From an optimization exercise on the open Yosys and OpenROAD flow, aimed at small area; shortcuts taken in it are not production practice. Where RTL was checked, it was by simulation tests only, not by an equivalence proof against the original. Not every run is shown, and edits may drop behaviour that the tests do not exercise. Function not checked in runs 3 to 6: the RTL went through the layout flow alone. Power figures rest on the tool's default switching activity, not on a simulated workload.

`config.mk`:
```
export PLATFORM = sky130hd
export DESIGN_NAME = riscv_core
export DESIGN_NICKNAME = riscv_core
export VERILOG_FILES = /design/flow/design.v
export SDC_FILE = /design/flow/constraint.sdc
export NUM_CORES = 8
export LEC_CHECK = 0
export CAP_MARGIN = 20
export CORE_MARGIN = 2
export CORE_UTILIZATION = 28
export PLACE_DENSITY = 0.4
export SETUP_SLACK_MARGIN = 2.0
export SLEW_MARGIN = 20
```
`constraint.sdc`:
```
create_clock -name core_clock -period 16.0 [get_ports {clk}]
set_input_delay 3.2000 -clock core_clock [delete_from_list [all_inputs] [get_ports {clk}]]
set_output_delay 3.2000 -clock core_clock [all_outputs]
set_load 0.01 [all_outputs]
```
`design.v`:
```
module alu(
    input logic [31:0] operand_a,
    input logic [31:0] operand_b,
    input logic [11:0] immediate,  
    input logic [4:0] op_code,     
    output logic [31:0] result,
    output logic zero
);
    localparam ADD  = 5'b00000;  
    localparam SUB  = 5'b00001;  
    localparam SLL  = 5'b00010;  
    localparam SLT  = 5'b00011;  
    localparam SLTU = 5'b00100;  
    localparam XOR  = 5'b00101;  
    localparam SRL  = 5'b00110;  
    localparam SRA  = 5'b00111;  
    localparam OR   = 5'b01000;  
    localparam AND  = 5'b01001;  
    localparam ADDI  = 5'b01010;  
    localparam SLLI  = 5'b01011;  
    localparam SLTI  = 5'b01100;  
    localparam SLTUI = 5'b01101;  
    localparam XORI  = 5'b01110;  
    localparam SRLI  = 5'b01111;  
    localparam SRAI  = 5'b10000;  
    localparam ORI   = 5'b10001;  
    localparam ANDI  = 5'b10010;  
    logic [31:0] immediate_extended;
    assign immediate_extended = {{20{immediate[11]}}, immediate};   
     always_comb begin
        case (op_code)
            ADD:  result = operand_a + operand_b;
            SUB:  result = operand_a - operand_b;
            SLL:  result = operand_a << operand_b[4:0];
            SLT:  result = ($signed(operand_a) < $signed(operand_b)) ? 32'd1 : 32'd0;
            SLTU: result = (operand_a < operand_b) ? 32'd1 : 32'd0;  
            XOR:  result = operand_a ^ operand_b;
            SRL:  result = operand_a >> operand_b[4:0];
            SRA:  result = $signed(operand_a) >>> operand_b[4:0];  
            OR:   result = operand_a | operand_b;
            AND:  result = operand_a & operand_b;
            ADDI: result = operand_a + immediate_extended;
            SLLI: result = operand_a << immediate_extended[4:0];
            SLTI: result = ($signed(operand_a) < $signed(immediate_extended)) ? 32'd1 : 32'd0;
            SLTUI:result = (operand_a < immediate_extended) ? 32'd1 : 32'd0;
            XORI: result = operand_a ^ immediate_extended;
            SRLI: result = operand_a >> immediate_extended[4:0];
            SRAI: result = $signed(operand_a) >>> immediate_extended[4:0];  
            ORI:  result = operand_a | immediate_extended;
            ANDI: result = operand_a & immediate_extended;
            default: result = 32'd0;
        endcase
    end
    assign zero = (result == 32'd0);
endmodule
module control_unit(
    input logic [31:0] instruction,
    output logic [4:0] alu_op,
    output logic mem_read_enable,
    output logic mem_write_enable,
    output logic reg_read_enable,
    output logic reg_write_enable,
    output logic [4:0] reg_write_addr,
    output logic [4:0] reg_read_addr1,
    output logic [4:0] reg_read_addr2,
    output logic [11:0] immediate,
    output logic [2:0] load_operation,
    output logic [2:0] store_operation,
    output logic jump
);
    localparam R_TYPE = 7'b0110011;
    localparam I_TYPE = 7'b0010011;
    localparam LOAD   = 7'b0000011;
    localparam STORE  = 7'b0100011;
    localparam ADD_SUB  = 3'b000;  
    localparam SLL  = 3'b001;  
    localparam SLT  = 3'b010;  
    localparam SLTU = 3'b011;  
    localparam XOR  = 3'b100;  
    localparam SR   = 3'b101;  
    localparam OR   = 3'b110;  
    localparam AND  = 3'b111;  
    localparam ADDI  = 3'b000;  
    localparam SLLI  = 3'b001;  
    localparam SLTI  = 3'b010;  
    localparam SLTUI = 3'b011;  
    localparam XORI  = 3'b100;  
    localparam SRI  = 3'b101;  
    localparam ORI   = 3'b110;  
    localparam ANDI  = 3'b111;  
    always_comb begin
        immediate = 12'b000000000000;
        alu_op = 5'b11111;
        load_operation = 3'b011;
        store_operation = 3'b011;
        mem_read_enable = 0;
        mem_write_enable = 0;
        reg_read_enable = 0;
        reg_write_enable = 0;
        jump = 0;
        reg_write_addr = instruction[11:7];  
        reg_read_addr1 = instruction[19:15];  
        reg_read_addr2 = 5'b00000;  
        if (instruction != 32'b0) begin
            case (instruction[6:0])
                R_TYPE: begin
                    reg_read_addr2 = instruction[24:20];  
                    reg_read_enable = 1;
                    reg_write_enable = 1;
                    case (instruction[14:12]) 
                        ADD_SUB: alu_op = (instruction[30] ? 5'b00001 : 5'b00000);  
                        SLL  : alu_op = 5'b00010;
                        SLT  : alu_op = 5'b00011;
                        SLTU : alu_op = 5'b00100;
                        XOR  : alu_op = 5'b00101;
                        SR   : alu_op = (instruction[30] ? 5'b00111 : 5'b00110);  
                        OR   : alu_op = 5'b01000;
                        AND  : alu_op = 5'b01001;
                    endcase
                end
                I_TYPE: begin 
                    immediate = instruction[31:20];
                    reg_read_enable = 1;
                    reg_write_enable = 1;
                    case (instruction[14:12])
                        ADDI : alu_op = 5'b01010;
                        SLLI : alu_op = 5'b01011;
                        SLTI : alu_op = 5'b01100;
                        SLTUI: alu_op = 5'b01101;
                        XORI : alu_op = 5'b01110;
                        SRI : begin
                            immediate = instruction[24:20];  
                            alu_op = (instruction[30] ? 5'b10000 : 5'b01111);  
                        end
                        ORI  : alu_op = 5'b10001;
                        ANDI : alu_op = 5'b10010;
                    endcase
                end
                LOAD: begin  
                    mem_read_enable = 1;
                    immediate = instruction[31:20];
                    load_operation = instruction[14:12];
                    alu_op = 5'b01010;  
                    reg_write_enable = 1;
                end
                STORE: begin  
                    immediate = {instruction[31:25], instruction[11:7]};
                    store_operation = instruction[14:12];
                    reg_read_addr2 = instruction[24:20];  
                    reg_read_enable = 1;
                    mem_write_enable = 1;
                    alu_op = 5'b01010;  
                end
                7'b1101111: begin  
                    jump = 1;
                    reg_write_enable = 1;
                end
            endcase
        end
    end
endmodule
module register_file(
    input logic clk,
    input logic reset,
    input logic [4:0] reg_read_addr1,  
    input logic [4:0] reg_read_addr2,  
    input logic [4:0] reg_write_addr,  
    input logic [31:0] reg_write_data,  
    input logic [2:0] load_operation,  
    input logic reg_write_enable,  
    input logic reg_read_enable,  
    input logic read_from_mem,  
    input logic [31:0] data_from_mem,  
    output logic [31:0] reg_read_data1,
    output logic [31:0] reg_read_data2
);
    logic [31:0] registers [0:31];
    localparam LB  = 3'b000;  
    localparam LH  = 3'b001;  
    localparam LW  = 3'b010;  
    localparam LBU = 3'b100;  
    localparam LHU = 3'b101;  
    assign reg_read_data1 = reg_read_addr1 ? registers[reg_read_addr1] : 32'b0;
    assign reg_read_data2 = reg_read_addr2 ? registers[reg_read_addr2] : 32'b0;
    always @(posedge clk or posedge reset) begin
        if (reset) begin
            integer i;
            for (i = 0; i < 32; i = i + 1) begin
                registers[i] = 32'h00000000;
            end
            registers[1] = 32'h00000002;   
            registers[2] = 32'h00000007;   
            registers[4] = 32'h00000010;   
            registers[5] = 32'hFFFFFFF0;   
            registers[7] = 32'h00000014;   
        end else if (reg_write_enable && (reg_write_addr != 0)) begin
            if (read_from_mem) begin
                case(load_operation)
                    LB  : registers[reg_write_addr] = {{24{data_from_mem[7]}}, data_from_mem[7:0]};
                    LH  : registers[reg_write_addr] = {{16{data_from_mem[15]}}, data_from_mem[15:0]};
                    LW  : registers[reg_write_addr] = data_from_mem;
                    LBU : registers[reg_write_addr] = {24'b0, data_from_mem[7:0]};
                    LHU : registers[reg_write_addr] = {16'b0, data_from_mem[15:0]};
                endcase
            end else begin
                registers[reg_write_addr] = reg_write_data;
            end
        end
    end
endmodule
`timescale 1ns / 1ps
module program_counter(
    input wire clk,
    input wire reset,
    input wire [31:0] jump_addr,
    input wire jump,
    output reg [31:0] pc
);
    always @(posedge clk or posedge reset)
    begin
        if (reset) begin
            pc <= 4'h0;
        end else if (jump) begin
            pc <= jump_addr; 
        end else begin
            pc <= pc + 4; 
        end
    end
endmodule
module riscv_core(
    input  logic        clk,
    input  logic        reset,           
    output logic [31:0] imem_addr,
    input  logic [31:0] imem_rdata,
    output logic [31:0] dmem_addr,
    output logic        dmem_re,
    input  logic [31:0] dmem_rdata,
    output logic        dmem_we,
    output logic [31:0] dmem_wdata,
    output logic        wb_en,
    output logic [4:0]  wb_addr,
    output logic [31:0] wb_data
);
logic [31:0] alu_result;
logic [31:0] reg_read_data1;
logic [31:0] reg_read_data2;
logic [31:0] program_counter;
logic [4:0] alu_op;
logic [11:0] immediate;
logic [2:0] load_operation;
logic [2:0] store_operation;
logic jump;
logic mem_read_enable, mem_write_enable;
logic reg_write_enable;
logic reg_read_enable;
logic [4:0] reg_read_addr1, reg_read_addr2, reg_write_addr;
logic [31:0] instruction;
logic [31:0] jump_target;
logic [31:0] link_addr;
logic [31:0] reg_write_data;
assign instruction = imem_rdata;
assign imem_addr   = program_counter;
control_unit control_unit_inst (
    .instruction(instruction),
    .alu_op(alu_op),
    .mem_read_enable(mem_read_enable),
    .mem_write_enable(mem_write_enable),
    .reg_read_enable(reg_read_enable),
    .reg_write_enable(reg_write_enable),
    .reg_write_addr(reg_write_addr),
    .reg_read_addr1(reg_read_addr1),
    .reg_read_addr2(reg_read_addr2),
    .immediate(immediate),
    .load_operation(load_operation),
    .store_operation(store_operation),
    .jump(jump)
);
alu alu_inst (
    .operand_a(reg_read_data1),
    .operand_b(reg_read_data2),
    .immediate(immediate),
    .op_code(alu_op),
    .result(alu_result),
    .zero()
);
assign jump_target = program_counter + {{12{instruction[31]}}, instruction[19:12],
                                        instruction[20], instruction[30:21], 1'b0};
assign link_addr = program_counter + 32'd4;
assign reg_write_data = jump ? link_addr : alu_result;
register_file register_file_inst (
    .clk(clk),
    .reset(reset),
    .reg_read_addr1(reg_read_addr1),
    .reg_read_addr2(reg_read_addr2),
    .reg_write_addr(reg_write_addr),
    .reg_write_data(reg_write_data),
    .load_operation(load_operation),
    .reg_write_enable(reg_write_enable),
    .reg_read_enable(reg_read_enable),
    .read_from_mem(mem_read_enable),
    .data_from_mem(dmem_rdata),
    .reg_read_data1(reg_read_data1),
    .reg_read_data2(reg_read_data2)
);
program_counter pc_inst (
    .clk(clk),
    .reset(reset),
    .jump_addr(jump_target),
    .jump(jump),
    .pc(program_counter)
);
assign dmem_addr = alu_result;
assign dmem_re   = mem_read_enable;
assign dmem_we   = mem_write_enable && reg_read_enable && (alu_result != 32'd0) &&
                   (store_operation == 3'b000 || store_operation == 3'b001 ||
                    store_operation == 3'b010);
always_comb begin
    case (store_operation)
        3'b000:  dmem_wdata = {24'b0, reg_read_data2[7:0]};    
        3'b001:  dmem_wdata = {16'b0, reg_read_data2[15:0]};   
        default: dmem_wdata = reg_read_data2;                  
    endcase
end
assign wb_addr = reg_write_addr;
assign wb_en   = reg_write_enable && (reg_write_addr != 5'd0) &&
                 (!mem_read_enable || load_operation == 3'b000 || load_operation == 3'b001 ||
                  load_operation == 3'b010 || load_operation == 3'b100 ||
                  load_operation == 3'b101);
always_comb begin
    if (mem_read_enable) begin
        case (load_operation)
            3'b000:  wb_data = {{24{dmem_rdata[7]}}, dmem_rdata[7:0]};     
            3'b001:  wb_data = {{16{dmem_rdata[15]}}, dmem_rdata[15:0]};   
            3'b100:  wb_data = {24'b0, dmem_rdata[7:0]};                   
            3'b101:  wb_data = {16'b0, dmem_rdata[15:0]};                  
            default: wb_data = dmem_rdata;                                 
        endcase
    end else begin
        wb_data = reg_write_data;
    end
end
endmodule
```
`run.sh`:
```
#!/bin/bash
# synth_recipe.tcl (not shown) runs the flow's synth.tcl, then flattens the netlist and writes it again
# the make line also repeats each setting of config.mk as NAME=value (left out here)
make -C /OpenROAD-flow-scripts/flow DESIGN_CONFIG=/design/flow/config.mk WORK_HOME=/design/flow/orfs CLKGATE_MAP_FILE= SYNTH_SCRIPT=/design/flow/synth_recipe.tcl finish
```
==> key figures, run 1 <==
Place
  – Dpl cells: 11,280
  – Setup WS pre-CTS: -162 ps
  – DP HPWL: 360,000 µm

Power
  – VDD IR max: 0.0928 mV
  – Comb. pwr: 0.000719 W
  – Pwr top: clock
  – Total Power: 0.00655 W
  – Combinational share of power: 0.110
  – Net Switching: between 0.0015 and 0.002 W
  – Sequential share of power: 0.410
  – Clk power: 0.00315 W

STA
  – Final Worst Setup Slack: 1900 ps
  – Setup TNS: 0 ps
  – Fmax: 70.9 MHz
  – RSZ-0062 raised after global routing: true
  – Fin Hold WS: approximately 500 ps
  – Final Hold Viols: 0
  – Final min period: around 14,000 ps

Layout
  – Clock buf/inv share: 0.0554
  – Antenna Cells: 33
  – Area Growth Syn to Fin: 21.6%
  – Nets: about 8,500
  – Seq Cell Count: 1,023
  – Largest register FFs: 992
  – Commonest non-fill, non-tap cell in the layout: nand2_1
  – Non-clock buffering overhead: 0.0898
  – Final cell count without fillers: 11,629
  – #MultiIn Comb: 6,237
  – Signal buffers: 834
  – Cell area after layout: around 0.08 mm²
  – Leading cell kind: multi-input gates
  – Share of cells above drive strength 1: 0.158
  – Fraction of area in multi-input gates: 0.486
  – Clock buf count: 195

Critical path
  – Slowest CP cell: or4_1
  – CP startpoint kind: input pin
  – Crit-path max FO: 22
  – R2r setup slk: 8100 ps
  – CP startpoint: imem_rdata[16]
  – CP Capture Type: output pin
  – Delay-heaviest family, CP: simple AND/OR/NAND/NOR gates
  – WS Path Type: input pin to output pin
  – CP Capture Point: dmem_we

Drt
  – Vias/cell: 6.53
  – Met3 WL: 55,100 µm
  – 1st-pass router iterations: 30
  – Met2 WL: 211,000 µm
  – Routed Antenna Nets: 0
  – Met1 wire length: 194,000 µm
  – Detailed-route via count: 75,941

Clock tree
  – Post-CTS setup buffer count: between 50 and 60
  – CTS buffer count: 130
  – Root buf cell: clkbuf_16
  – Clk latency of the worst-skew pair: 860 ps
  – Clock sinks: 1,023
  – Hold_buf cts: 0
  – Worst-path clk slew: 60 ps
  – H-tree Lvls: 4

Worst hold path
  – Worst hold path type: flop to flop
  – Hold endpoint: register_file_inst.registers[5][6]

Yosys
  – Synthesized instance count: a little over 8,000
  – Top FF cell, synth: dfrtp_1
  – Asr flop ratio synth: 1.00
  – Synthesis Warnings: 6
  – Largest family of logic cells by synthesized area: compound AO/OA/AOI/OAI gates
  – Mapped Avg Cell Area: 8.24 µm²
  – Unique cell type count in the Yosys netlist: around 120

Die
  – Core Area: ~0.24 mm²
  – Well Taps: 3,167
  – Row count: around 180
  – Effective utilization at floorplan: 0.281

Global route
  – Number of global-route vias before repair: 71,085
  – Largest net degree at the start of global routing: around 140
  – Grt met1 use: 0.497
  – M2 GR Usage: 0.596

Run status
  – Status: finished clean
Figure 1. Met4 routing (run 1).
Drawn at 1 px/µm. Supply wires on this layer in gray.
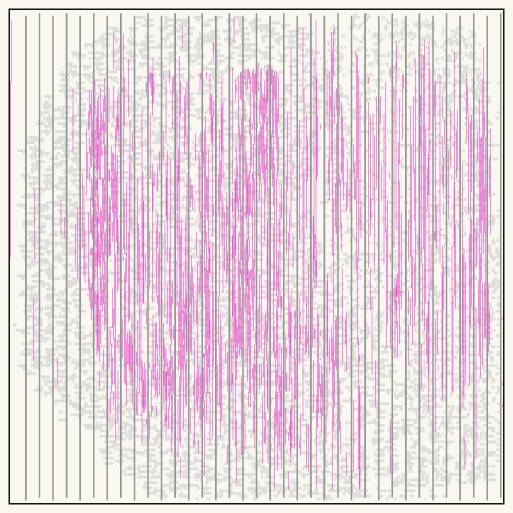
longest straight run: 291 µm
main direction: vertical
nets with wire on the layer: 481

Figure 2. Sequential cells colored by netlist name (run 1).
Drawn at 1 px/µm. Other cells in gray.
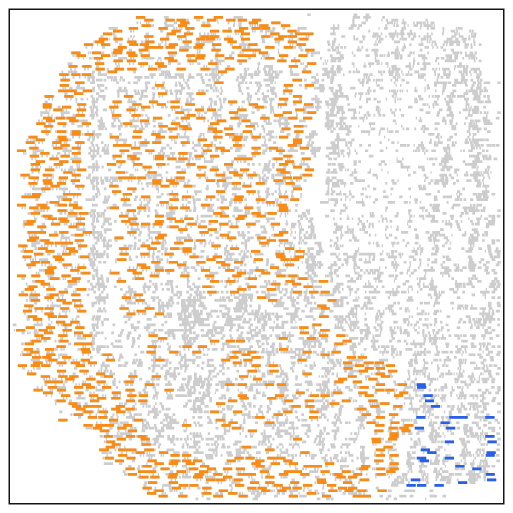
legend:
  blue:
    name_in_the_netlist: pc_inst.pc
    sequential_cells: 31
    where: lower right
  orange:
    name_in_the_netlist: register_file_inst.registers
    sequential_cells: 992
total area of sequential cells: 0.0256 mm²
sequential logic power: 0.00268 W
Seq/total area: 0.315
final core occ: 0.342

Figure 3. Pin map (run 1).
Drawn at 1 px/µm. Pins as bars across the die edge, other pins in gray.
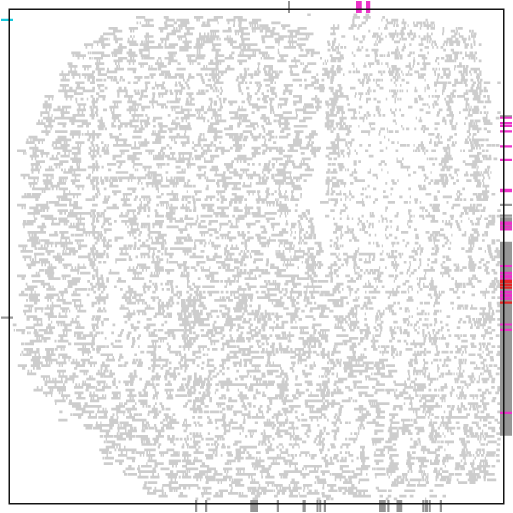
legend:
  magenta:
    port: dmem_wdata
    pins: 32
    direction: output
    edge: 24 right, 8 top
  cyan:
    port: clk
    pins: 1
    direction: input
    edge: left
  red:
    port: wb_addr
    pins: 5
    direction: output
    edge: right
die width: 493 µm
Die H: 493 µm
IO Port Bufs: 200

Figure 4. Clock tree branches (run 1).
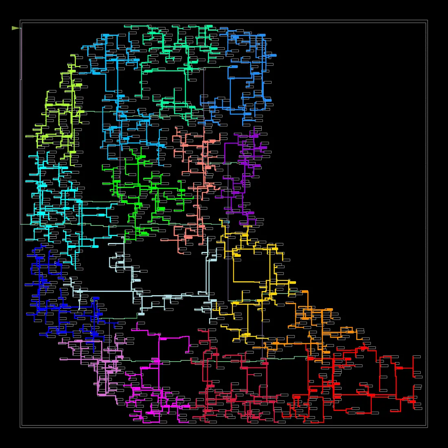

--- run 2 (diff from run 1) ---
==> design.v (replaced) <==
module riscv_core(
    input  logic        clk,
    input  logic        reset,           
    output logic [31:0] imem_addr,
    input  logic [31:0] imem_rdata,
    output logic [31:0] dmem_addr,
    output logic        dmem_re,
    input  logic [31:0] dmem_rdata,
    output logic        dmem_we,
    output logic [31:0] dmem_wdata,
    output logic        wb_en,
    output logic [4:0]  wb_addr,
    output logic [31:0] wb_data
);
logic [31:0] ins;
assign ins = imem_rdata;
logic [2:0] f3;
logic [4:0] rs1, rs2, rd;
assign f3  = ins[14:12];
assign rs1 = ins[19:15];
assign rs2 = ins[24:20];
assign rd  = ins[11:7];
logic is_r, is_i, is_ld, is_st, is_jal;
assign is_r   = ins[6:0] == 7'b0110011;
assign is_i   = ins[6:0] == 7'b0010011;
assign is_ld  = ins[6:0] == 7'b0000011;
assign is_st  = ins[6:0] == 7'b0100011;
assign is_jal = ins[6:0] == 7'b1101111;
logic [31:0] pc;
logic [31:0] pc_plus4, jump_target;
assign pc_plus4    = pc + 32'd4;
assign jump_target = pc + {{12{ins[31]}}, ins[19:12], ins[20], ins[30:21], 1'b0};
always_ff @(posedge clk or posedge reset) begin
    if (reset) pc <= 32'd0;
    else       pc <= is_jal ? jump_target : pc_plus4;
end
assign imem_addr = pc;
logic [31:0] rf [1:31];
logic [31:1] vld;
logic [31:1] wsel;
always_comb begin
    for (int i = 1; i < 32; i++) wsel[i] = wb_en && (rd == i);
end
always_ff @(posedge clk) begin
    for (int i = 1; i < 32; i++)
        if (wsel[i]) rf[i] <= wb_data;
end
always_ff @(posedge clk or posedge reset) begin
    if (reset) vld <= '0;
    else       vld <= vld | wsel;
end
logic [31:0] ra, rb;
logic [31:1] ua, ub;
always_comb begin
    ra = '0;
    rb = '0;
    for (int i = 1; i < 32; i++) begin
        ra = ra | (rf[i] & {32{rs1 == i && vld[i]}});
        rb = rb | (rf[i] & {32{rs2 == i && vld[i]}});
        ua[i] = rs1 == i && !vld[i];
        ub[i] = rs2 == i && !vld[i];
    end
    ra = ra | {{27{ua[5]}}, ua[4] | ua[5] | ua[7], 1'b0, ua[2] | ua[7], ua[1] | ua[2], ua[2]};
    rb = rb | {{27{ub[5]}}, ub[4] | ub[5] | ub[7], 1'b0, ub[2] | ub[7], ub[1] | ub[2], ub[2]};
end
logic [31:0] opb;
assign opb = is_r  ? rb :
             is_st ? {{20{ins[31]}}, ins[31:25], ins[11:7]} :
                     {{20{ins[31]}}, ins[31:20]};
logic sub;
assign sub = ins[4] && ((f3 == 3'b000 && ins[30] && ins[5]) || f3[2:1] == 2'b01);
logic [32:0] sum;
assign sum = {1'b0, ra} + {1'b0, opb ^ {32{sub}}} + {32'd0, sub};
logic slt, sltu;
assign sltu = !sum[32];
assign slt  = (ra[31] ^ opb[31]) ? ra[31] : sum[31];
logic        left;
logic [31:0] sh_in, sh_out, sh_rev;
logic        fill;
assign left = !f3[2];
always_comb begin
    for (int k = 0; k < 32; k++) sh_in[k] = left ? ra[31 - k] : ra[k];
end
assign fill   = ins[30] && !left && ra[31];
assign sh_out = 32'($signed({fill, sh_in}) >>> opb[4:0]);
always_comb begin
    for (int k = 0; k < 32; k++) sh_rev[k] = sh_out[31 - k];
end
logic [31:0] alu;
always_comb begin
    case (f3)
        3'b000:  alu = sum[31:0];
        3'b001:  alu = sh_rev;
        3'b010:  alu = {31'd0, slt};
        3'b011:  alu = {31'd0, sltu};
        3'b100:  alu = ra ^ opb;
        3'b101:  alu = sh_out;
        3'b110:  alu = ra | opb;
        default: alu = ra & opb;
    endcase
end
assign dmem_addr = sum[31:0];
assign dmem_re   = is_ld;
assign dmem_we   = is_st && (sum[31:0] != 32'd0) && !f3[2] && !(f3[1] && f3[0]);
assign dmem_wdata = {rb[31:16] & {16{f3[1]}}, rb[15:8] & {8{f3[1] | f3[0]}}, rb[7:0]};
logic [31:0] ld;
logic        ld_sign;
assign ld_sign = !f3[2] && (f3[0] ? dmem_rdata[15] : dmem_rdata[7]);
assign ld = f3[1]  ? dmem_rdata :
            f3[0]  ? {{16{ld_sign}}, dmem_rdata[15:0]} :
                     {{24{ld_sign}}, dmem_rdata[7:0]};
assign wb_addr = rd;
assign wb_en   = (rd != 5'd0) &&
                 (is_r || is_i || is_jal ||
                  (is_ld && !(f3[1] && f3[0]) && !(f3[2] && f3[1])));
assign wb_data = is_ld  ? ld :
                 is_jal ? pc_plus4 :
                          alu;
endmodule
Figure 5. Clock tree branches (run 2).
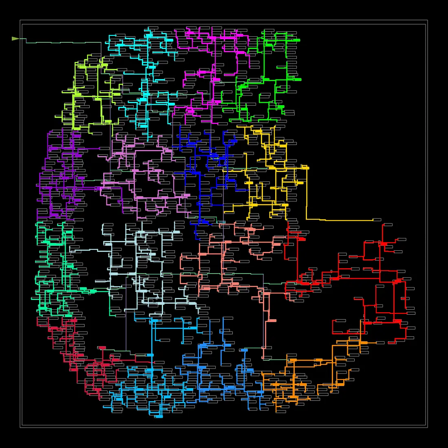
Seq Cell Count: 1,054
H-tree Lvls: 4
clock sinks: 1,054
CTS buffer count: 130
root buf cell: clkbuf_16

Figure 6. Sequential cells colored by netlist name (run 2).
Drawn at 1 px/µm. Other sequential cells in the stronger gray, the rest of the logic in the fainter gray.
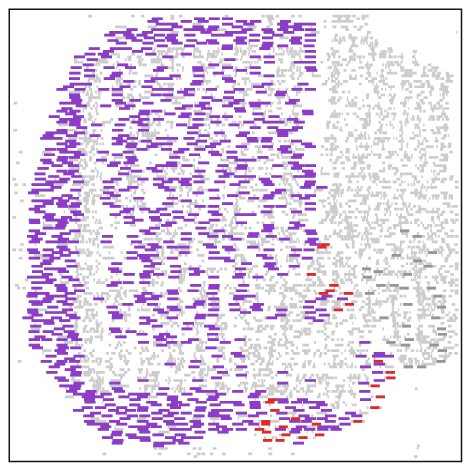
Seq/total area: 0.460
sequential logic power: 0.00319 W
total area of sequential cells: 0.0313 mm²

==> run 2 against run 1 <==
Still clean. Sequential share of layout area rose by 15 points. Hold slack improved by 110 ps. Design area shrank 16%. Utilization grew 0.19 points. Maximum frequency about the same. Die area shrank 16%. Sequential cell count rose by 31. Clock power is 3% lower. Critical path depth shrank 2. Clock skew shrank 15 ps. Largest cell class is now flip-flops and latches.
==> key figures, run 2 <==
Place
  – Setup WS pre-CTS: 831 ps (+993 ps)
  – Dpl cells: 7,689 (-32%)
  – IO Port Bufs: 200 (unchanged)
  – DP HPWL: 254,000 µm (-29%)

Layout
  – Antenna Cells: 30 (-9.1%)
  – Leading cell kind: flip-flops and latches
  – Most frequent cells in the layout: edfxtp_1 (992), nand3_1 (535), a22oi_1 (377)
  – Share of cells above drive strength 1: 0.160 (+0.00152)
  – Final cell count without fillers: 7,981 (-31%)
  – Area Growth Syn to Fin: 21.9%
  – Nets: 5,402 (-37%)
  – Clock buf/inv share: 0.0623 (+0.00690)
  – Commonest non-fill, non-tap cell in the layout: edfxtp_1
  – Cell area after layout: 0.0681 mm² (-16%)
  – Clock buf count: 164 (-16%)
  – Largest register FFs: 992 (unchanged)
  – Non-clock buffering overhead: 0.0748 (-0.0149)
  – Multi-input combinational cell area: ~0.024 mm²
  – #MultiIn Comb: 3,355 (-46%)
  – Inverters excl. clock: 96
  – Fraction of area in multi-input gates: 0.348 (-0.138)
  – Signal buffers: 571 (-32%)
  – Final core occ: 0.344 (+0.00189)

Power
  – Net Switching: 0.00212 W (+14%)
  – Total Power: 0.00743 W (+13%)
  – Comb. pwr: 0.00120 W (+67%)
  – Clk power: 0.00304 W (-3%)
  – Cell leakage power: 23.5 nW
  – Pwr top: sequential cells
  – Combinational share of power: 0.161 (+0.051)
  – VDD IR max: 0.0899 mV (-3.1%)
  – Clk pwr share: 0.409
  – Switching Share: 0.285
  – Sequential share of power: 0.430 (+0.020)

Critical path
  – R2r setup slk: 8340 ps (+240 ps)
  – CP startpoint kind: input pin
  – Slowest stage delay, CP: 550 ps
  – CP Capture Type: output pin
  – WS Path Type: input pin to output pin
  – Worst r2r dst: rf[6][26]
  – Crit-path max FO: 11 (-50%)
  – Delay-heaviest family, CP: simple AND/OR/NAND/NOR gates
  – CP startpoint: imem_rdata[21]
  – CP Capture Point: dmem_we
  – Slowest CP cell: xnor2_1

Die
  – Row count: 163 (-8.9%)
  – Effective utilization at floorplan: 0.282 (+0.00102)
  – Die width: 451 µm (-8.6%)
  – Die area: 0.203 mm²
  – Well Taps: 2,640 (-17%)
  – Core Area: 0.198 mm² (-17%)
  – Die H: 451 µm (-8.6%)
  – Top-Level Pins: about 200

STA
  – Fin Hold WS: 607 ps (+110 ps)
  – Final setup fails: 0
  – Final min period: 14,110 ps (+6.92 ps)
  – Fmax: 70.9 MHz (about the same)
  – Final Hold Viols: 0 (unchanged)
  – Setup TNS: 0 ps (unchanged)
  – Slew margin rel.: 0.176
  – Final Worst Setup Slack: 1890 ps (-6.92 ps)
  – Worst Skew: 40.4 ps
  – RSZ-0062 raised after global routing: true
  – Final Max Tran Viols: 0
  – Slew @ Worst Pin: 1240 ps

Worst hold path
  – Hold_sp: vld[16]
  – Hold endpoint: vld[16]
  – Worst hold path type: flop to flop

Clock tree
  – CTS tree: yes
  – CTS resizes: 123
  – Post-CTS setup buffer count: 15 (-72%)
  – Clk latency of the worst-skew pair: 820 ps (-40 ps)
  – Hold_buf cts: 0 (unchanged)
  – Worst-path clk slew: 50 ps (about the same)

Yosys
  – Sequential share of the synthesized area: 0.561
  – Unique cell type count in the Yosys netlist: 91 (-21%)
  – Synthesis Warnings: 2 (-4)
  – Synth Area in Compound Gates: 0.170
  – Mapped Avg Cell Area: 11.4 µm² (+38%)
  – Top FF cell, synth: edfxtp_1
  – Asr flop ratio synth: 0.0588 (-0.941)
  – Synth area leaders: edfxtp_1 (53%), a22oi_1 (5.1%), nand3_1 (4.8%)
  – Synthesized instance count: 4,906 (-40%)
  – Largest family of logic cells by synthesized area: compound AO/OA/AOI/OAI gates
  – Post-synth EDFFs: slightly below 1,000

Run status
  – Status: finished clean

Drt
  – Detailed-route via count: 54,651 (-28%)
  – Vias/cell: 6.85 (+4.9%)
  – 1st-pass router iterations: 10 (-67%)
  – Highest routed layer: met5
  – Met2 WL: 158,000 µm (-25%)
  – Met1 wire length: 145,000 µm (-25%)
  – Met3 WL: 49,200 µm (-11%)
  – Routed Antenna Nets: 0 (unchanged)

Global route
  – Global router's overall resource usage: 0.363
  – Grt met1 use: 0.459 (-0.0381)
  – Gr ovfl total: 0
  – Largest net degree at the start of global routing: 63 (-56%)
  – M2 GR Usage: 0.524 (-0.0722)
  – Met3 usage: 0.128
  – Number of global-route vias before repair: 50,673 (-29%)
Figure 7. Met4 routing (run 2).
Drawn at 1 px/µm. Supply wires on this layer in gray.
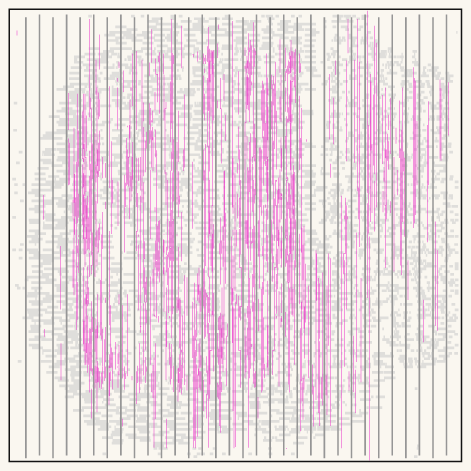

--- run 3 (diff from run 2) ---
--- a/design.v
+++ b/design.v
@@ -1,2 +1,9 @@
+module rf_read_bit(
+    input  logic [31:1] d,
+    input  logic [31:1] s,
+    output logic        y
+);
+assign y = |(d & s);
+endmodule
 module riscv_core(
     input  logic        clk,
@@ -50,18 +57,24 @@
     else       vld <= vld | wsel;
 end
-logic [31:0] ra, rb;
-logic [31:1] ua, ub;
+logic [31:0] ra, rb, xa, xb;
+logic [31:1] sa, sb, ua, ub;
 always_comb begin
-    ra = '0;
-    rb = '0;
     for (int i = 1; i < 32; i++) begin
-        ra = ra | (rf[i] & {32{rs1 == i && vld[i]}});
-        rb = rb | (rf[i] & {32{rs2 == i && vld[i]}});
+        sa[i] = rs1 == i && vld[i];
+        sb[i] = rs2 == i && vld[i];
         ua[i] = rs1 == i && !vld[i];
         ub[i] = rs2 == i && !vld[i];
     end
-    ra = ra | {{27{ua[5]}}, ua[4] | ua[5] | ua[7], 1'b0, ua[2] | ua[7], ua[1] | ua[2], ua[2]};
-    rb = rb | {{27{ub[5]}}, ub[4] | ub[5] | ub[7], 1'b0, ub[2] | ub[7], ub[1] | ub[2], ub[2]};
 end
+for (genvar k = 0; k < 32; k++) begin : g_rd
+    logic [31:1] col;
+    for (genvar j = 1; j < 32; j++) begin : g_col
+        assign col[j] = rf[j][k];
+    end
+    rf_read_bit rda (.d(col), .s(sa), .y(xa[k]));
+    rf_read_bit rdb (.d(col), .s(sb), .y(xb[k]));
+end
+assign ra = xa | {{27{ua[5]}}, ua[4] | ua[5] | ua[7], 1'b0, ua[2] | ua[7], ua[1] | ua[2], ua[2]};
+assign rb = xb | {{27{ub[5]}}, ub[4] | ub[5] | ub[7], 1'b0, ub[2] | ub[7], ub[1] | ub[2], ub[2]};
 logic [31:0] opb;
 assign opb = is_r  ? rb :
--- a/config.mk
+++ b/config.mk
@@ -10,4 +10,5 @@
 export CORE_UTILIZATION = 28
 export PLACE_DENSITY = 0.4
-export SETUP_SLACK_MARGIN = 2.0
+export SETUP_SLACK_MARGIN = 0
 export SLEW_MARGIN = 20
+export SYNTH_HIERARCHICAL = 1
Figure 8. Met4 routing (run 3).
Drawn at 1 px/µm. Supply wires on this layer in gray.
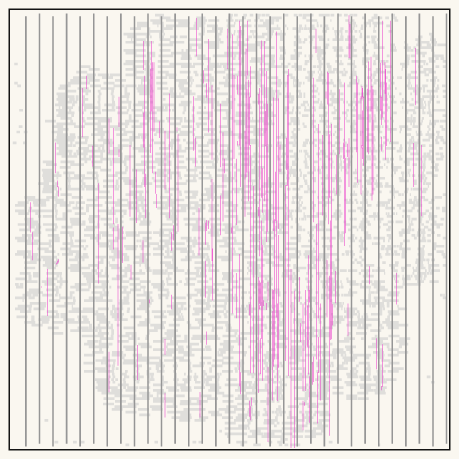
longest straight run: 307 µm
share of all routed wire: 4.6%

Figure 9. Sequential cells colored by netlist name (run 3).
Drawn at 1 px/µm. Other sequential cells in the stronger gray, the rest of the logic in the fainter gray.
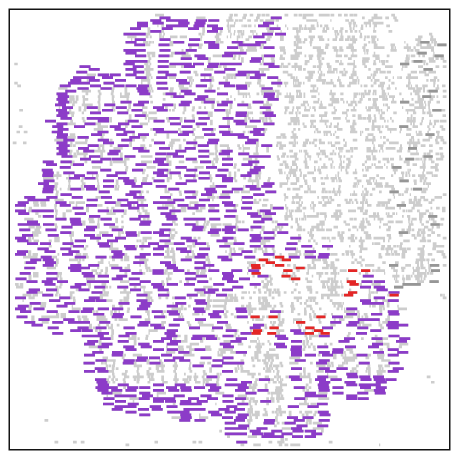
legend:
  red:
    name_in_the_netlist: vld
    sequential_cells: 31
  purple:
    name_in_the_netlist: rf
    sequential_cells: 992
not colored: 31

==> run 3 against run 2 <==
Register-to-register slack got worse by 310 ps. Clock skew rose by 24 ps. Global-route usage down 8.9 points.
==> key figures, run 3 <==
Layout
  – Commonest non-fill, non-tap cell in the layout: edfxtp_1
  – Non-clock buffering overhead: 0.0558 (-0.0190)
  – Fraction of area in multi-input gates: 0.335 (-0.0123)
  – Seq/total area: 0.491 (+0.0307)
  – Antenna Cells: 9 (-70%)
  – Cell area after layout: 0.0638 mm² (-6.3%)
  – Final cell count without fillers: 7,208 (-9.7%)
  – Most frequent cells in the layout: edfxtp_1 (992), a22oi_1 (774), buf_4 (202)
  – Area Growth Syn to Fin: 20.6%
  – Seq Cell Count: 1,054 (unchanged)
  – Largest register FFs: 992 (unchanged)
  – Final core occ: 0.340 (-0.00432)
  – #MultiIn Comb: 2,925 (-13%)
  – Inverters excl. clock: 95 (-1.0%)
  – Total area of sequential cells: 0.0313 mm² (unchanged)
  – Nets: 4,794 (-11%)
  – Leading cell kind: flip-flops and latches
  – Signal buffers: 405 (-29%)

Global route
  – Met3 usage: 0.0588 (-0.0691)
  – Grt met1 use: 0.369 (-0.0893)
  – Largest net degree at the start of global routing: 63 (unchanged)
  – Gr ovfl total: 0 (unchanged)
  – Number of global-route vias before repair: 42,394 (-16%)

Worst hold path
  – Hold endpoint: vld[14]
  – Hold_sp: vld[14]

Die
  – Top-Level Pins: 202 (unchanged)
  – Row count: 159 (-2.5%)
  – Die H: 439 µm (-2.6%)
  – Die area: 0.193 mm² (-5.2%)
  – Core Area: 0.188 mm² (-5.1%)
  – Well Taps: 2,495 (-5.5%)
  – Die width: 439 µm (-2.6%)
  – Effective utilization at floorplan: 0.282 (-0.000501)

Drt
  – Detailed-route via count: 44,114 (-19%)
  – Met1 wire length: 115,000 µm (-21%)
  – Routed Antenna Nets: 0 (unchanged)
  – Met3 WL: 23,700 µm (-52%)
  – 1st-pass router iterations: 29 (+19)
  – Met2 WL: 121,000 µm (-24%)
  – Highest routed layer: met5
  – Vias/cell: 6.12 (-11%)

Place
  – Setup WS pre-CTS: 852 ps (+20.9 ps)
  – IO Port Bufs: 200 (unchanged)
  – DP HPWL: 192,000 µm (-24%)
  – Dpl cells: 6,974 (-9.3%)

STA
  – Final Worst Setup Slack: 713 ps (-1180 ps)
  – Final Max Tran Viols: 0 (unchanged)
  – Slew margin rel.: 0.234 (+0.0586)
  – Fmax: 65.4 MHz (-7.7%)
  – Final setup fails: 0 (unchanged)
  – Slew @ Worst Pin: 1140 ps (-96.1 ps)

Yosys
  – Post-synth EDFFs: 992 (unchanged)
  – Asr flop ratio synth: 0.0588 (unchanged)
  – Largest family of logic cells by synthesized area: compound AO/OA/AOI/OAI gates
  – Sequential share of the synthesized area: 0.592 (+0.0310)
  – Synthesis Warnings: 8 (+6)
  – Top FF cell, synth: edfxtp_1
  – Synth Area in Compound Gates: 0.221 (+0.0509)

Clock tree
  – Clock sinks: 1,054 (unchanged)
  – Worst-path clk slew: 60 ps (about the same)
  – Post-CTS setup buffer count: 0 (-15)
  – CTS resizes: 0 (-100%)
  – Clk latency of the worst-skew pair: 810 ps (about the same)
  – H-tree Lvls: 3 (-1)

Run status
  – Status: finished clean

Critical path
  – Crit-path max FO: 14 (+3)
  – Slowest CP cell: clkdlybuf4s50_1
  – Delay-heaviest family, CP: simple AND/OR/NAND/NOR gates
  – Slowest stage delay, CP: 810 ps (+260 ps)
  – Worst r2r dst: rf[22][28]
  – CP startpoint: imem_rdata[16]
  – CP startpoint kind: input pin

Power
  – Combinational share of power: 0.152 (-0.009)
  – Sequential share of power: 0.446 (+0.016)
  – Cell leakage power: 21.9 nW (-6.6%)
  – Total Power: 0.00710 W (-4.3%)
  – Switching Share: 0.278 (-0.00659)
  – Clk pwr share: 0.402 (-0.007)
  – Sequential logic power: 0.00317 W (about the same)
  – Net Switching: 0.00198 W (-6.5%)
  – VDD IR max: 0.0895 mV (-0.42%)
  – Comb. pwr: 0.00108 W (-10%)
Figure 10. Pin map (run 3).
Drawn at 1 px/µm. Pins as bars across the die edge, other pins in gray.
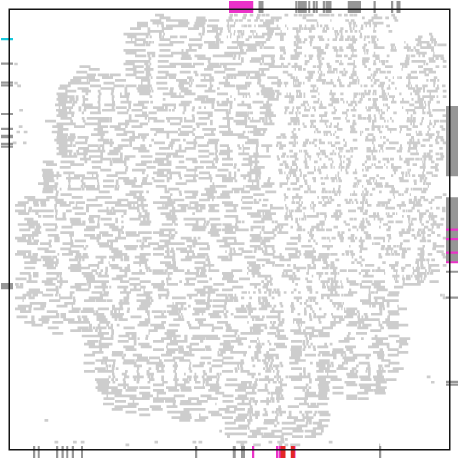

--- run 4 (diff from run 3) ---
--- a/config.mk
+++ b/config.mk
@@ -6,9 +6,10 @@
 export NUM_CORES = 8
 export LEC_CHECK = 0
-export CAP_MARGIN = 20
+export CAP_MARGIN = 0
 export CORE_MARGIN = 2
-export CORE_UTILIZATION = 28
-export PLACE_DENSITY = 0.4
+export CORE_UTILIZATION = 60
+export CTS_BUF_LIST = sky130_fd_sc_hd__clkbuf_4
+export PLACE_DENSITY = 0.7
 export SETUP_SLACK_MARGIN = 0
-export SLEW_MARGIN = 20
+export SLEW_MARGIN = 0
 export SYNTH_HIERARCHICAL = 1
Figure 11. Pin map (run 4).
Drawn at 1.5 px/µm. Pins as bars across the die edge, other pins in gray.
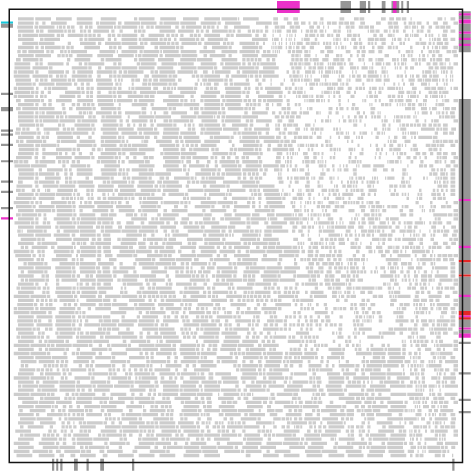
die width: 301 µm
Die H: 301 µm

Figure 12. Sequential cells colored by netlist name (run 4).
Drawn at 1.5 px/µm. Other sequential cells in the stronger gray, the rest of the logic in the fainter gray.
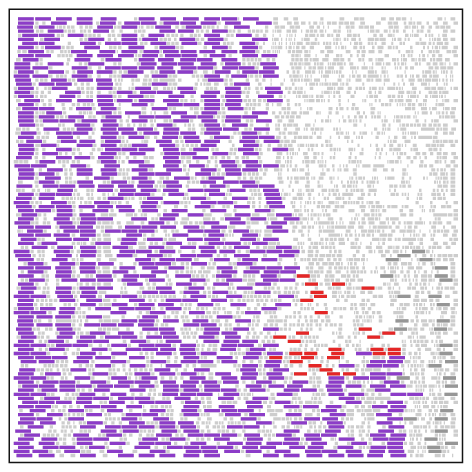
final core occ: 0.700
sequential logic power: 0.00317 W
Seq/total area: 0.513

==> run 4 against run 3 <==
Global-route usage is 22 points higher. Largest cell class unchanged. Design area is 4.4% lower. Combinational power about the same. Utilization increased by 36 points. Non-clock buffer count is 20 lower.
==> key figures, run 4 <==
Yosys
  – Synthesis Warnings: 8 (unchanged)
  – Asr flop ratio synth: 0.0588 (unchanged)
  – Synth Area in Compound Gates: 0.221 (unchanged)
  – Sequential share of the synthesized area: 0.592 (unchanged)
  – Post-synth EDFFs: 992 (unchanged)

Clock tree
  – Worst-path clk slew: 60 ps (about the same)
  – CTS resizes: 0 (unchanged)
  – H-tree Lvls: 5 (+2)
  – Post-CTS setup buffer count: 0 (unchanged)
  – Clk latency of the worst-skew pair: 1240 ps (+430 ps)
  – Clock sinks: 1,054 (unchanged)

STA
  – Slew margin rel.: 0.198 (-0.0361)
  – Final Max Tran Viols: 0 (unchanged)
  – Fin Hold WS: ~520 ps
  – Final setup fails: 0 (unchanged)
  – Slew @ Worst Pin: 1200 ps (+58.3 ps)
  – Fmax: 64.7 MHz (-1.1%)
  – Final Worst Setup Slack: 544 ps (-169 ps)

Layout
  – Inverters excl. clock: 95 (unchanged)
  – Cell area after layout: 0.0610 mm² (-4.4%)
  – Nets: 4,941 (+3.1%)
  – Largest register FFs: 992 (unchanged)
  – Clock buf/inv share: 0.0527
  – Fraction of area in multi-input gates: 0.348 (+0.0126)
  – #MultiIn Comb: 2,925 (unchanged)
  – Total area of sequential cells: 0.0313 mm² (unchanged)
  – Seq Cell Count: 1,054 (unchanged)
  – Leading cell kind: flip-flops and latches
  – Commonest non-fill, non-tap cell in the layout: edfxtp_1
  – FILL cells: 6,362
  – Non-clock buffering overhead: 0.0554 (-0.000427)
  – Signal buffers: 385 (-4.9%)
  – Most frequent cells in the layout: edfxtp_1 (992), a22oi_1 (774), clkbuf_4 (386)

Worst hold path
  – Hold endpoint: vld[18]
  – Hold_sp: vld[18]

Power
  – VDD IR max: 0.0895 mV (about the same)
  – Comb. pwr: 0.00106 W (about the same)
  – Sequential share of power: 0.489 (+0.043)
  – Clk pwr share: 0.348 (-0.054)
  – Total Power: 0.00648 W (-8.8%)
  – Switching Share: 0.283 (+0.00422)
  – Int Pwr: around 0.0046 W
  – Cell leakage power: 21.9 nW (-0.31%)
  – Net Switching: 0.00183 W (-7.4%)

Global route
  – Met3 usage: 0.245 (+0.186)
  – Number of global-route vias before repair: 44,240 (+4.4%)
  – Grt met1 use: 0.604 (+0.235)
  – Gr ovfl total: 0 (unchanged)

Drt
  – Met3 WL: 40,900 µm (+72%)
  – Met2 WL: 92,300 µm (-24%)
  – Detailed-route via count: 47,100 (+6.8%)
  – 1st-pass router iterations: 11 (-62%)
  – Met1 wire length: 73,700 µm (-36%)
  – Routed Antenna Nets: 0 (unchanged)
  – Vias/cell: 7.75 (+27%)
  – Highest routed layer: met5

Critical path
  – CP startpoint kind: input pin
  – Delay-heaviest family, CP: simple AND/OR/NAND/NOR gates
  – CP startpoint: imem_rdata[18]
  – Cell Chain, Critical Path: clkdlybuf4s50_1 -> and2_0 -> and3_1 -> buf_4 -> a222oi_1 -> nand3_1 -> or4_1 -> nor4_1 -> inv_1 -> ha_1 -> nand2_1 -> nor2_1 -> nand2_1 -> a221oi_1 -> nor3_1 -> o311ai_0 -> nand3_1 -> a31oi_1 -> xor2_1 -> nand4b_1 -> a31oi_4 -> clkdlybuf4s50_1
  – Slowest CP cell: a221oi_1
  – Arr. time, crit path: 12,260 ps
  – Slowest stage delay, CP: 770 ps (-40 ps)

Run status
  – Status: finished clean

Die
  – Die area: 0.0907 mm² (-53%)
  – Effective utilization at floorplan: 0.608 (+0.326)
  – Core Area: 0.0872 mm² (-54%)
  – Top-Level Pins: 202 (unchanged)
  – Well Taps: 1,155 (-54%)
  – Row count: 108 (-32%)

Place
  – Dpl cells: 5,614 (-20%)
  – DP HPWL: 152,000 µm (-21%)
Figure 13. Clock tree branches (run 4).
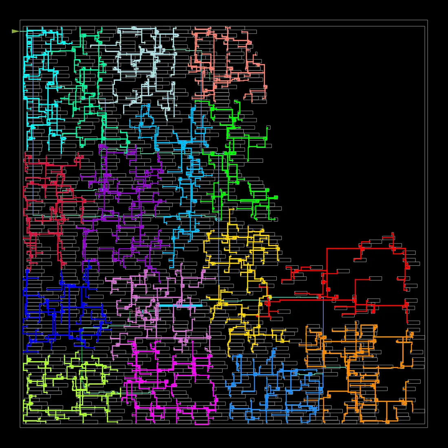

--- run 5 (changed files replaced; the others as in run 4) ---
==> design.v <==
module mux2n(input logic a0, input logic a1, input logic s, output logic y);
assign y = ~(s ? a1 : a0);
endmodule
module alu(
    input  logic [31:0] a,
    input  logic [31:0] b,
    input  logic        sub,
    input  logic [2:0]  f3,
    input  logic        arith,
    output logic [31:0] sum,
    output logic [31:0] res
);
logic [31:0] bx, p, g;
logic [32:0] c;
logic [7:0]  G, P;
assign bx = b ^ {32{sub}};
assign p = a ^ bx;
assign g = a & bx;
assign c[0] = sub;
for (genvar j = 0; j < 8; j++) begin : grp
    localparam int B = 4 * j;
    assign G[j] = g[B+3] | p[B+3] & (g[B+2] | p[B+2] & (g[B+1] | p[B+1] & g[B]));
    assign P[j] = p[B+3] & p[B+2] & p[B+1] & p[B];
    assign c[B+1] = g[B] | p[B] & c[B];
    assign c[B+2] = g[B+1] | p[B+1] & c[B+1];
    assign c[B+3] = g[B+2] | p[B+2] & c[B+2];
    assign c[B+4] = G[j] | P[j] & c[B];
end
assign sum = p ^ c[31:0];
logic slt, sltu;
assign sltu = !c[32];
assign slt  = (a[31] ^ b[31]) ? a[31] : sum[31];
logic left, fill;
assign left = !f3[2];
assign fill = arith && !left && a[31];
logic [31:0] d [0:5];
for (genvar k = 0; k < 32; k++) begin : rev
    mux2n m (.a0(a[k]), .a1(a[31 - k]), .s(left), .y(d[0][k]));
end
for (genvar j = 0; j < 5; j++) begin : st
    logic fp;
    assign fp = (j % 2 == 0) ? !fill : fill;    
    for (genvar k = 0; k < 32; k++) begin : b_
        if (k + (1 << j) < 32) begin : in_
            mux2n m (.a0(d[j][k]), .a1(d[j][k + (1 << j)]), .s(b[j]), .y(d[j+1][k]));
        end else begin : fl
            mux2n m (.a0(d[j][k]), .a1(fp), .s(b[j]), .y(d[j+1][k]));
        end
    end
end
logic [31:0] shr, shl;
assign shr = d[5];
always_comb for (int k = 0; k < 32; k++) shl[k] = shr[31 - k];
logic c_sum, c_shl, c_shr, c_p, c_g;
assign c_sum = f3 == 3'b000;
assign c_shl = f3 == 3'b001;
assign c_shr = f3 == 3'b101;
assign c_p   = f3 == 3'b100 || f3 == 3'b110;
assign c_g   = f3 == 3'b110 || f3 == 3'b111;
assign res = ({32{c_sum}} & sum) | ({32{c_shl}} & shl) | ({32{c_shr}} & shr) |
             ({32{c_p}} & p) | ({32{c_g}} & g) |
             {31'd0, (f3 == 3'b010 && slt) || (f3 == 3'b011 && sltu)};
endmodule
module ao222n(
    input  logic a0, b0, a1, b1, a2, b2,
    output logic y
);
assign y = ~((a0 & b0) | (a1 & b1) | (a2 & b2));
endmodule
module ao22n(
    input  logic a0, b0, a1, b1,
    output logic y
);
assign y = ~((a0 & b0) | (a1 & b1));
endmodule
module nand4m(
    input  logic a, b, c, d,
    output logic y
);
assign y = ~(a & b & c & d);
endmodule
module nand3m(
    input  logic a, b, c,
    output logic y
);
assign y = ~(a & b & c);
endmodule
module nand2m(
    input  logic a, b,
    output logic y
);
assign y = ~(a & b);
endmodule
module or4m(
    input  logic a, b, c, d,
    output logic y
);
assign y = a | b | c | d;
endmodule
module rf_read_tree(
    input  logic [10:0] n,
    input  logic        e,
    output logic        y
);
logic t0, t1, t2;
nand4m m0 (.a(n[0]), .b(n[1]), .c(n[2]), .d(n[3]), .y(t0));
nand4m m1 (.a(n[4]), .b(n[5]), .c(n[6]), .d(n[7]), .y(t1));
nand3m m2 (.a(n[8]), .b(n[9]), .c(n[10]), .y(t2));
or4m   m3 (.a(t0), .b(t1), .c(t2), .d(e), .y(y));
endmodule
module rf_read_bit_a(
    input  logic [31:0] d,
    input  logic [31:0] s,
    input  logic        e,
    output logic        y
);
logic [10:0] n;
for (genvar i = 0; i < 10; i++) begin : g
    ao222n m (.a0(d[3*i]), .b0(s[3*i]), .a1(d[3*i+1]), .b1(s[3*i+1]),
              .a2(d[3*i+2]), .b2(s[3*i+2]), .y(n[i]));
end
ao22n m10 (.a0(d[30]), .b0(s[30]), .a1(d[31]), .b1(s[31]), .y(n[10]));
rf_read_tree t (.n(n), .e(e), .y(y));
endmodule
module rf_read_bit_b(
    input  logic [31:1] d,
    input  logic [31:1] s,
    input  logic        e,
    output logic        y
);
logic [10:0] n;
for (genvar i = 0; i < 10; i++) begin : g
    ao222n m (.a0(d[3*i+1]), .b0(s[3*i+1]), .a1(d[3*i+2]), .b1(s[3*i+2]),
              .a2(d[3*i+3]), .b2(s[3*i+3]), .y(n[i]));
end
nand2m m10 (.a(d[31]), .b(s[31]), .y(n[10]));
rf_read_tree t (.n(n), .e(e), .y(y));
endmodule
module pc_inc(
    input  logic [31:1] pc,
    output logic [31:1] pc4
);
logic [31:2] c;
assign c[2] = 1'b1;
for (genvar i = 2; i < 32; i++) begin : g
    assign pc4[i] = pc[i] ^ c[i];
    if (i < 31) begin : g_c
        assign c[i + 1] = pc[i] & c[i];
    end
end
assign pc4[1] = pc[1];
endmodule
module riscv_core(
    input  logic        clk,
    input  logic        reset,           
    output logic [31:0] imem_addr,
    input  logic [31:0] imem_rdata,
    output logic [31:0] dmem_addr,
    output logic        dmem_re,
    input  logic [31:0] dmem_rdata,
    output logic        dmem_we,
    output logic [31:0] dmem_wdata,
    output logic        wb_en,
    output logic [4:0]  wb_addr,
    output logic [31:0] wb_data
);
logic [31:0] ins;
assign ins = imem_rdata;
logic [2:0] f3;
logic [4:0] rs1, rs2, rd;
assign f3  = ins[14:12];
assign rs1 = ins[19:15];
assign rs2 = ins[24:20];
assign rd  = ins[11:7];
logic is_r, is_i, is_ld, is_st, is_jal;
assign is_r   = ins[6:0] == 7'b0110011;
assign is_i   = ins[6:0] == 7'b0010011;
assign is_ld  = ins[6:0] == 7'b0000011;
assign is_st  = ins[6:0] == 7'b0100011;
assign is_jal = ins[6:0] == 7'b1101111;
logic [31:1] pc, pc4;
logic [31:0] sum;
pc_inc inc (.pc(pc), .pc4(pc4));
always_ff @(posedge clk or posedge reset) begin
    if (reset) pc <= '0;
    else       pc <= is_jal ? sum[31:1] : pc4;
end
assign imem_addr = {pc, 1'b0};
logic [31:0] rf [1:31];
logic [31:1] vld;
logic [31:1] wsel;
always_comb begin
    for (int i = 1; i < 32; i++) wsel[i] = wb_en && (rd == i);
end
always_ff @(posedge clk) begin
    for (int i = 1; i < 32; i++)
        if (wsel[i]) rf[i] <= wb_data;
end
always_ff @(posedge clk or posedge reset) begin
    if (reset) vld <= '0;
    else       vld <= vld | wsel;
end
logic [31:0] sa;
logic [31:1] sb, ua, ub;
always_comb begin
    sa[0] = is_jal;
    for (int i = 1; i < 32; i++) begin
        sa[i] = !is_jal && rs1 == i && vld[i];
        ua[i] = !is_jal && rs1 == i && !vld[i];
        sb[i] = rs2 == i && vld[i];
        ub[i] = rs2 == i && !vld[i];
    end
end
logic [31:0] ea, eb;
assign ea = {{27{ua[5]}}, ua[4] | ua[5] | ua[7], 1'b0, ua[2] | ua[7], ua[1] | ua[2], ua[2]};
assign eb = {{27{ub[5]}}, ub[4] | ub[5] | ub[7], 1'b0, ub[2] | ub[7], ub[1] | ub[2], ub[2]};
logic [31:0] ra, rb;
for (genvar k = 0; k < 32; k++) begin : g_rd
    logic [31:1] col;
    for (genvar j = 1; j < 32; j++) begin : g_col
        assign col[j] = rf[j][k];
    end
    rf_read_bit_a rda (.d({col, imem_addr[k]}), .s(sa), .e(ea[k]), .y(ra[k]));
    rf_read_bit_b rdb (.d(col), .s(sb), .e(eb[k]), .y(rb[k]));
end
logic [31:0] opb;
assign opb = is_r   ? rb :
             is_st  ? {{20{ins[31]}}, ins[31:25], ins[11:7]} :
             is_jal ? {{12{ins[31]}}, ins[19:12], ins[20], ins[30:21], 1'b0} :
                      {{20{ins[31]}}, ins[31:20]};
logic sub;
assign sub = ins[4] && ((f3 == 3'b000 && ins[30] && ins[5]) || f3[2:1] == 2'b01);
logic [31:0] alu_res;
alu alu_i (.a(ra), .b(opb), .sub(sub), .f3(f3), .arith(ins[30]), .sum(sum), .res(alu_res));
assign dmem_addr  = sum;
assign dmem_re    = is_ld;
assign dmem_we    = is_st && (sum != 32'd0) && !f3[2] && !(f3[1] && f3[0]);
assign dmem_wdata = {rb[31:16] & {16{f3[1]}}, rb[15:8] & {8{f3[1] | f3[0]}}, rb[7:0]};
logic [31:0] ld;
logic        ld_sign;
assign ld_sign = !f3[2] && (f3[0] ? dmem_rdata[15] : dmem_rdata[7]);
assign ld = f3[1] ? dmem_rdata :
            f3[0] ? {{16{ld_sign}}, dmem_rdata[15:0]} :
                    {{24{ld_sign}}, dmem_rdata[7:0]};
assign wb_addr = rd;
assign wb_en   = (rd != 5'd0) &&
                 (is_r || is_i || is_jal ||
                  (is_ld && !(f3[1] && f3[0]) && !(f3[2] && f3[1])));
assign wb_data = is_ld  ? ld :
                 is_jal ? {pc4, 1'b0} :
                          alu_res;
endmodule
==> config.mk <==
export PLATFORM = sky130hd
export DESIGN_NAME = riscv_core
export DESIGN_NICKNAME = riscv_core
export VERILOG_FILES = /design/flow/design.v
export SDC_FILE = /design/flow/constraint.sdc
export NUM_CORES = 8
export LEC_CHECK = 0
export CAP_MARGIN = 0
export CORE_MARGIN = 2
export CORE_UTILIZATION = 50
export CTS_BUF_LIST = sky130_fd_sc_hd__clkbuf_16
export CTS_CLUSTER_DIAMETER = 80
export CTS_CLUSTER_SIZE = 30
export PLACE_DENSITY = 0.6
export SETUP_SLACK_MARGIN = 0
export SLEW_MARGIN = 0
export SYNTH_HIERARCHICAL = 1
Figure 14. Clock tree branches (run 5).
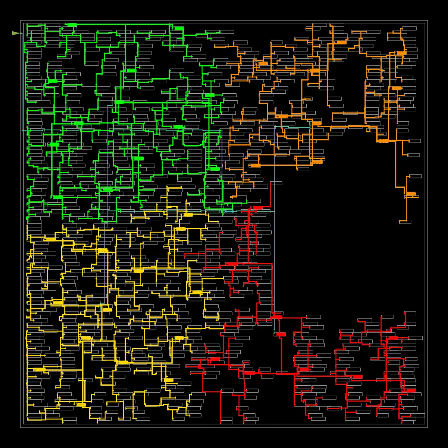
CTS buffer count: 49
H-tree Lvls: 2

Figure 15. Met4 routing (run 5).
Drawn at 1 px/µm. Supply wires on this layer in gray.
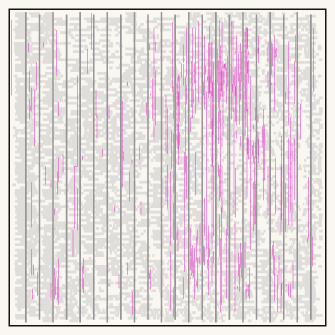
share of all routed wire: 4.5%
main direction: vertical
wire length on this layer: 9,200 µm
nets with wire on the layer: 189
longest straight run: 173 µm

==> run 5 against run 4 <==
Still clean on timing, DRC and antenna. Synthesized area down 8.7%. Hold slack worse by 8.5 ps. Cell count down 20%. Die area up 9.4%. Worst setup slack worse by 360 ps. Clock skew down 85 ps. First-iteration DRC count up 10%. Critical endpoint unchanged. Highest routed layer unchanged.
==> key figures, run 5 <==
Yosys
  – Post-synthesis mux area share: 0.0447
  – Post-Synth Simple-Gate Area: 0.0835
  – Commonest cells post-synth: edfxtp_1 (992), a222oi_1 (643), nand2_1 (265)
  – Most common cell in the netlist: edfxtp_1
  – Asr flop ratio synth: 0.0588 (unchanged)
  – Top FF cell, synth: edfxtp_1
  – Synth Area in Adders: 0.0253
  – Synthesized instance count: between 3,000 and 4,000
  – Synthesized cell area: 0.0483 mm²
  – Largest family of logic cells by synthesized area: compound AO/OA/AOI/OAI gates
  – Synthesis Warnings: 10 (+2)
  – Sequential share of the synthesized area: 0.648 (+0.0565)
  – Top cell type's share of synthesized area: 0.616
  – Post-synth EDFFs: 992 (unchanged)
  – Synth Area in Compound Gates: 0.179 (-0.0420)

Layout
  – Clock buf/inv share: 0.0298 (-0.0229)
  – Cell area after layout: 0.0552 mm² (-9.5%)
  – Seq/total area: 0.567 (+0.0538)
  – Total area of sequential cells: 0.0313 mm² (unchanged)
  – Non-clock buffering overhead: 0.0674 (+0.0120)
  – Seq Cell Count: 1,054 (unchanged)
  – FILL cells: 7,611 (+20%)
  – Final core occ: 0.574 (-0.126)
  – Inverters excl. clock: 21 (-78%)
  – Nets: 3,719 (-25%)
  – #MultiIn Comb: 2,026 (-31%)
  – Largest register FFs: 992 (unchanged)
  – Leading cell kind: flip-flops and latches
  – Commonest non-fill, non-tap cell in the layout: edfxtp_1
  – Multi-input combinational cell area: 0.0168 mm²
  – Signal buffers: 418 (+8.6%)
  – Fraction of area in multi-input gates: 0.305 (-0.0432)
  – Most frequent cells in the layout: edfxtp_1 (992), a222oi_1 (643), nand2_1 (265)

Power
  – Comb. pwr: 0.000679 W (-36%)
  – Combinational share of power: 0.126
  – Cell Pwr Density: 97.8 mW/mm²
  – Clk pwr share: 0.293 (-0.055)
  – VDD IR max: 0.105 mV (+17%)
  – Cell leakage power: 19.4 nW (-11%)
  – Sequential share of power: 0.581 (+0.092)
  – Net Switching: 0.00144 W (-22%)
  – Pwr top: sequential cells
  – Total Power: 0.00540 W (-17%)
  – Int Pwr: 0.00397 W (-15%)
  – Switching Share: 0.266 (-0.0168)
  – Sequential logic power: 0.00314 W (about the same)

Critical path
  – Delay-heaviest family, CP: simple AND/OR/NAND/NOR gates
  – RR Startpoint: vld[22]
  – Arr. time, crit path: 12,610 ps (+350 ps)
  – WP depth: 27
  – Crit-path max FO: 32
  – CP startpoint: imem_rdata[20]
  – CP startpoint kind: input pin
  – Slowest CP cell: and3_1
  – Slowest stage delay, CP: 1180 ps (+410 ps)

Clock tree
  – Worst-path clk slew: 110 ps (+50 ps)
  – Hold_buf cts: 0
  – Post-CTS setup buffer count: 0 (unchanged)
  – Clk latency of the worst-skew pair: 720 ps (-520 ps)
  – CTS resizes: 0 (unchanged)
  – Clock sinks: 1,054 (unchanged)

Global route
  – Global router's overall resource usage: 0.406
  – Largest net degree at the start of global routing: 66
  – Number of global-route vias before repair: 36,395 (-18%)
  – M2 GR Usage: 0.574
  – Gr ovfl total: 0 (unchanged)
  – Grt met1 use: 0.569 (-0.0357)
  – Met3 usage: 0.158 (-0.0868)

Drt
  – 1st-pass router iterations: 17 (+6)
  – Met2 WL: 85,600 µm (-7.3%)
  – Detailed-route via count: 39,259 (-17%)
  – Initial drt markers: 10,114
  – Met3 WL: 34,700 µm (-15%)
  – Routed Antenna Nets: 0 (unchanged)
  – Vias/cell: 8.04 (+3.7%)
  – Met1 wire length: 76,700 µm (+4.1%)
  – Highest routed layer: met5

Place
  – Placed Area: 0.0536 mm²
  – Placer Congestion: 1.05
  – Dpl cells: 4,795 (-15%)
  – DP HPWL: 149,000 µm (-1.6%)

STA
  – RSZ-0062 raised after global routing: false
  – Final Hold Viols: 0
  – Final min period: 15,810 ps
  – Final Max Tran Viols: 0 (unchanged)
  – Slew margin rel.: 0.0869 (-0.111)
  – Fin Hold WS: 507 ps (-8.45 ps)
  – Final setup fails: 0 (unchanged)
  – Final Worst Setup Slack: 187 ps (-357 ps)
  – Fmax: 63.2 MHz (-2.3%)
  – Slew @ Worst Pin: 1370 ps (+171 ps)

Die
  – Core Area: 0.0963 mm² (+10%)
  – Die area: 0.0992 mm² (+9.4%)
  – Well Taps: 1,276 (+10%)
  – Die H: 315 µm (+4.6%)
  – Effective utilization at floorplan: 0.502 (-0.105)
  – Top-Level Pins: 202 (unchanged)
  – Row count: 114 (+5.6%)
  – Die width: 315 µm (+4.6%)

Worst hold path
  – Hold_sp: vld[19]
  – Hold endpoint: vld[19]

Run status
  – Status: finished clean
Figure 16. Pin map (run 5).
Drawn at 1.5 px/µm. Pins as bars across the die edge, other pins in gray.
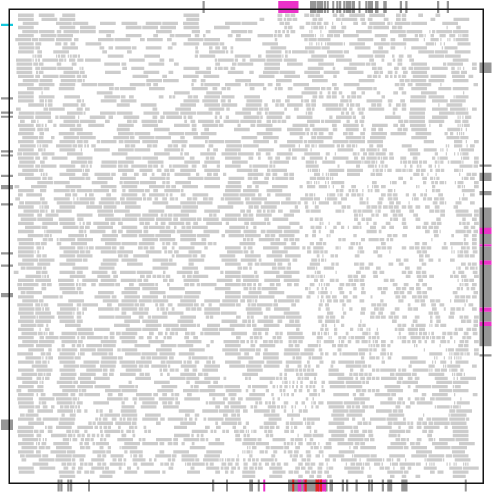

--- run 6 (diff from run 5) ---
==> flow/run.sh (new file) <==
#!/bin/bash
# The standard layout (standard.sh), with two changes: the port buffers are
# the smallest buffer cell, and clock tree synthesis adds no dummy loads.
set -euo pipefail
export BUFFER_PORTS_ARGS="-buffer_cell sky130_fd_sc_hd__buf_1"
export CTS_ARGS="-sink_clustering_enable -repair_clock_nets -dont_use_dummy_load -buf_list sky130_fd_sc_hd__clkbuf_16 -sink_clustering_size 30 -sink_clustering_max_diameter 80"
bash standard.sh > standard.log 2>&1
==> standard.sh (new file) <==
#!/bin/bash
# synth_recipe.tcl (not shown) runs the flow's synth.tcl, then flattens the netlist and writes it again
# the make line also repeats each setting of config.mk as NAME=value (left out here)
make -C /OpenROAD-flow-scripts/flow DESIGN_CONFIG=/design/flow/config.mk WORK_HOME=/design/flow/orfs CLKGATE_MAP_FILE= SYNTH_SCRIPT=/design/flow/synth_recipe.tcl "${@:-finish}"
removed: run.sh
Figure 17. Pin map (run 6).
Drawn at 1.5 px/µm. Pins as bars across the die edge, other pins in gray.
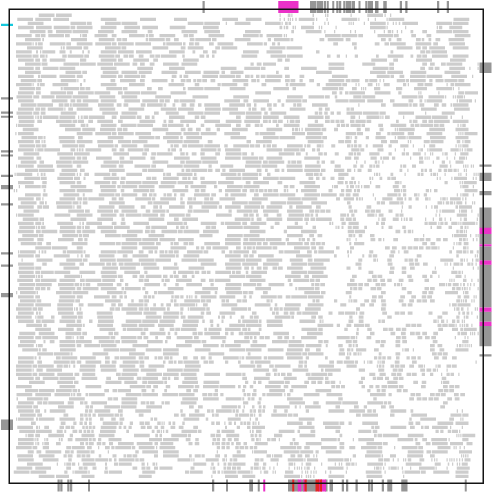
legend:
  cyan:
    port: clk
    pins: 1
    direction: input
    edge: left
  red:
    port: wb_addr
    pins: 5
    direction: output
    edge: bottom
  magenta:
    port: dmem_wdata
    pins: 32
    direction: output
    edge: 14 top, 10 right, 8 bottom
all pins by edge: 81 right, 55 bottom, 47 top, 19 left

==> run 6 against run 5 <==
Die area stayed put. Global-route usage is 0.079 points lower. Power is 5.1% lower. Critical endpoint unchanged. Largest power group unchanged.
==> key figures, run 6 <==
Clock tree
  – Post-CTS setup buffer count: 0 (unchanged)
  – Clk latency of the worst-skew pair: 720 ps (about the same)
  – Clock sinks: 1,054 (unchanged)
  – Maximum clock path buffer count: 3
  – H-tree Lvls: 2 (unchanged)
  – Worst-path clk slew: 80 ps (-30 ps)
  – Root buf cell: clkbuf_16
  – CTS tree: yes
  – CTS buffer count: 49 (unchanged)
  – CTS resizes: 0 (unchanged)
  – Hold_buf cts: 0 (unchanged)

STA
  – Final setup fails: 0 (unchanged)
  – Setup TNS: 0 ps
  – Final Max Tran Viols: 0 (unchanged)
  – Final min period: 15,500 ps (-315 ps)
  – Worst Skew: between 100 and 150 ps
  – Crit share post-route: 0.969
  – Slew margin rel.: 0.0624 (-0.0245)
  – Fin Hold WS: 501 ps (-6.14 ps)
  – Final Worst Setup Slack: 501 ps (+315 ps)
  – Fmax: 64.5 MHz (+2.0%)
  – RSZ-0062 raised after global routing: false
  – Final Hold Viols: 0 (unchanged)
  – Slew @ Worst Pin: 1400 ps (+32.3 ps)

Layout
  – Clock buf/inv share: 0.0230 (-0.00680)
  – Inverters excl. clock: 21 (unchanged)
  – Total area of sequential cells: 0.0313 mm² (unchanged)
  – Largest register FFs: 992 (unchanged)
  – Leading cell kind: flip-flops and latches
  – Nets: 3,690 (-0.78%)
  – Commonest non-fill, non-tap cell in the layout: edfxtp_1
  – Signal buffers: 389 (-6.9%)
  – Final core occ: 0.554 (-0.0202)
  – Fraction of area in multi-input gates: 0.316 (+0.0113)
  – Cell area after layout: 0.0533 mm² (-3.5%)
  – Most frequent cells in the layout: edfxtp_1 (992), a222oi_1 (643), nand2_1 (265)
  – Non-clock buffering overhead: 0.0411 (-0.0262)
  – FILL cells: 7,873 (+3.4%)
  – Multi-input combinational cell area: 0.0169 mm² (about the same)
  – #MultiIn Comb: 2,026 (unchanged)
  – Area Growth Syn to Fin: 10.3%
  – Final cell count without fillers: about 4,800
  – Seq Cell Count: 1,054 (unchanged)
  – Seq/total area: 0.588 (+0.0207)
  – Antenna Cells: 7
  – Share of cells above drive strength 1: 0.114

Power
  – Int Pwr: 0.00380 W (-4.2%)
  – VDD IR max: 0.112 mV (+6.4%)
  – Total Power: 0.00513 W (-5.1%)
  – Combinational share of power: 0.117 (-0.009)
  – Cell leakage power: 18.5 nW (-4.5%)
  – Clk pwr share: 0.269 (-0.024)
  – Cell Pwr Density: 96.2 mW/mm² (-1.6%)
  – Clk power: 0.00138 W
  – Sequential logic power: 0.00315 W (about the same)
  – Pwr top: sequential cells
  – Comb. pwr: 0.000599 W (-12%)
  – Sequential share of power: 0.614 (+0.033)
  – Net Switching: 0.00133 W (-7.4%)
  – Switching Share: 0.259 (-0.00668)

Yosys
  – Synth area leaders: edfxtp_1 (62%), a222oi_1 (13%), mux2i_1 (4.3%)
  – Most common cell in the netlist: edfxtp_1
  – Synth area leader: edfxtp_1
  – #FFs+latches synth: 1,054
  – Synth Area in Adders: 0.0253 (unchanged)
  – Synthesis Warnings: 10 (unchanged)
  – Top cell type's share of synthesized area: 0.616 (unchanged)
  – Sequential share of the synthesized area: 0.648 (unchanged)
  – Post-synthesis mux area share: 0.0447 (unchanged)
  – Synthesized cell area: 0.0483 mm² (unchanged)
  – Top FF cell, synth: edfxtp_1
  – Mapped Avg Cell Area: 15.1 µm²
  – Synth Area in Compound Gates: 0.179 (unchanged)
  – Largest family of logic cells by synthesized area: compound AO/OA/AOI/OAI gates
  – Post-Synth Simple-Gate Area: 0.0835 (unchanged)
  – Asr flop ratio synth: 0.0588 (unchanged)
  – Commonest cells post-synth: edfxtp_1 (992), a222oi_1 (643), nand2_1 (265)
  – XOR/XNOR Fraction of Synth Area: 0.00761
  – Synthesized instance count: 3,198 (unchanged)
  – Post-synth EDFFs: 992 (unchanged)

Job
  – Max-cap viol count: 0

Drt
  – Detailed-route via count: 38,698 (-1.4%)
  – Routed Antenna Nets: 0 (unchanged)
  – Met2 WL: 86,700 µm (+1.4%)
  – Initial drt markers: 9,668 (-4.4%)
  – Routed length per placed instance: 42.5 µm
  – Met1 wire length: 77,200 µm (+0.63%)
  – Met3 WL: 31,700 µm (-8.5%)
  – Remaining DRCs: 0
  – 1st-pass router iterations: 15 (-2)
  – Final wirelength: 205,000 µm
  – Vias/cell: 8.03 (-0.24%)
  – Highest routed layer: met5

Global route
  – Initial antenna violation count: 19
  – Largest net degree at the start of global routing: 63 (-4.5%)
  – Gr ovfl total: 0 (unchanged)
  – Met3 usage: 0.136 (-0.0216)
  – Grt met1 use: 0.569 (+0.000711)
  – Number of global-route vias before repair: 36,202 (-0.53%)
  – M2 GR Usage: 0.587 (+0.0126)
  – Global router's overall resource usage: 0.405 (-0.000795)

Critical path
  – Worst r2r path cells: 26
  – CP required: 12,800 ps
  – Arr. time, crit path: 12,300 ps (-310 ps)
  – RR Startpoint: vld[10]
  – Worst r2r dst: rf[11][0]
  – WP buf/inv: 3
  – WP depth: 28 (+3.7%)
  – R2r setup slk: 6820 ps
  – CP startpoint: imem_rdata[20]
  – Crit-path max FO: 19 (-41%)
  – Delay-heaviest family, CP: simple AND/OR/NAND/NOR gates
  – Slowest stage delay, CP: 740 ps (-440 ps)
  – Slowest CP cell: or4_1
  – CP startpoint kind: input pin
  – CP Capture Point: wb_data[0]

Run status
  – Status: finished clean

Place
  – Placed Area: 0.0520 mm² (-2.9%)
  – Dpl cells: 4,765 (-0.63%)
  – Placer Congestion: 1.01 (-3.8%)
  – Setup WS pre-CTS: 980 ps
  – DP HPWL: 148,000 µm (-0.58%)

Die
  – Die H: 315 µm (unchanged)
  – Effective utilization at floorplan: 0.502 (unchanged)
  – Die area: 0.0992 mm² (unchanged)
  – Core Area: 0.0963 mm² (unchanged)
  – Row count: 114 (unchanged)
  – Well Taps: 1,276 (unchanged)
  – Die width: 315 µm (unchanged)
  – Top-Level Pins: 202 (unchanged)

Worst hold path
  – Worst hold path type: flop to flop
  – Hold endpoint: vld[25]
  – Hold_sp: vld[25]
Figure 18. Clock tree branches (run 6).
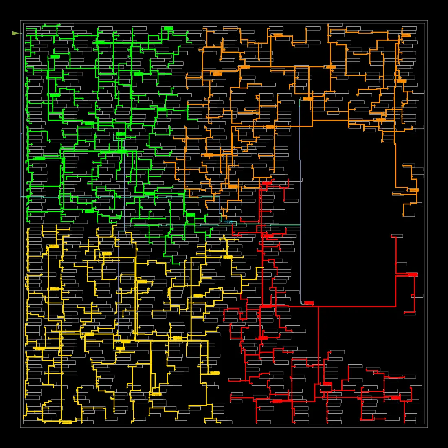

Figure 19. Met4 routing (run 6).
Drawn at 1 px/µm. Supply wires on this layer in gray.
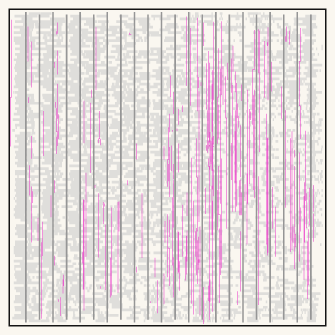

--- run 7 (diff from run 6) ---
--- a/design.v
+++ b/design.v
@@ -7,5 +7,8 @@
     input  logic        sub,
     input  logic [2:0]  f3,
-    input  logic        arith,
+    input  logic        arith,     
+    input  logic        c_sum, c_shl, c_shr, c_p, c_g, c_slt, c_sltu, c_ld, c_pc,
+    input  logic [31:0] ld,        
+    input  logic [31:0] pc4,       
     output logic [31:0] sum,
     output logic [31:0] res
@@ -52,13 +55,7 @@
 assign shr = d[5];
 always_comb for (int k = 0; k < 32; k++) shl[k] = shr[31 - k];
-logic c_sum, c_shl, c_shr, c_p, c_g;
-assign c_sum = f3 == 3'b000;
-assign c_shl = f3 == 3'b001;
-assign c_shr = f3 == 3'b101;
-assign c_p   = f3 == 3'b100 || f3 == 3'b110;
-assign c_g   = f3 == 3'b110 || f3 == 3'b111;
 assign res = ({32{c_sum}} & sum) | ({32{c_shl}} & shl) | ({32{c_shr}} & shr) |
-             ({32{c_p}} & p) | ({32{c_g}} & g) |
-             {31'd0, (f3 == 3'b010 && slt) || (f3 == 3'b011 && sltu)};
+             ({32{c_p}} & p) | ({32{c_g}} & g) | ({32{c_ld}} & ld) | ({32{c_pc}} & pc4) |
+             {31'd0, (c_slt && slt) || (c_sltu && sltu)};
 endmodule
 module ao222n(
@@ -97,4 +94,10 @@
 );
 assign y = a | b | c | d;
+endmodule
+module or3m(
+    input  logic a, b, c,
+    output logic y
+);
+assign y = a | b | c;
 endmodule
 module rf_read_tree(
@@ -109,4 +112,14 @@
 or4m   m3 (.a(t0), .b(t1), .c(t2), .d(e), .y(y));
 endmodule
+module rf_read_tree3(
+    input  logic [10:0] n,
+    output logic        y
+);
+logic t0, t1, t2;
+nand4m m0 (.a(n[0]), .b(n[1]), .c(n[2]), .d(n[3]), .y(t0));
+nand4m m1 (.a(n[4]), .b(n[5]), .c(n[6]), .d(n[7]), .y(t1));
+nand3m m2 (.a(n[8]), .b(n[9]), .c(n[10]), .y(t2));
+or3m   m3 (.a(t0), .b(t1), .c(t2), .y(y));
+endmodule
 module rf_read_bit_a(
     input  logic [31:0] d,
@@ -120,6 +133,6 @@
               .a2(d[3*i+2]), .b2(s[3*i+2]), .y(n[i]));
 end
-ao22n m10 (.a0(d[30]), .b0(s[30]), .a1(d[31]), .b1(s[31]), .y(n[10]));
-rf_read_tree t (.n(n), .e(e), .y(y));
+ao222n m10 (.a0(d[30]), .b0(s[30]), .a1(d[31]), .b1(s[31]), .a2(e), .b2(e), .y(n[10]));
+rf_read_tree3 t (.n(n), .y(y));
 endmodule
 module rf_read_bit_b(
@@ -204,8 +217,8 @@
 logic [31:1] sb, ua, ub;
 always_comb begin
-    sa[0] = is_jal;
+    sa[0] = ins[2];
     for (int i = 1; i < 32; i++) begin
-        sa[i] = !is_jal && rs1 == i && vld[i];
-        ua[i] = !is_jal && rs1 == i && !vld[i];
+        sa[i] = !ins[2] && rs1 == i && vld[i];
+        ua[i] = !ins[2] && rs1 == i && !vld[i];
         sb[i] = rs2 == i && vld[i];
         ub[i] = rs2 == i && !vld[i];
@@ -225,17 +238,29 @@
 end
 logic [31:0] opb;
-assign opb = is_r   ? rb :
-             is_st  ? {{20{ins[31]}}, ins[31:25], ins[11:7]} :
-             is_jal ? {{12{ins[31]}}, ins[19:12], ins[20], ins[30:21], 1'b0} :
-                      {{20{ins[31]}}, ins[31:20]};
+assign opb = ins[2]            ? {{12{ins[31]}}, ins[19:12], ins[20], ins[30:21], 1'b0} :
+             !ins[5]           ? {{20{ins[31]}}, ins[31:20]} :
+             ins[4]            ? rb :
+                                 {{20{ins[31]}}, ins[31:25], ins[11:7]};
 logic sub;
 assign sub = ins[4] && ((f3 == 3'b000 && ins[30] && ins[5]) || f3[2:1] == 2'b01);
-logic [31:0] alu_res;
-alu alu_i (.a(ra), .b(opb), .sub(sub), .f3(f3), .arith(ins[30]), .sum(sum), .res(alu_res));
+logic c_sum, c_shl, c_shr, c_p, c_g, c_slt, c_sltu, c_ld, c_pc;
+assign c_sum  = ins[4] && f3 == 3'b000;
+assign c_shl  = ins[4] && f3 == 3'b001;
+assign c_slt  = ins[4] && f3 == 3'b010;
+assign c_sltu = ins[4] && f3 == 3'b011;
+assign c_shr  = ins[4] && f3 == 3'b101;
+assign c_p    = ins[4] && (f3 == 3'b100 || f3 == 3'b110);
+assign c_g    = ins[4] && (f3 == 3'b110 || f3 == 3'b111);
+assign c_ld   = !ins[4] && !ins[2];
+assign c_pc   = !ins[4] && ins[2];
+logic [31:0] ld;
+alu alu_i (.a(ra), .b(opb), .sub(sub), .f3(f3), .arith(ins[30]),
+           .c_sum(c_sum), .c_shl(c_shl), .c_shr(c_shr), .c_p(c_p), .c_g(c_g),
+           .c_slt(c_slt), .c_sltu(c_sltu), .c_ld(c_ld), .c_pc(c_pc),
+           .ld(ld), .pc4({pc4, 1'b0}), .sum(sum), .res(wb_data));
 assign dmem_addr  = sum;
 assign dmem_re    = is_ld;
 assign dmem_we    = is_st && (sum != 32'd0) && !f3[2] && !(f3[1] && f3[0]);
 assign dmem_wdata = {rb[31:16] & {16{f3[1]}}, rb[15:8] & {8{f3[1] | f3[0]}}, rb[7:0]};
-logic [31:0] ld;
 logic        ld_sign;
 assign ld_sign = !f3[2] && (f3[0] ? dmem_rdata[15] : dmem_rdata[7]);
@@ -247,6 +272,3 @@
                  (is_r || is_i || is_jal ||
                   (is_ld && !(f3[1] && f3[0]) && !(f3[2] && f3[1])));
-assign wb_data = is_ld  ? ld :
-                 is_jal ? {pc4, 1'b0} :
-                          alu_res;
-endmodule
+endmodule
==> run.sh (new file) <==
#!/bin/bash
# synth_recipe.tcl (not shown) runs the flow's synth.tcl, then flattens the netlist and writes it again
# the make line also repeats each setting of config.mk as NAME=value (left out here)
make -C /OpenROAD-flow-scripts/flow DESIGN_CONFIG=/design/flow/config.mk WORK_HOME=/design/flow/orfs CLKGATE_MAP_FILE= SYNTH_SCRIPT=/design/flow/synth_recipe.tcl finish
--- a/config.mk
+++ b/config.mk
@@ -13,5 +13,5 @@
 export CTS_CLUSTER_SIZE = 30
 export PLACE_DENSITY = 0.6
-export SETUP_SLACK_MARGIN = 0
+export SETUP_SLACK_MARGIN = 0.2
 export SLEW_MARGIN = 0
 export SYNTH_HIERARCHICAL = 1
removed: flow/run.sh
removed: standard.sh
Figure 20. Met4 routing (run 7).
Drawn at 1 px/µm. Supply wires on this layer in gray.
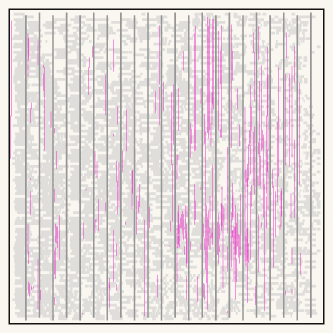
final wirelength: 205,000 µm
detailed-route via count: 38,464

==> run 7 against run 6 <==
Still clean on timing, DRC and antenna. Sequential cell count stayed put. Power is 15% higher. Synthesized area is 1.3% lower. Clock power is 15% higher. Worst setup slack worse by 270 ps. Synthesized cell count is 5.2% lower. Register-to-register slack better by 770 ps. Cell count is 3.4% lower. Non-clock buffer count is 31 lower.
==> key figures, run 7 <==
Run status
  – Status: finished clean

STA
  – Final Hold Viols: 0 (unchanged)
  – Fin Hold WS: 505 ps (+4.14 ps)
  – Worst Skew: 44.9 ps (-68.8 ps)
  – Final setup fails: 0 (unchanged)
  – Final min period: 15,770 ps (+269 ps)
  – Final Worst Setup Slack: 232 ps (-269 ps)
  – RSZ-0062 raised after global routing: false
  – Slew @ Worst Pin: 1410 ps (+3.90 ps)

Yosys
  – Synth area leaders: edfxtp_1 (62%), a222oi_1 (15%), mux2i_1 (4.2%)
  – Synth area leader: edfxtp_1
  – Largest family of logic cells by synthesized area: compound AO/OA/AOI/OAI gates
  – Top FF cell, synth: edfxtp_1
  – #FFs+latches synth: 1,054 (unchanged)
  – Post-Synth Simple-Gate Area: 0.0739 (-0.00954)
  – Post-synth EDFFs: 992 (unchanged)
  – Synthesis Warnings: 10 (unchanged)

Layout
  – FILL cells: 7,440 (-5.5%)
  – Clock buf/inv share: 0.0314 (+0.00839)
  – Area Growth Syn to Fin: 13.5%
  – Leading cell kind: flip-flops and latches
  – Nets: 3,509 (-4.9%)
  – Antenna Cells: 5 (-2)
  – Fraction of area in multi-input gates: 0.299 (-0.0167)
  – Commonest non-fill, non-tap cell in the layout: edfxtp_1
  – Share of cells above drive strength 1: 0.113 (-0.000317)
  – Most frequent cells in the layout: edfxtp_1 (992), a222oi_1 (695), mux2i_1 (198), clkdlybuf4s50_1 (198), buf_4 (152)
  – Cell area after layout: 0.0542 mm² (+1.6%)
  – Largest register FFs: 992 (unchanged)

Global route
  – Global router's overall resource usage: 0.405 (about the same)
  – Met3 usage: 0.179 (+0.0429)

Clock tree
  – Root buf cell: clkbuf_16
  – Maximum clock path buffer count: 3 (unchanged)
  – Worst-path clk slew: 100 ps (+20 ps)
  – H-tree Lvls: 2 (unchanged)

Power
  – Sequential share of power: 0.546 (-0.068)
  – Total Power: 0.00592 W (+15%)
  – Cell Pwr Density: 109 mW/mm² (+14%)
  – VDD IR max: 0.125 mV (+12%)
  – Comb. pwr: 0.00110 W (+84%)

Critical path
  – Crit-path max FO: 26 (+7)
  – WP depth: 25 (-11%)
  – Arr. time, crit path: 12,570 ps (+270 ps)
  – R2r setup slk: 7590 ps (+770 ps)
  – CP required: 12,800 ps (about the same)
  – CP startpoint: imem_rdata[20]
  – Slowest stage delay, CP: 950 ps (+210 ps)
  – Slowest CP cell: clkdlybuf4s50_1

Place
  – Placer Congestion: 1.03 (+2.0%)
  – Dpl cells: 4,573 (-4.0%)
  – Placed Area: 0.0524 mm² (+0.75%)

Drt
  – 1st-pass router iterations: 17 (+2)
  – Vias/cell: 8.25 (+2.9%)
  – Initial drt markers: 10,884 (+13%)
  – Highest routed layer: met5
  – Routed Antenna Nets: 0 (unchanged)
  – Met2 WL: 86,600 µm (-0.19%)
  – Met3 WL: 37,100 µm (+17%)
  – Routed length per placed instance: 43.9 µm (+3.4%)

Worst hold path
  – Worst hold path type: flop to flop
  – Hold endpoint: vld[27]
  – Hold_sp: vld[27]

Die
  – Die width: 313 µm (-0.65%)
  – Effective utilization at floorplan: 0.504 (+0.00151)
  – Top-Level Pins: 202 (unchanged)

Job
  – Max-cap viol count: 0 (unchanged)
Figure 21. Clock tree branches (run 7).
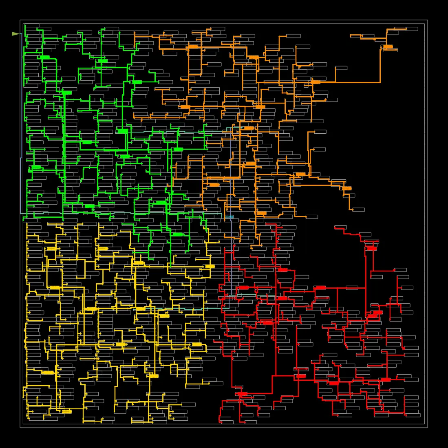
CTS buffer count: 50

Figure 22. Sequential cells colored by netlist name (run 7).
Drawn at 1.5 px/µm. Other sequential cells in the stronger gray, the rest of the logic in the fainter gray.
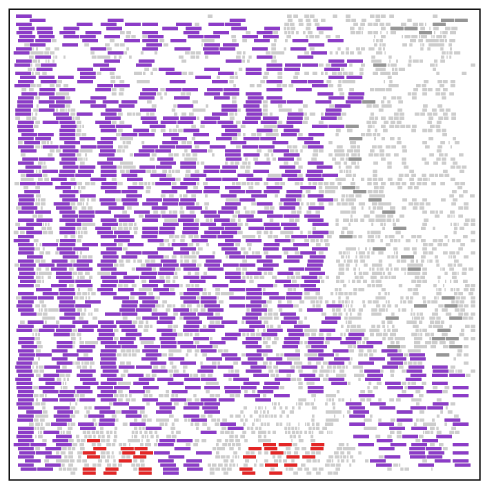

--- run 8 (diff from run 7) ---
==> flow/run.sh (new file) <==
#!/bin/bash
# The standard layout (standard.sh), with these changes: the port buffers are
# the smallest buffer cell, clock tree synthesis uses large sink clusters and
# adds no dummy loads, and after global routing the resizer downsizes gates
# off the critical paths (RECOVER_POWER).
set -euo pipefail
export BUFFER_PORTS_ARGS="-buffer_cell sky130_fd_sc_hd__buf_1"
export CTS_ARGS="-sink_clustering_enable -repair_clock_nets -dont_use_dummy_load -buf_list sky130_fd_sc_hd__clkbuf_16 -sink_clustering_size 30 -sink_clustering_max_diameter 80"
export RECOVER_POWER=100
bash standard.sh > standard.log 2>&1
==> standard.sh (new file) <==
#!/bin/bash
# synth_recipe.tcl (not shown) runs the flow's synth.tcl, then flattens the netlist and writes it again
# the make line also repeats each setting of config.mk as NAME=value (left out here)
make -C /OpenROAD-flow-scripts/flow DESIGN_CONFIG=/design/flow/config.mk WORK_HOME=/design/flow/orfs CLKGATE_MAP_FILE= SYNTH_SCRIPT=/design/flow/synth_recipe.tcl "${@:-finish}"
--- a/config.mk
+++ b/config.mk
@@ -9,7 +9,4 @@
 export CORE_MARGIN = 2
 export CORE_UTILIZATION = 50
-export CTS_BUF_LIST = sky130_fd_sc_hd__clkbuf_16
-export CTS_CLUSTER_DIAMETER = 80
-export CTS_CLUSTER_SIZE = 30
 export PLACE_DENSITY = 0.6
 export SETUP_SLACK_MARGIN = 0.2
removed: run.sh
Figure 23. Sequential cells colored by netlist name (run 8).
Drawn at 1.5 px/µm. Other sequential cells in the stronger gray, the rest of the logic in the fainter gray.
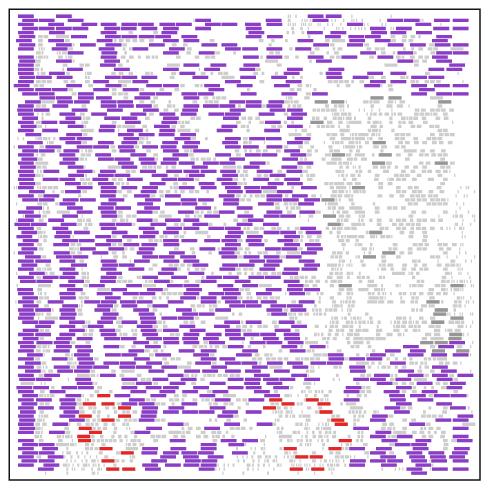
legend:
  red:
    name_in_the_netlist: vld
    sequential_cells: 31
  purple:
    name_in_the_netlist: rf
    sequential_cells: 992
    where: all over the die
sequential logic power: 0.00323 W
final core occ: 0.548
Seq/total area: 0.604

==> run 8 against run 7 <==
Now fails the layout checks on capacitance limit, slew limit. Synthesized cell count unchanged. Sequential power about the same. Register-to-register slack got worse by 690 ps. Non-clock buffer count decreased by 21. Sequential cell count unchanged. Via count decreased by 0.60%. Clock power decreased by 11%. Clock-buffer cell count decreased by 3. Critical path type unchanged. Highest routed layer unchanged.
==> key figures, run 8 <==
Run status
  – Violated checks: capacitance limit, slew limit
  – Status: complete, but fails checks

Yosys
  – Synth area leaders: edfxtp_1 (62%), a222oi_1 (15%), mux2i_1 (4.2%)
  – Unique cell type count in the Yosys netlist: 64
  – Synth area leader: edfxtp_1
  – Post-synthesis mux area share: 0.0505
  – Post-Synth Simple-Gate Area: 0.0739 (unchanged)
  – Top cell type's share of synthesized area: 0.624
  – Synthesis Warnings: 10 (unchanged)
  – Largest family of logic cells by synthesized area: compound AO/OA/AOI/OAI gates
  – Post-synth EDFFs: 992 (unchanged)
  – Top FF cell, synth: edfxtp_1
  – #FFs+latches synth: 1,054 (unchanged)

Die
  – Effective utilization at floorplan: 0.504 (unchanged)
  – Top-Level Pins: 202 (unchanged)
  – Well Taps: 1,265
  – Die width: 313 µm (unchanged)

Clock tree
  – Root buf cell: clkbuf_16
  – CTS tree: yes
  – Maximum clock path buffer count: 3 (unchanged)
  – H-tree Lvls: 2 (unchanged)
  – Worst-path clk slew: 70 ps (-30 ps)
  – Clock sinks: 1,054
  – CTS buffer count: 50 (unchanged)

Power
  – Clk pwr share: 0.251
  – VDD IR max: 0.123 mV (-1.4%)
  – Net Switching: 0.00164 W
  – Comb. pwr: 0.000986 W (-10%)
  – Int Pwr: 0.00398 W
  – Total Power: 0.00563 W (-4.9%)
  – Cell Pwr Density: 108 mW/mm² (-0.74%)
  – Sequential share of power: 0.574 (+0.028)

STA
  – Slew margin rel.: -2.12
  – Worst Skew: 94.1 ps (+49.1 ps)
  – Final min period: 15,460 ps (-309 ps)
  – Final Worst Setup Slack: 542 ps (+309 ps)
  – Slew @ Worst Pin: 4670 ps (+3270 ps)
  – Final setup fails: 0 (unchanged)
  – Fin Hold WS: 479 ps (-26.0 ps)
  – Final Hold Viols: 0 (unchanged)
  – RSZ-0062 raised after global routing: false
  – Final Max Tran Viols: 1,676

Layout
  – #MultiIn Comb: approximately 1,900
  – Cell area after layout: 0.0519 mm² (-4.2%)
  – Clock buf/inv share: 0.0241 (-0.00727)
  – Area Growth Syn to Fin: 8.74%
  – Fraction of area in multi-input gates: 0.309 (+0.00998)
  – Share of cells above drive strength 1: 0.0767 (-0.0366)
  – Commonest non-fill, non-tap cell in the layout: edfxtp_1
  – FILL cells: 7,728 (+3.9%)
  – Nets: 3,488 (-0.60%)
  – Antenna Cells: 6 (+1)
  – Largest register FFs: 992 (unchanged)
  – Most frequent cells in the layout: edfxtp_1 (992), a222oi_1 (695), mux2i_1 (198)
  – Multi-input combinational cell area: 0.0161 mm²
  – Leading cell kind: flip-flops and latches

Global route
  – Global router's overall resource usage: 0.408 (+0.00322)
  – Met3 usage: 0.159 (-0.0202)

Place
  – Setup WS pre-CTS: approximately 1600 ps
  – Placed Area: 0.0510 mm² (-2.7%)
  – Dpl cells: 4,552 (-0.46%)
  – Placer Congestion: 1.06 (+2.8%)

Critical path
  – CP required: 12,800 ps (about the same)
  – R2r setup slk: 6900 ps (-690 ps)
  – Slowest stage delay, CP: 1840 ps (+890 ps)
  – RR Startpoint: vld[21]
  – CP startpoint: imem_rdata[23]
  – Slowest CP cell: clkbuf_1
  – WP depth: 18 (-28%)
  – Arr. time, crit path: 12,260 ps (-310 ps)
  – CP startpoint kind: input pin

Drt
  – Vias/cell: 8.30 (+0.52%)
  – Met3 WL: 36,900 µm (-0.62%)
  – Met2 WL: 85,200 µm (-1.6%)
  – Final wirelength: 206,000 µm (+0.77%)
  – Routed length per placed instance: 44.8 µm (+1.9%)
  – 1st-pass router iterations: 14 (-3)
  – Initial drt markers: 10,739 (-1.3%)
  – Detailed-route via count: 38,232 (-0.60%)
  – Highest routed layer: met5

Worst hold path
  – Worst hold path type: flop to flop
  – Hold_sp: vld[26]
  – Hold endpoint: vld[26]

Job
  – Max-cap viol count: 51 (+51)
Figure 24. Clock tree branches (run 8).
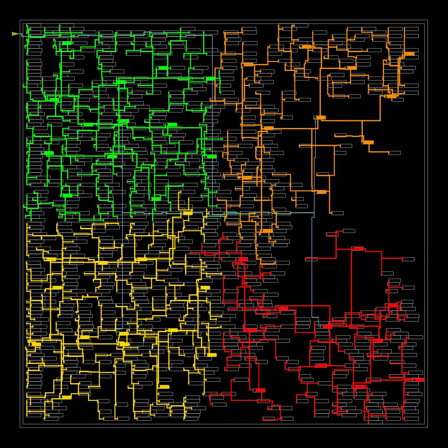

Figure 25. Pin map (run 8).
Drawn at 1.5 px/µm. Pins as bars across the die edge, other pins in gray.
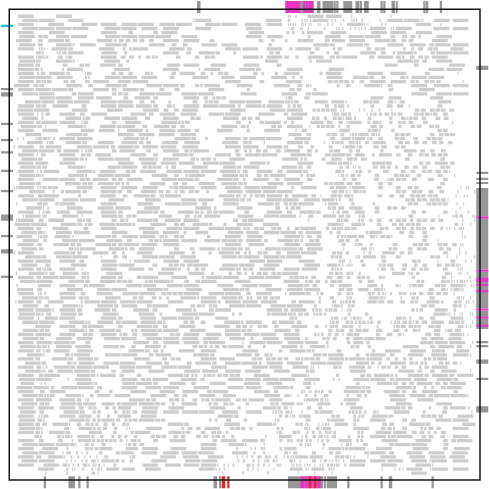

--- run 9 (diff from run 8) ---
==> flow/run.sh (replaced) <==
#!/bin/bash
# The standard layout (standard.sh) with two changes, made through the
# ORFS variables it reads: the port buffers are the smallest buffer cell
# (buf_1), and clock tree synthesis uses clusters of up to 30 sinks and adds
# no dummy loads. The full make output goes to standard.log; ORFS writes each
# step's log under orfs/logs/.
set -euo pipefail
export BUFFER_PORTS_ARGS="-buffer_cell sky130_fd_sc_hd__buf_1"
export CTS_ARGS="-sink_clustering_enable -repair_clock_nets -dont_use_dummy_load -buf_list sky130_fd_sc_hd__clkbuf_16 -sink_clustering_size 30 -sink_clustering_max_diameter 80"
bash standard.sh > standard.log 2>&1
Figure 26. Pin map (run 9).
Drawn at 1.5 px/µm. Pins as bars across the die edge, other pins in gray.
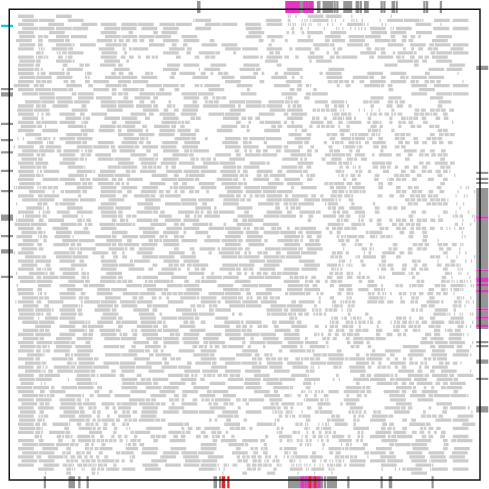
legend:
  red:
    port: wb_addr
    pins: 5
    direction: output
    edge: bottom
  magenta:
    port: dmem_wdata
    pins: 32
    direction: output
    edge: 15 top, 9 right, 8 bottom
  cyan:
    port: clk
    pins: 1
    direction: input
    edge: left
all pins by edge: 82 right, 53 top, 51 bottom, 16 left

Figure 27. Cells by drive strength (run 9).
Drawn at 2 px/µm.
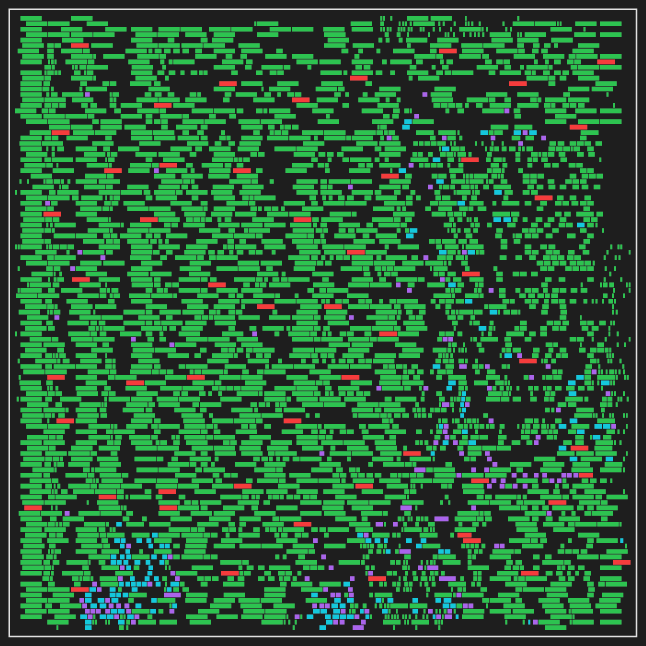
legend:
  green:
    size: x1 and smaller
    cells: 2,987
    share: 90%
    most_used: edfxtp_1
  red:
    size: x6 and larger
    cells: 52
    share: 1.6%
    most_used: clkbuf_16
  cyan:
    size: x2
    cells: 151
    share: 4.5%
    most_used: mux2_2
  purple:
    size: x3 and x4
    cells: 147
    share: 4.4%
    most_used: buf_4

==> run 9 against run 8 <==
Now clean on timing, DRC and antenna. Global-route usage unchanged. Cell count about the same. Non-clock buffer count unchanged.
==> key figures, run 9 <==
Drt
  – Initial drt markers: 10,835 (+0.89%)
  – Highest routed layer: met5
  – Vias/cell: 8.32 (+0.22%)
  – Met3 WL: 37,400 µm (+1.4%)
  – Met2 WL: 85,500 µm (+0.29%)
  – Routed length per placed instance: 44.8 µm (about the same)
  – 1st-pass router iterations: 14 (unchanged)

Die
  – Die width: 313 µm (unchanged)
  – Effective utilization at floorplan: 0.504 (unchanged)
  – Top-Level Pins: 202 (unchanged)
  – Well Taps: 1,265 (unchanged)

Layout
  – Largest register FFs: 992 (unchanged)
  – Commonest non-fill, non-tap cell in the layout: edfxtp_1
  – Share of cells above drive strength 1: 0.105 (+0.0282)
  – Seq/total area: 0.599 (-0.00470)
  – Area Growth Syn to Fin: 9.59%
  – Fraction of area in multi-input gates: 0.310 (+0.000849)
  – #MultiIn Comb: 1,881 (unchanged)
  – Leading cell kind: flip-flops and latches
  – Final core occ: 0.552 (+0.00429)
  – Antenna Cells: 9 (+3)
  – Multi-input combinational cell area: 0.0162 mm² (+1.1%)
  – Cell area after layout: 0.0523 mm² (+0.78%)

Power
  – Net Switching: 0.00165 W (+0.36%)
  – Cell Pwr Density: 108 mW/mm² (-0.64%)
  – Comb. pwr: 0.00100 W (about the same)
  – VDD IR max: 0.126 mV (+2.3%)
  – Int Pwr: 0.00399 W (about the same)
  – Total Power: 0.00563 W (+0.13%)

Clock tree
  – CTS tree: yes
  – Clock sinks: 1,054 (unchanged)
  – CTS buffer count: 50 (unchanged)
  – Root buf cell: clkbuf_16
  – H-tree Lvls: 2 (unchanged)

Worst hold path
  – Hold endpoint: vld[25]
  – Worst hold path type: flop to flop
  – Hold_sp: vld[25]

Critical path
  – R2r setup slk: 7730 ps (+830 ps)
  – Arr. time, crit path: 11,720 ps (-540 ps)
  – RR Startpoint: vld[22]
  – WP depth: 23 (+5)
  – Slowest stage delay, CP: 940 ps (-900 ps)

STA
  – Final Max Tran Viols: 0 (-100%)
  – Fin Hold WS: 480 ps (+0.887 ps)
  – Final setup fails: 0 (unchanged)
  – Final min period: 14,920 ps (-542 ps)
  – Final Worst Setup Slack: 1080 ps (+542 ps)
  – Final Hold Viols: 0 (unchanged)
  – Slew margin rel.: 0.106 (+2.22)

Yosys
  – Unique cell type count in the Yosys netlist: 64 (unchanged)
  – Largest family of logic cells by synthesized area: compound AO/OA/AOI/OAI gates
  – Post-synthesis mux area share: 0.0505 (unchanged)
  – Top FF cell, synth: edfxtp_1
  – Synthesis Warnings: 10 (unchanged)
  – Post-Synth Simple-Gate Area: 0.0739 (unchanged)
  – Synth area leader: edfxtp_1
  – Synth area leaders: edfxtp_1 (62%), a222oi_1 (15%), mux2i_1 (4.2%)
  – #FFs+latches synth: 1,054 (unchanged)
  – Top cell type's share of synthesized area: 0.624 (unchanged)

Place
  – Placer Congestion: 1.06 (unchanged)
  – Placed Area: 0.0510 mm² (unchanged)

Job
  – Max-cap viol count: 0 (-100%)

Run status
  – Status: finished clean

Global route
  – Met3 usage: 0.159 (unchanged)
  – Global router's overall resource usage: 0.408 (unchanged)

==> gallery <==
Cells by drive strength.
Drawn at 2 px/µm.
picture 1
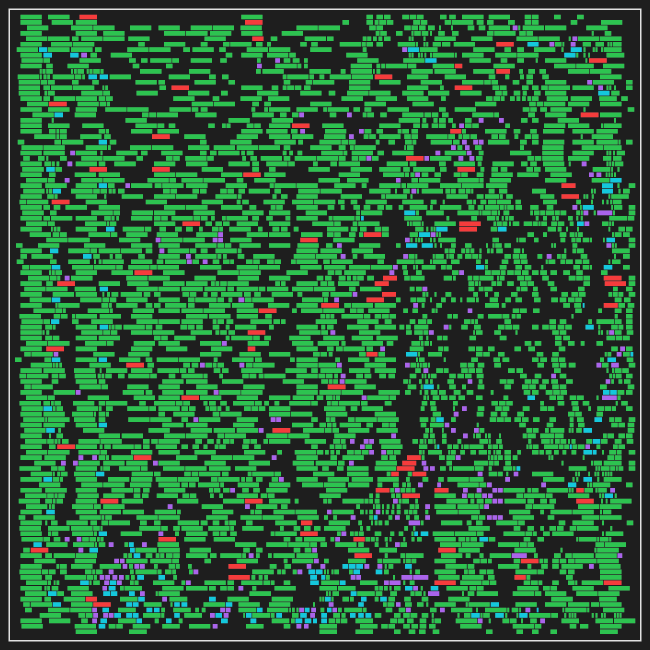
picture 2
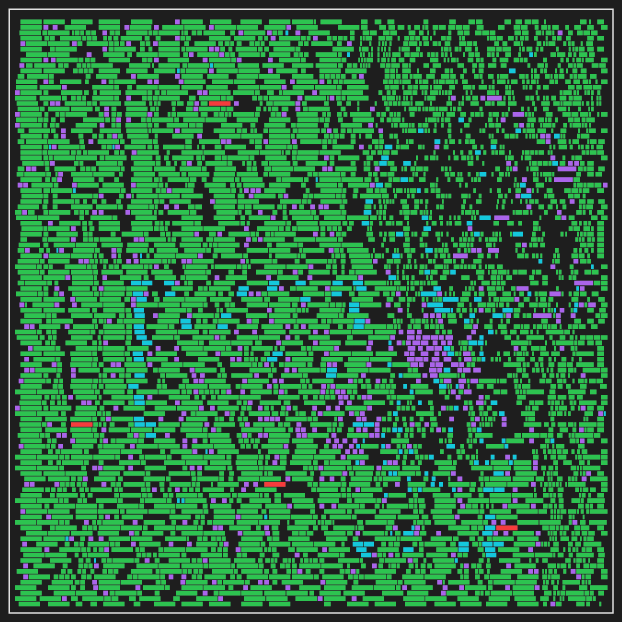
picture 3
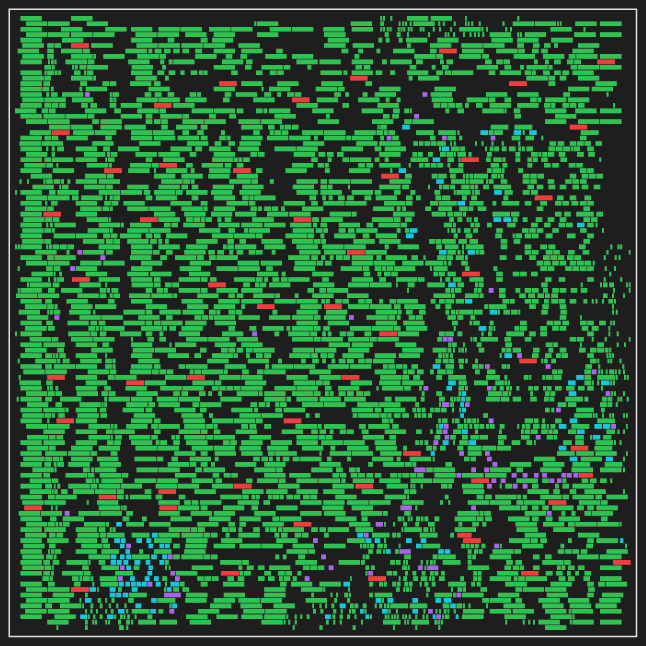
picture 4
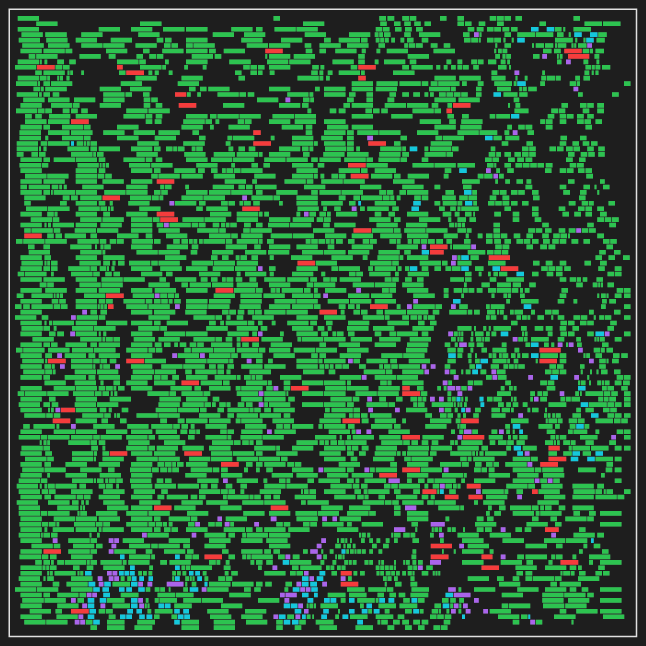
picture 5
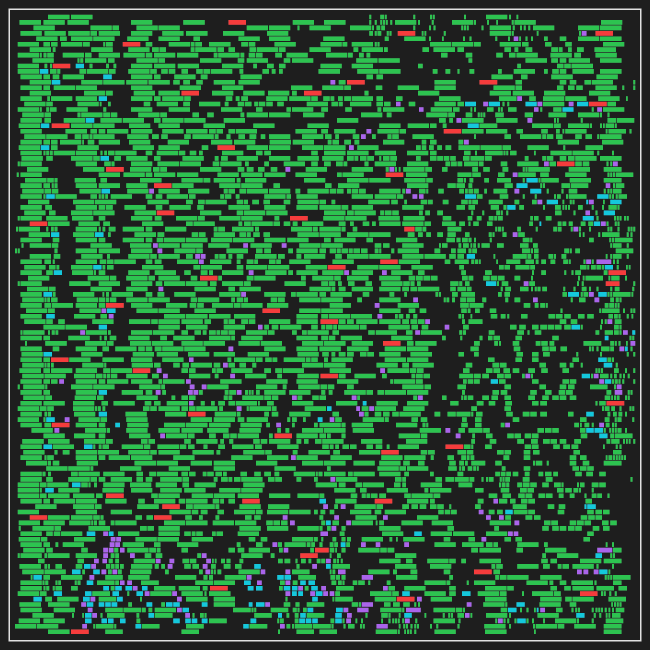
The one with the most cells is picture 2.
Picture 3 is run 8.
Picture 5 is run 6.
Picture 4 is run 7.
Picture 2 is run 4.
Picture 1 is run 5.


==> notes/layouts.md <==
Pictures saved along the way, in no particular order.

Met4 routing.
Drawn at 1 px/µm. Supply wires on this layer in gray.
panel A
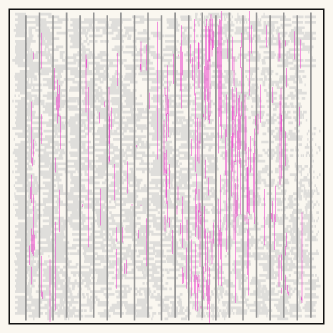
panel B
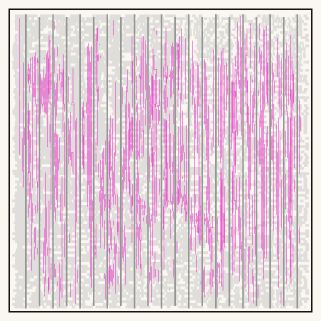
run 9 -> panel A
run 4 -> panel B

Key to panel B:
nets with wire on the layer: 339
share of all routed wire: 8.9%
longest straight run: 242 µm

## port drivers added, routing unchanged
The results above use ideal ports. As a check the final layouts listed here were re-extracted and re-timed, cells and wires unchanged. Step 1 assumes that a clkbuf_16 drives the clock port and a buf_2 every other input. Step 2, shift: input delay + t, output delay - t, t = (earliest + latest rising clock arrival at the registers) / 2. This alone moves slack from input paths to output paths. a / b / c = ideal ports / drivers / drivers and shift; a / b = the first two.
run	t, ns	setup slack, ns	worst hold slack (ns)	clock arrival spread, ns
run 1	0.929	1.900 / 1.870 / 1.870	0.497 / 0.497 / 0.497	0.055 / 0.056
run 2	0.900	1.893 / 1.834 / 1.834	0.607 / 0.607 / 0.607	0.040 / 0.040
run 3	0.861	0.713 / 0.683 / 0.683	0.514 / 0.514 / 0.514	0.065 / 0.065
run 4	1.244	0.544 / 0.516 / 0.516	0.515 / 0.515 / 0.515	0.136 / 0.136
run 5	0.763	0.187 / 0.163 / 0.163	0.507 / 0.507 / 0.507	0.052 / 0.052
run 6	0.731	0.501 / 0.474 / 0.474	0.501 / 0.501 / 0.501	0.113 / 0.114
run 7	0.732	0.232 / 0.197 / 0.197	0.505 / 0.505 / 0.505	0.045 / 0.045
run 8	0.741	0.542 / 0.519 / 0.519	0.479 / 0.479 / 0.479	0.094 / 0.094
run 9	0.743	1.083 / 1.049 / 1.049	0.480 / 0.480 / 0.480	0.095 / 0.096
The setup slack of run 2, which loses most, moves by -0.059 ns with the drivers and by -0.059 ns with both steps.
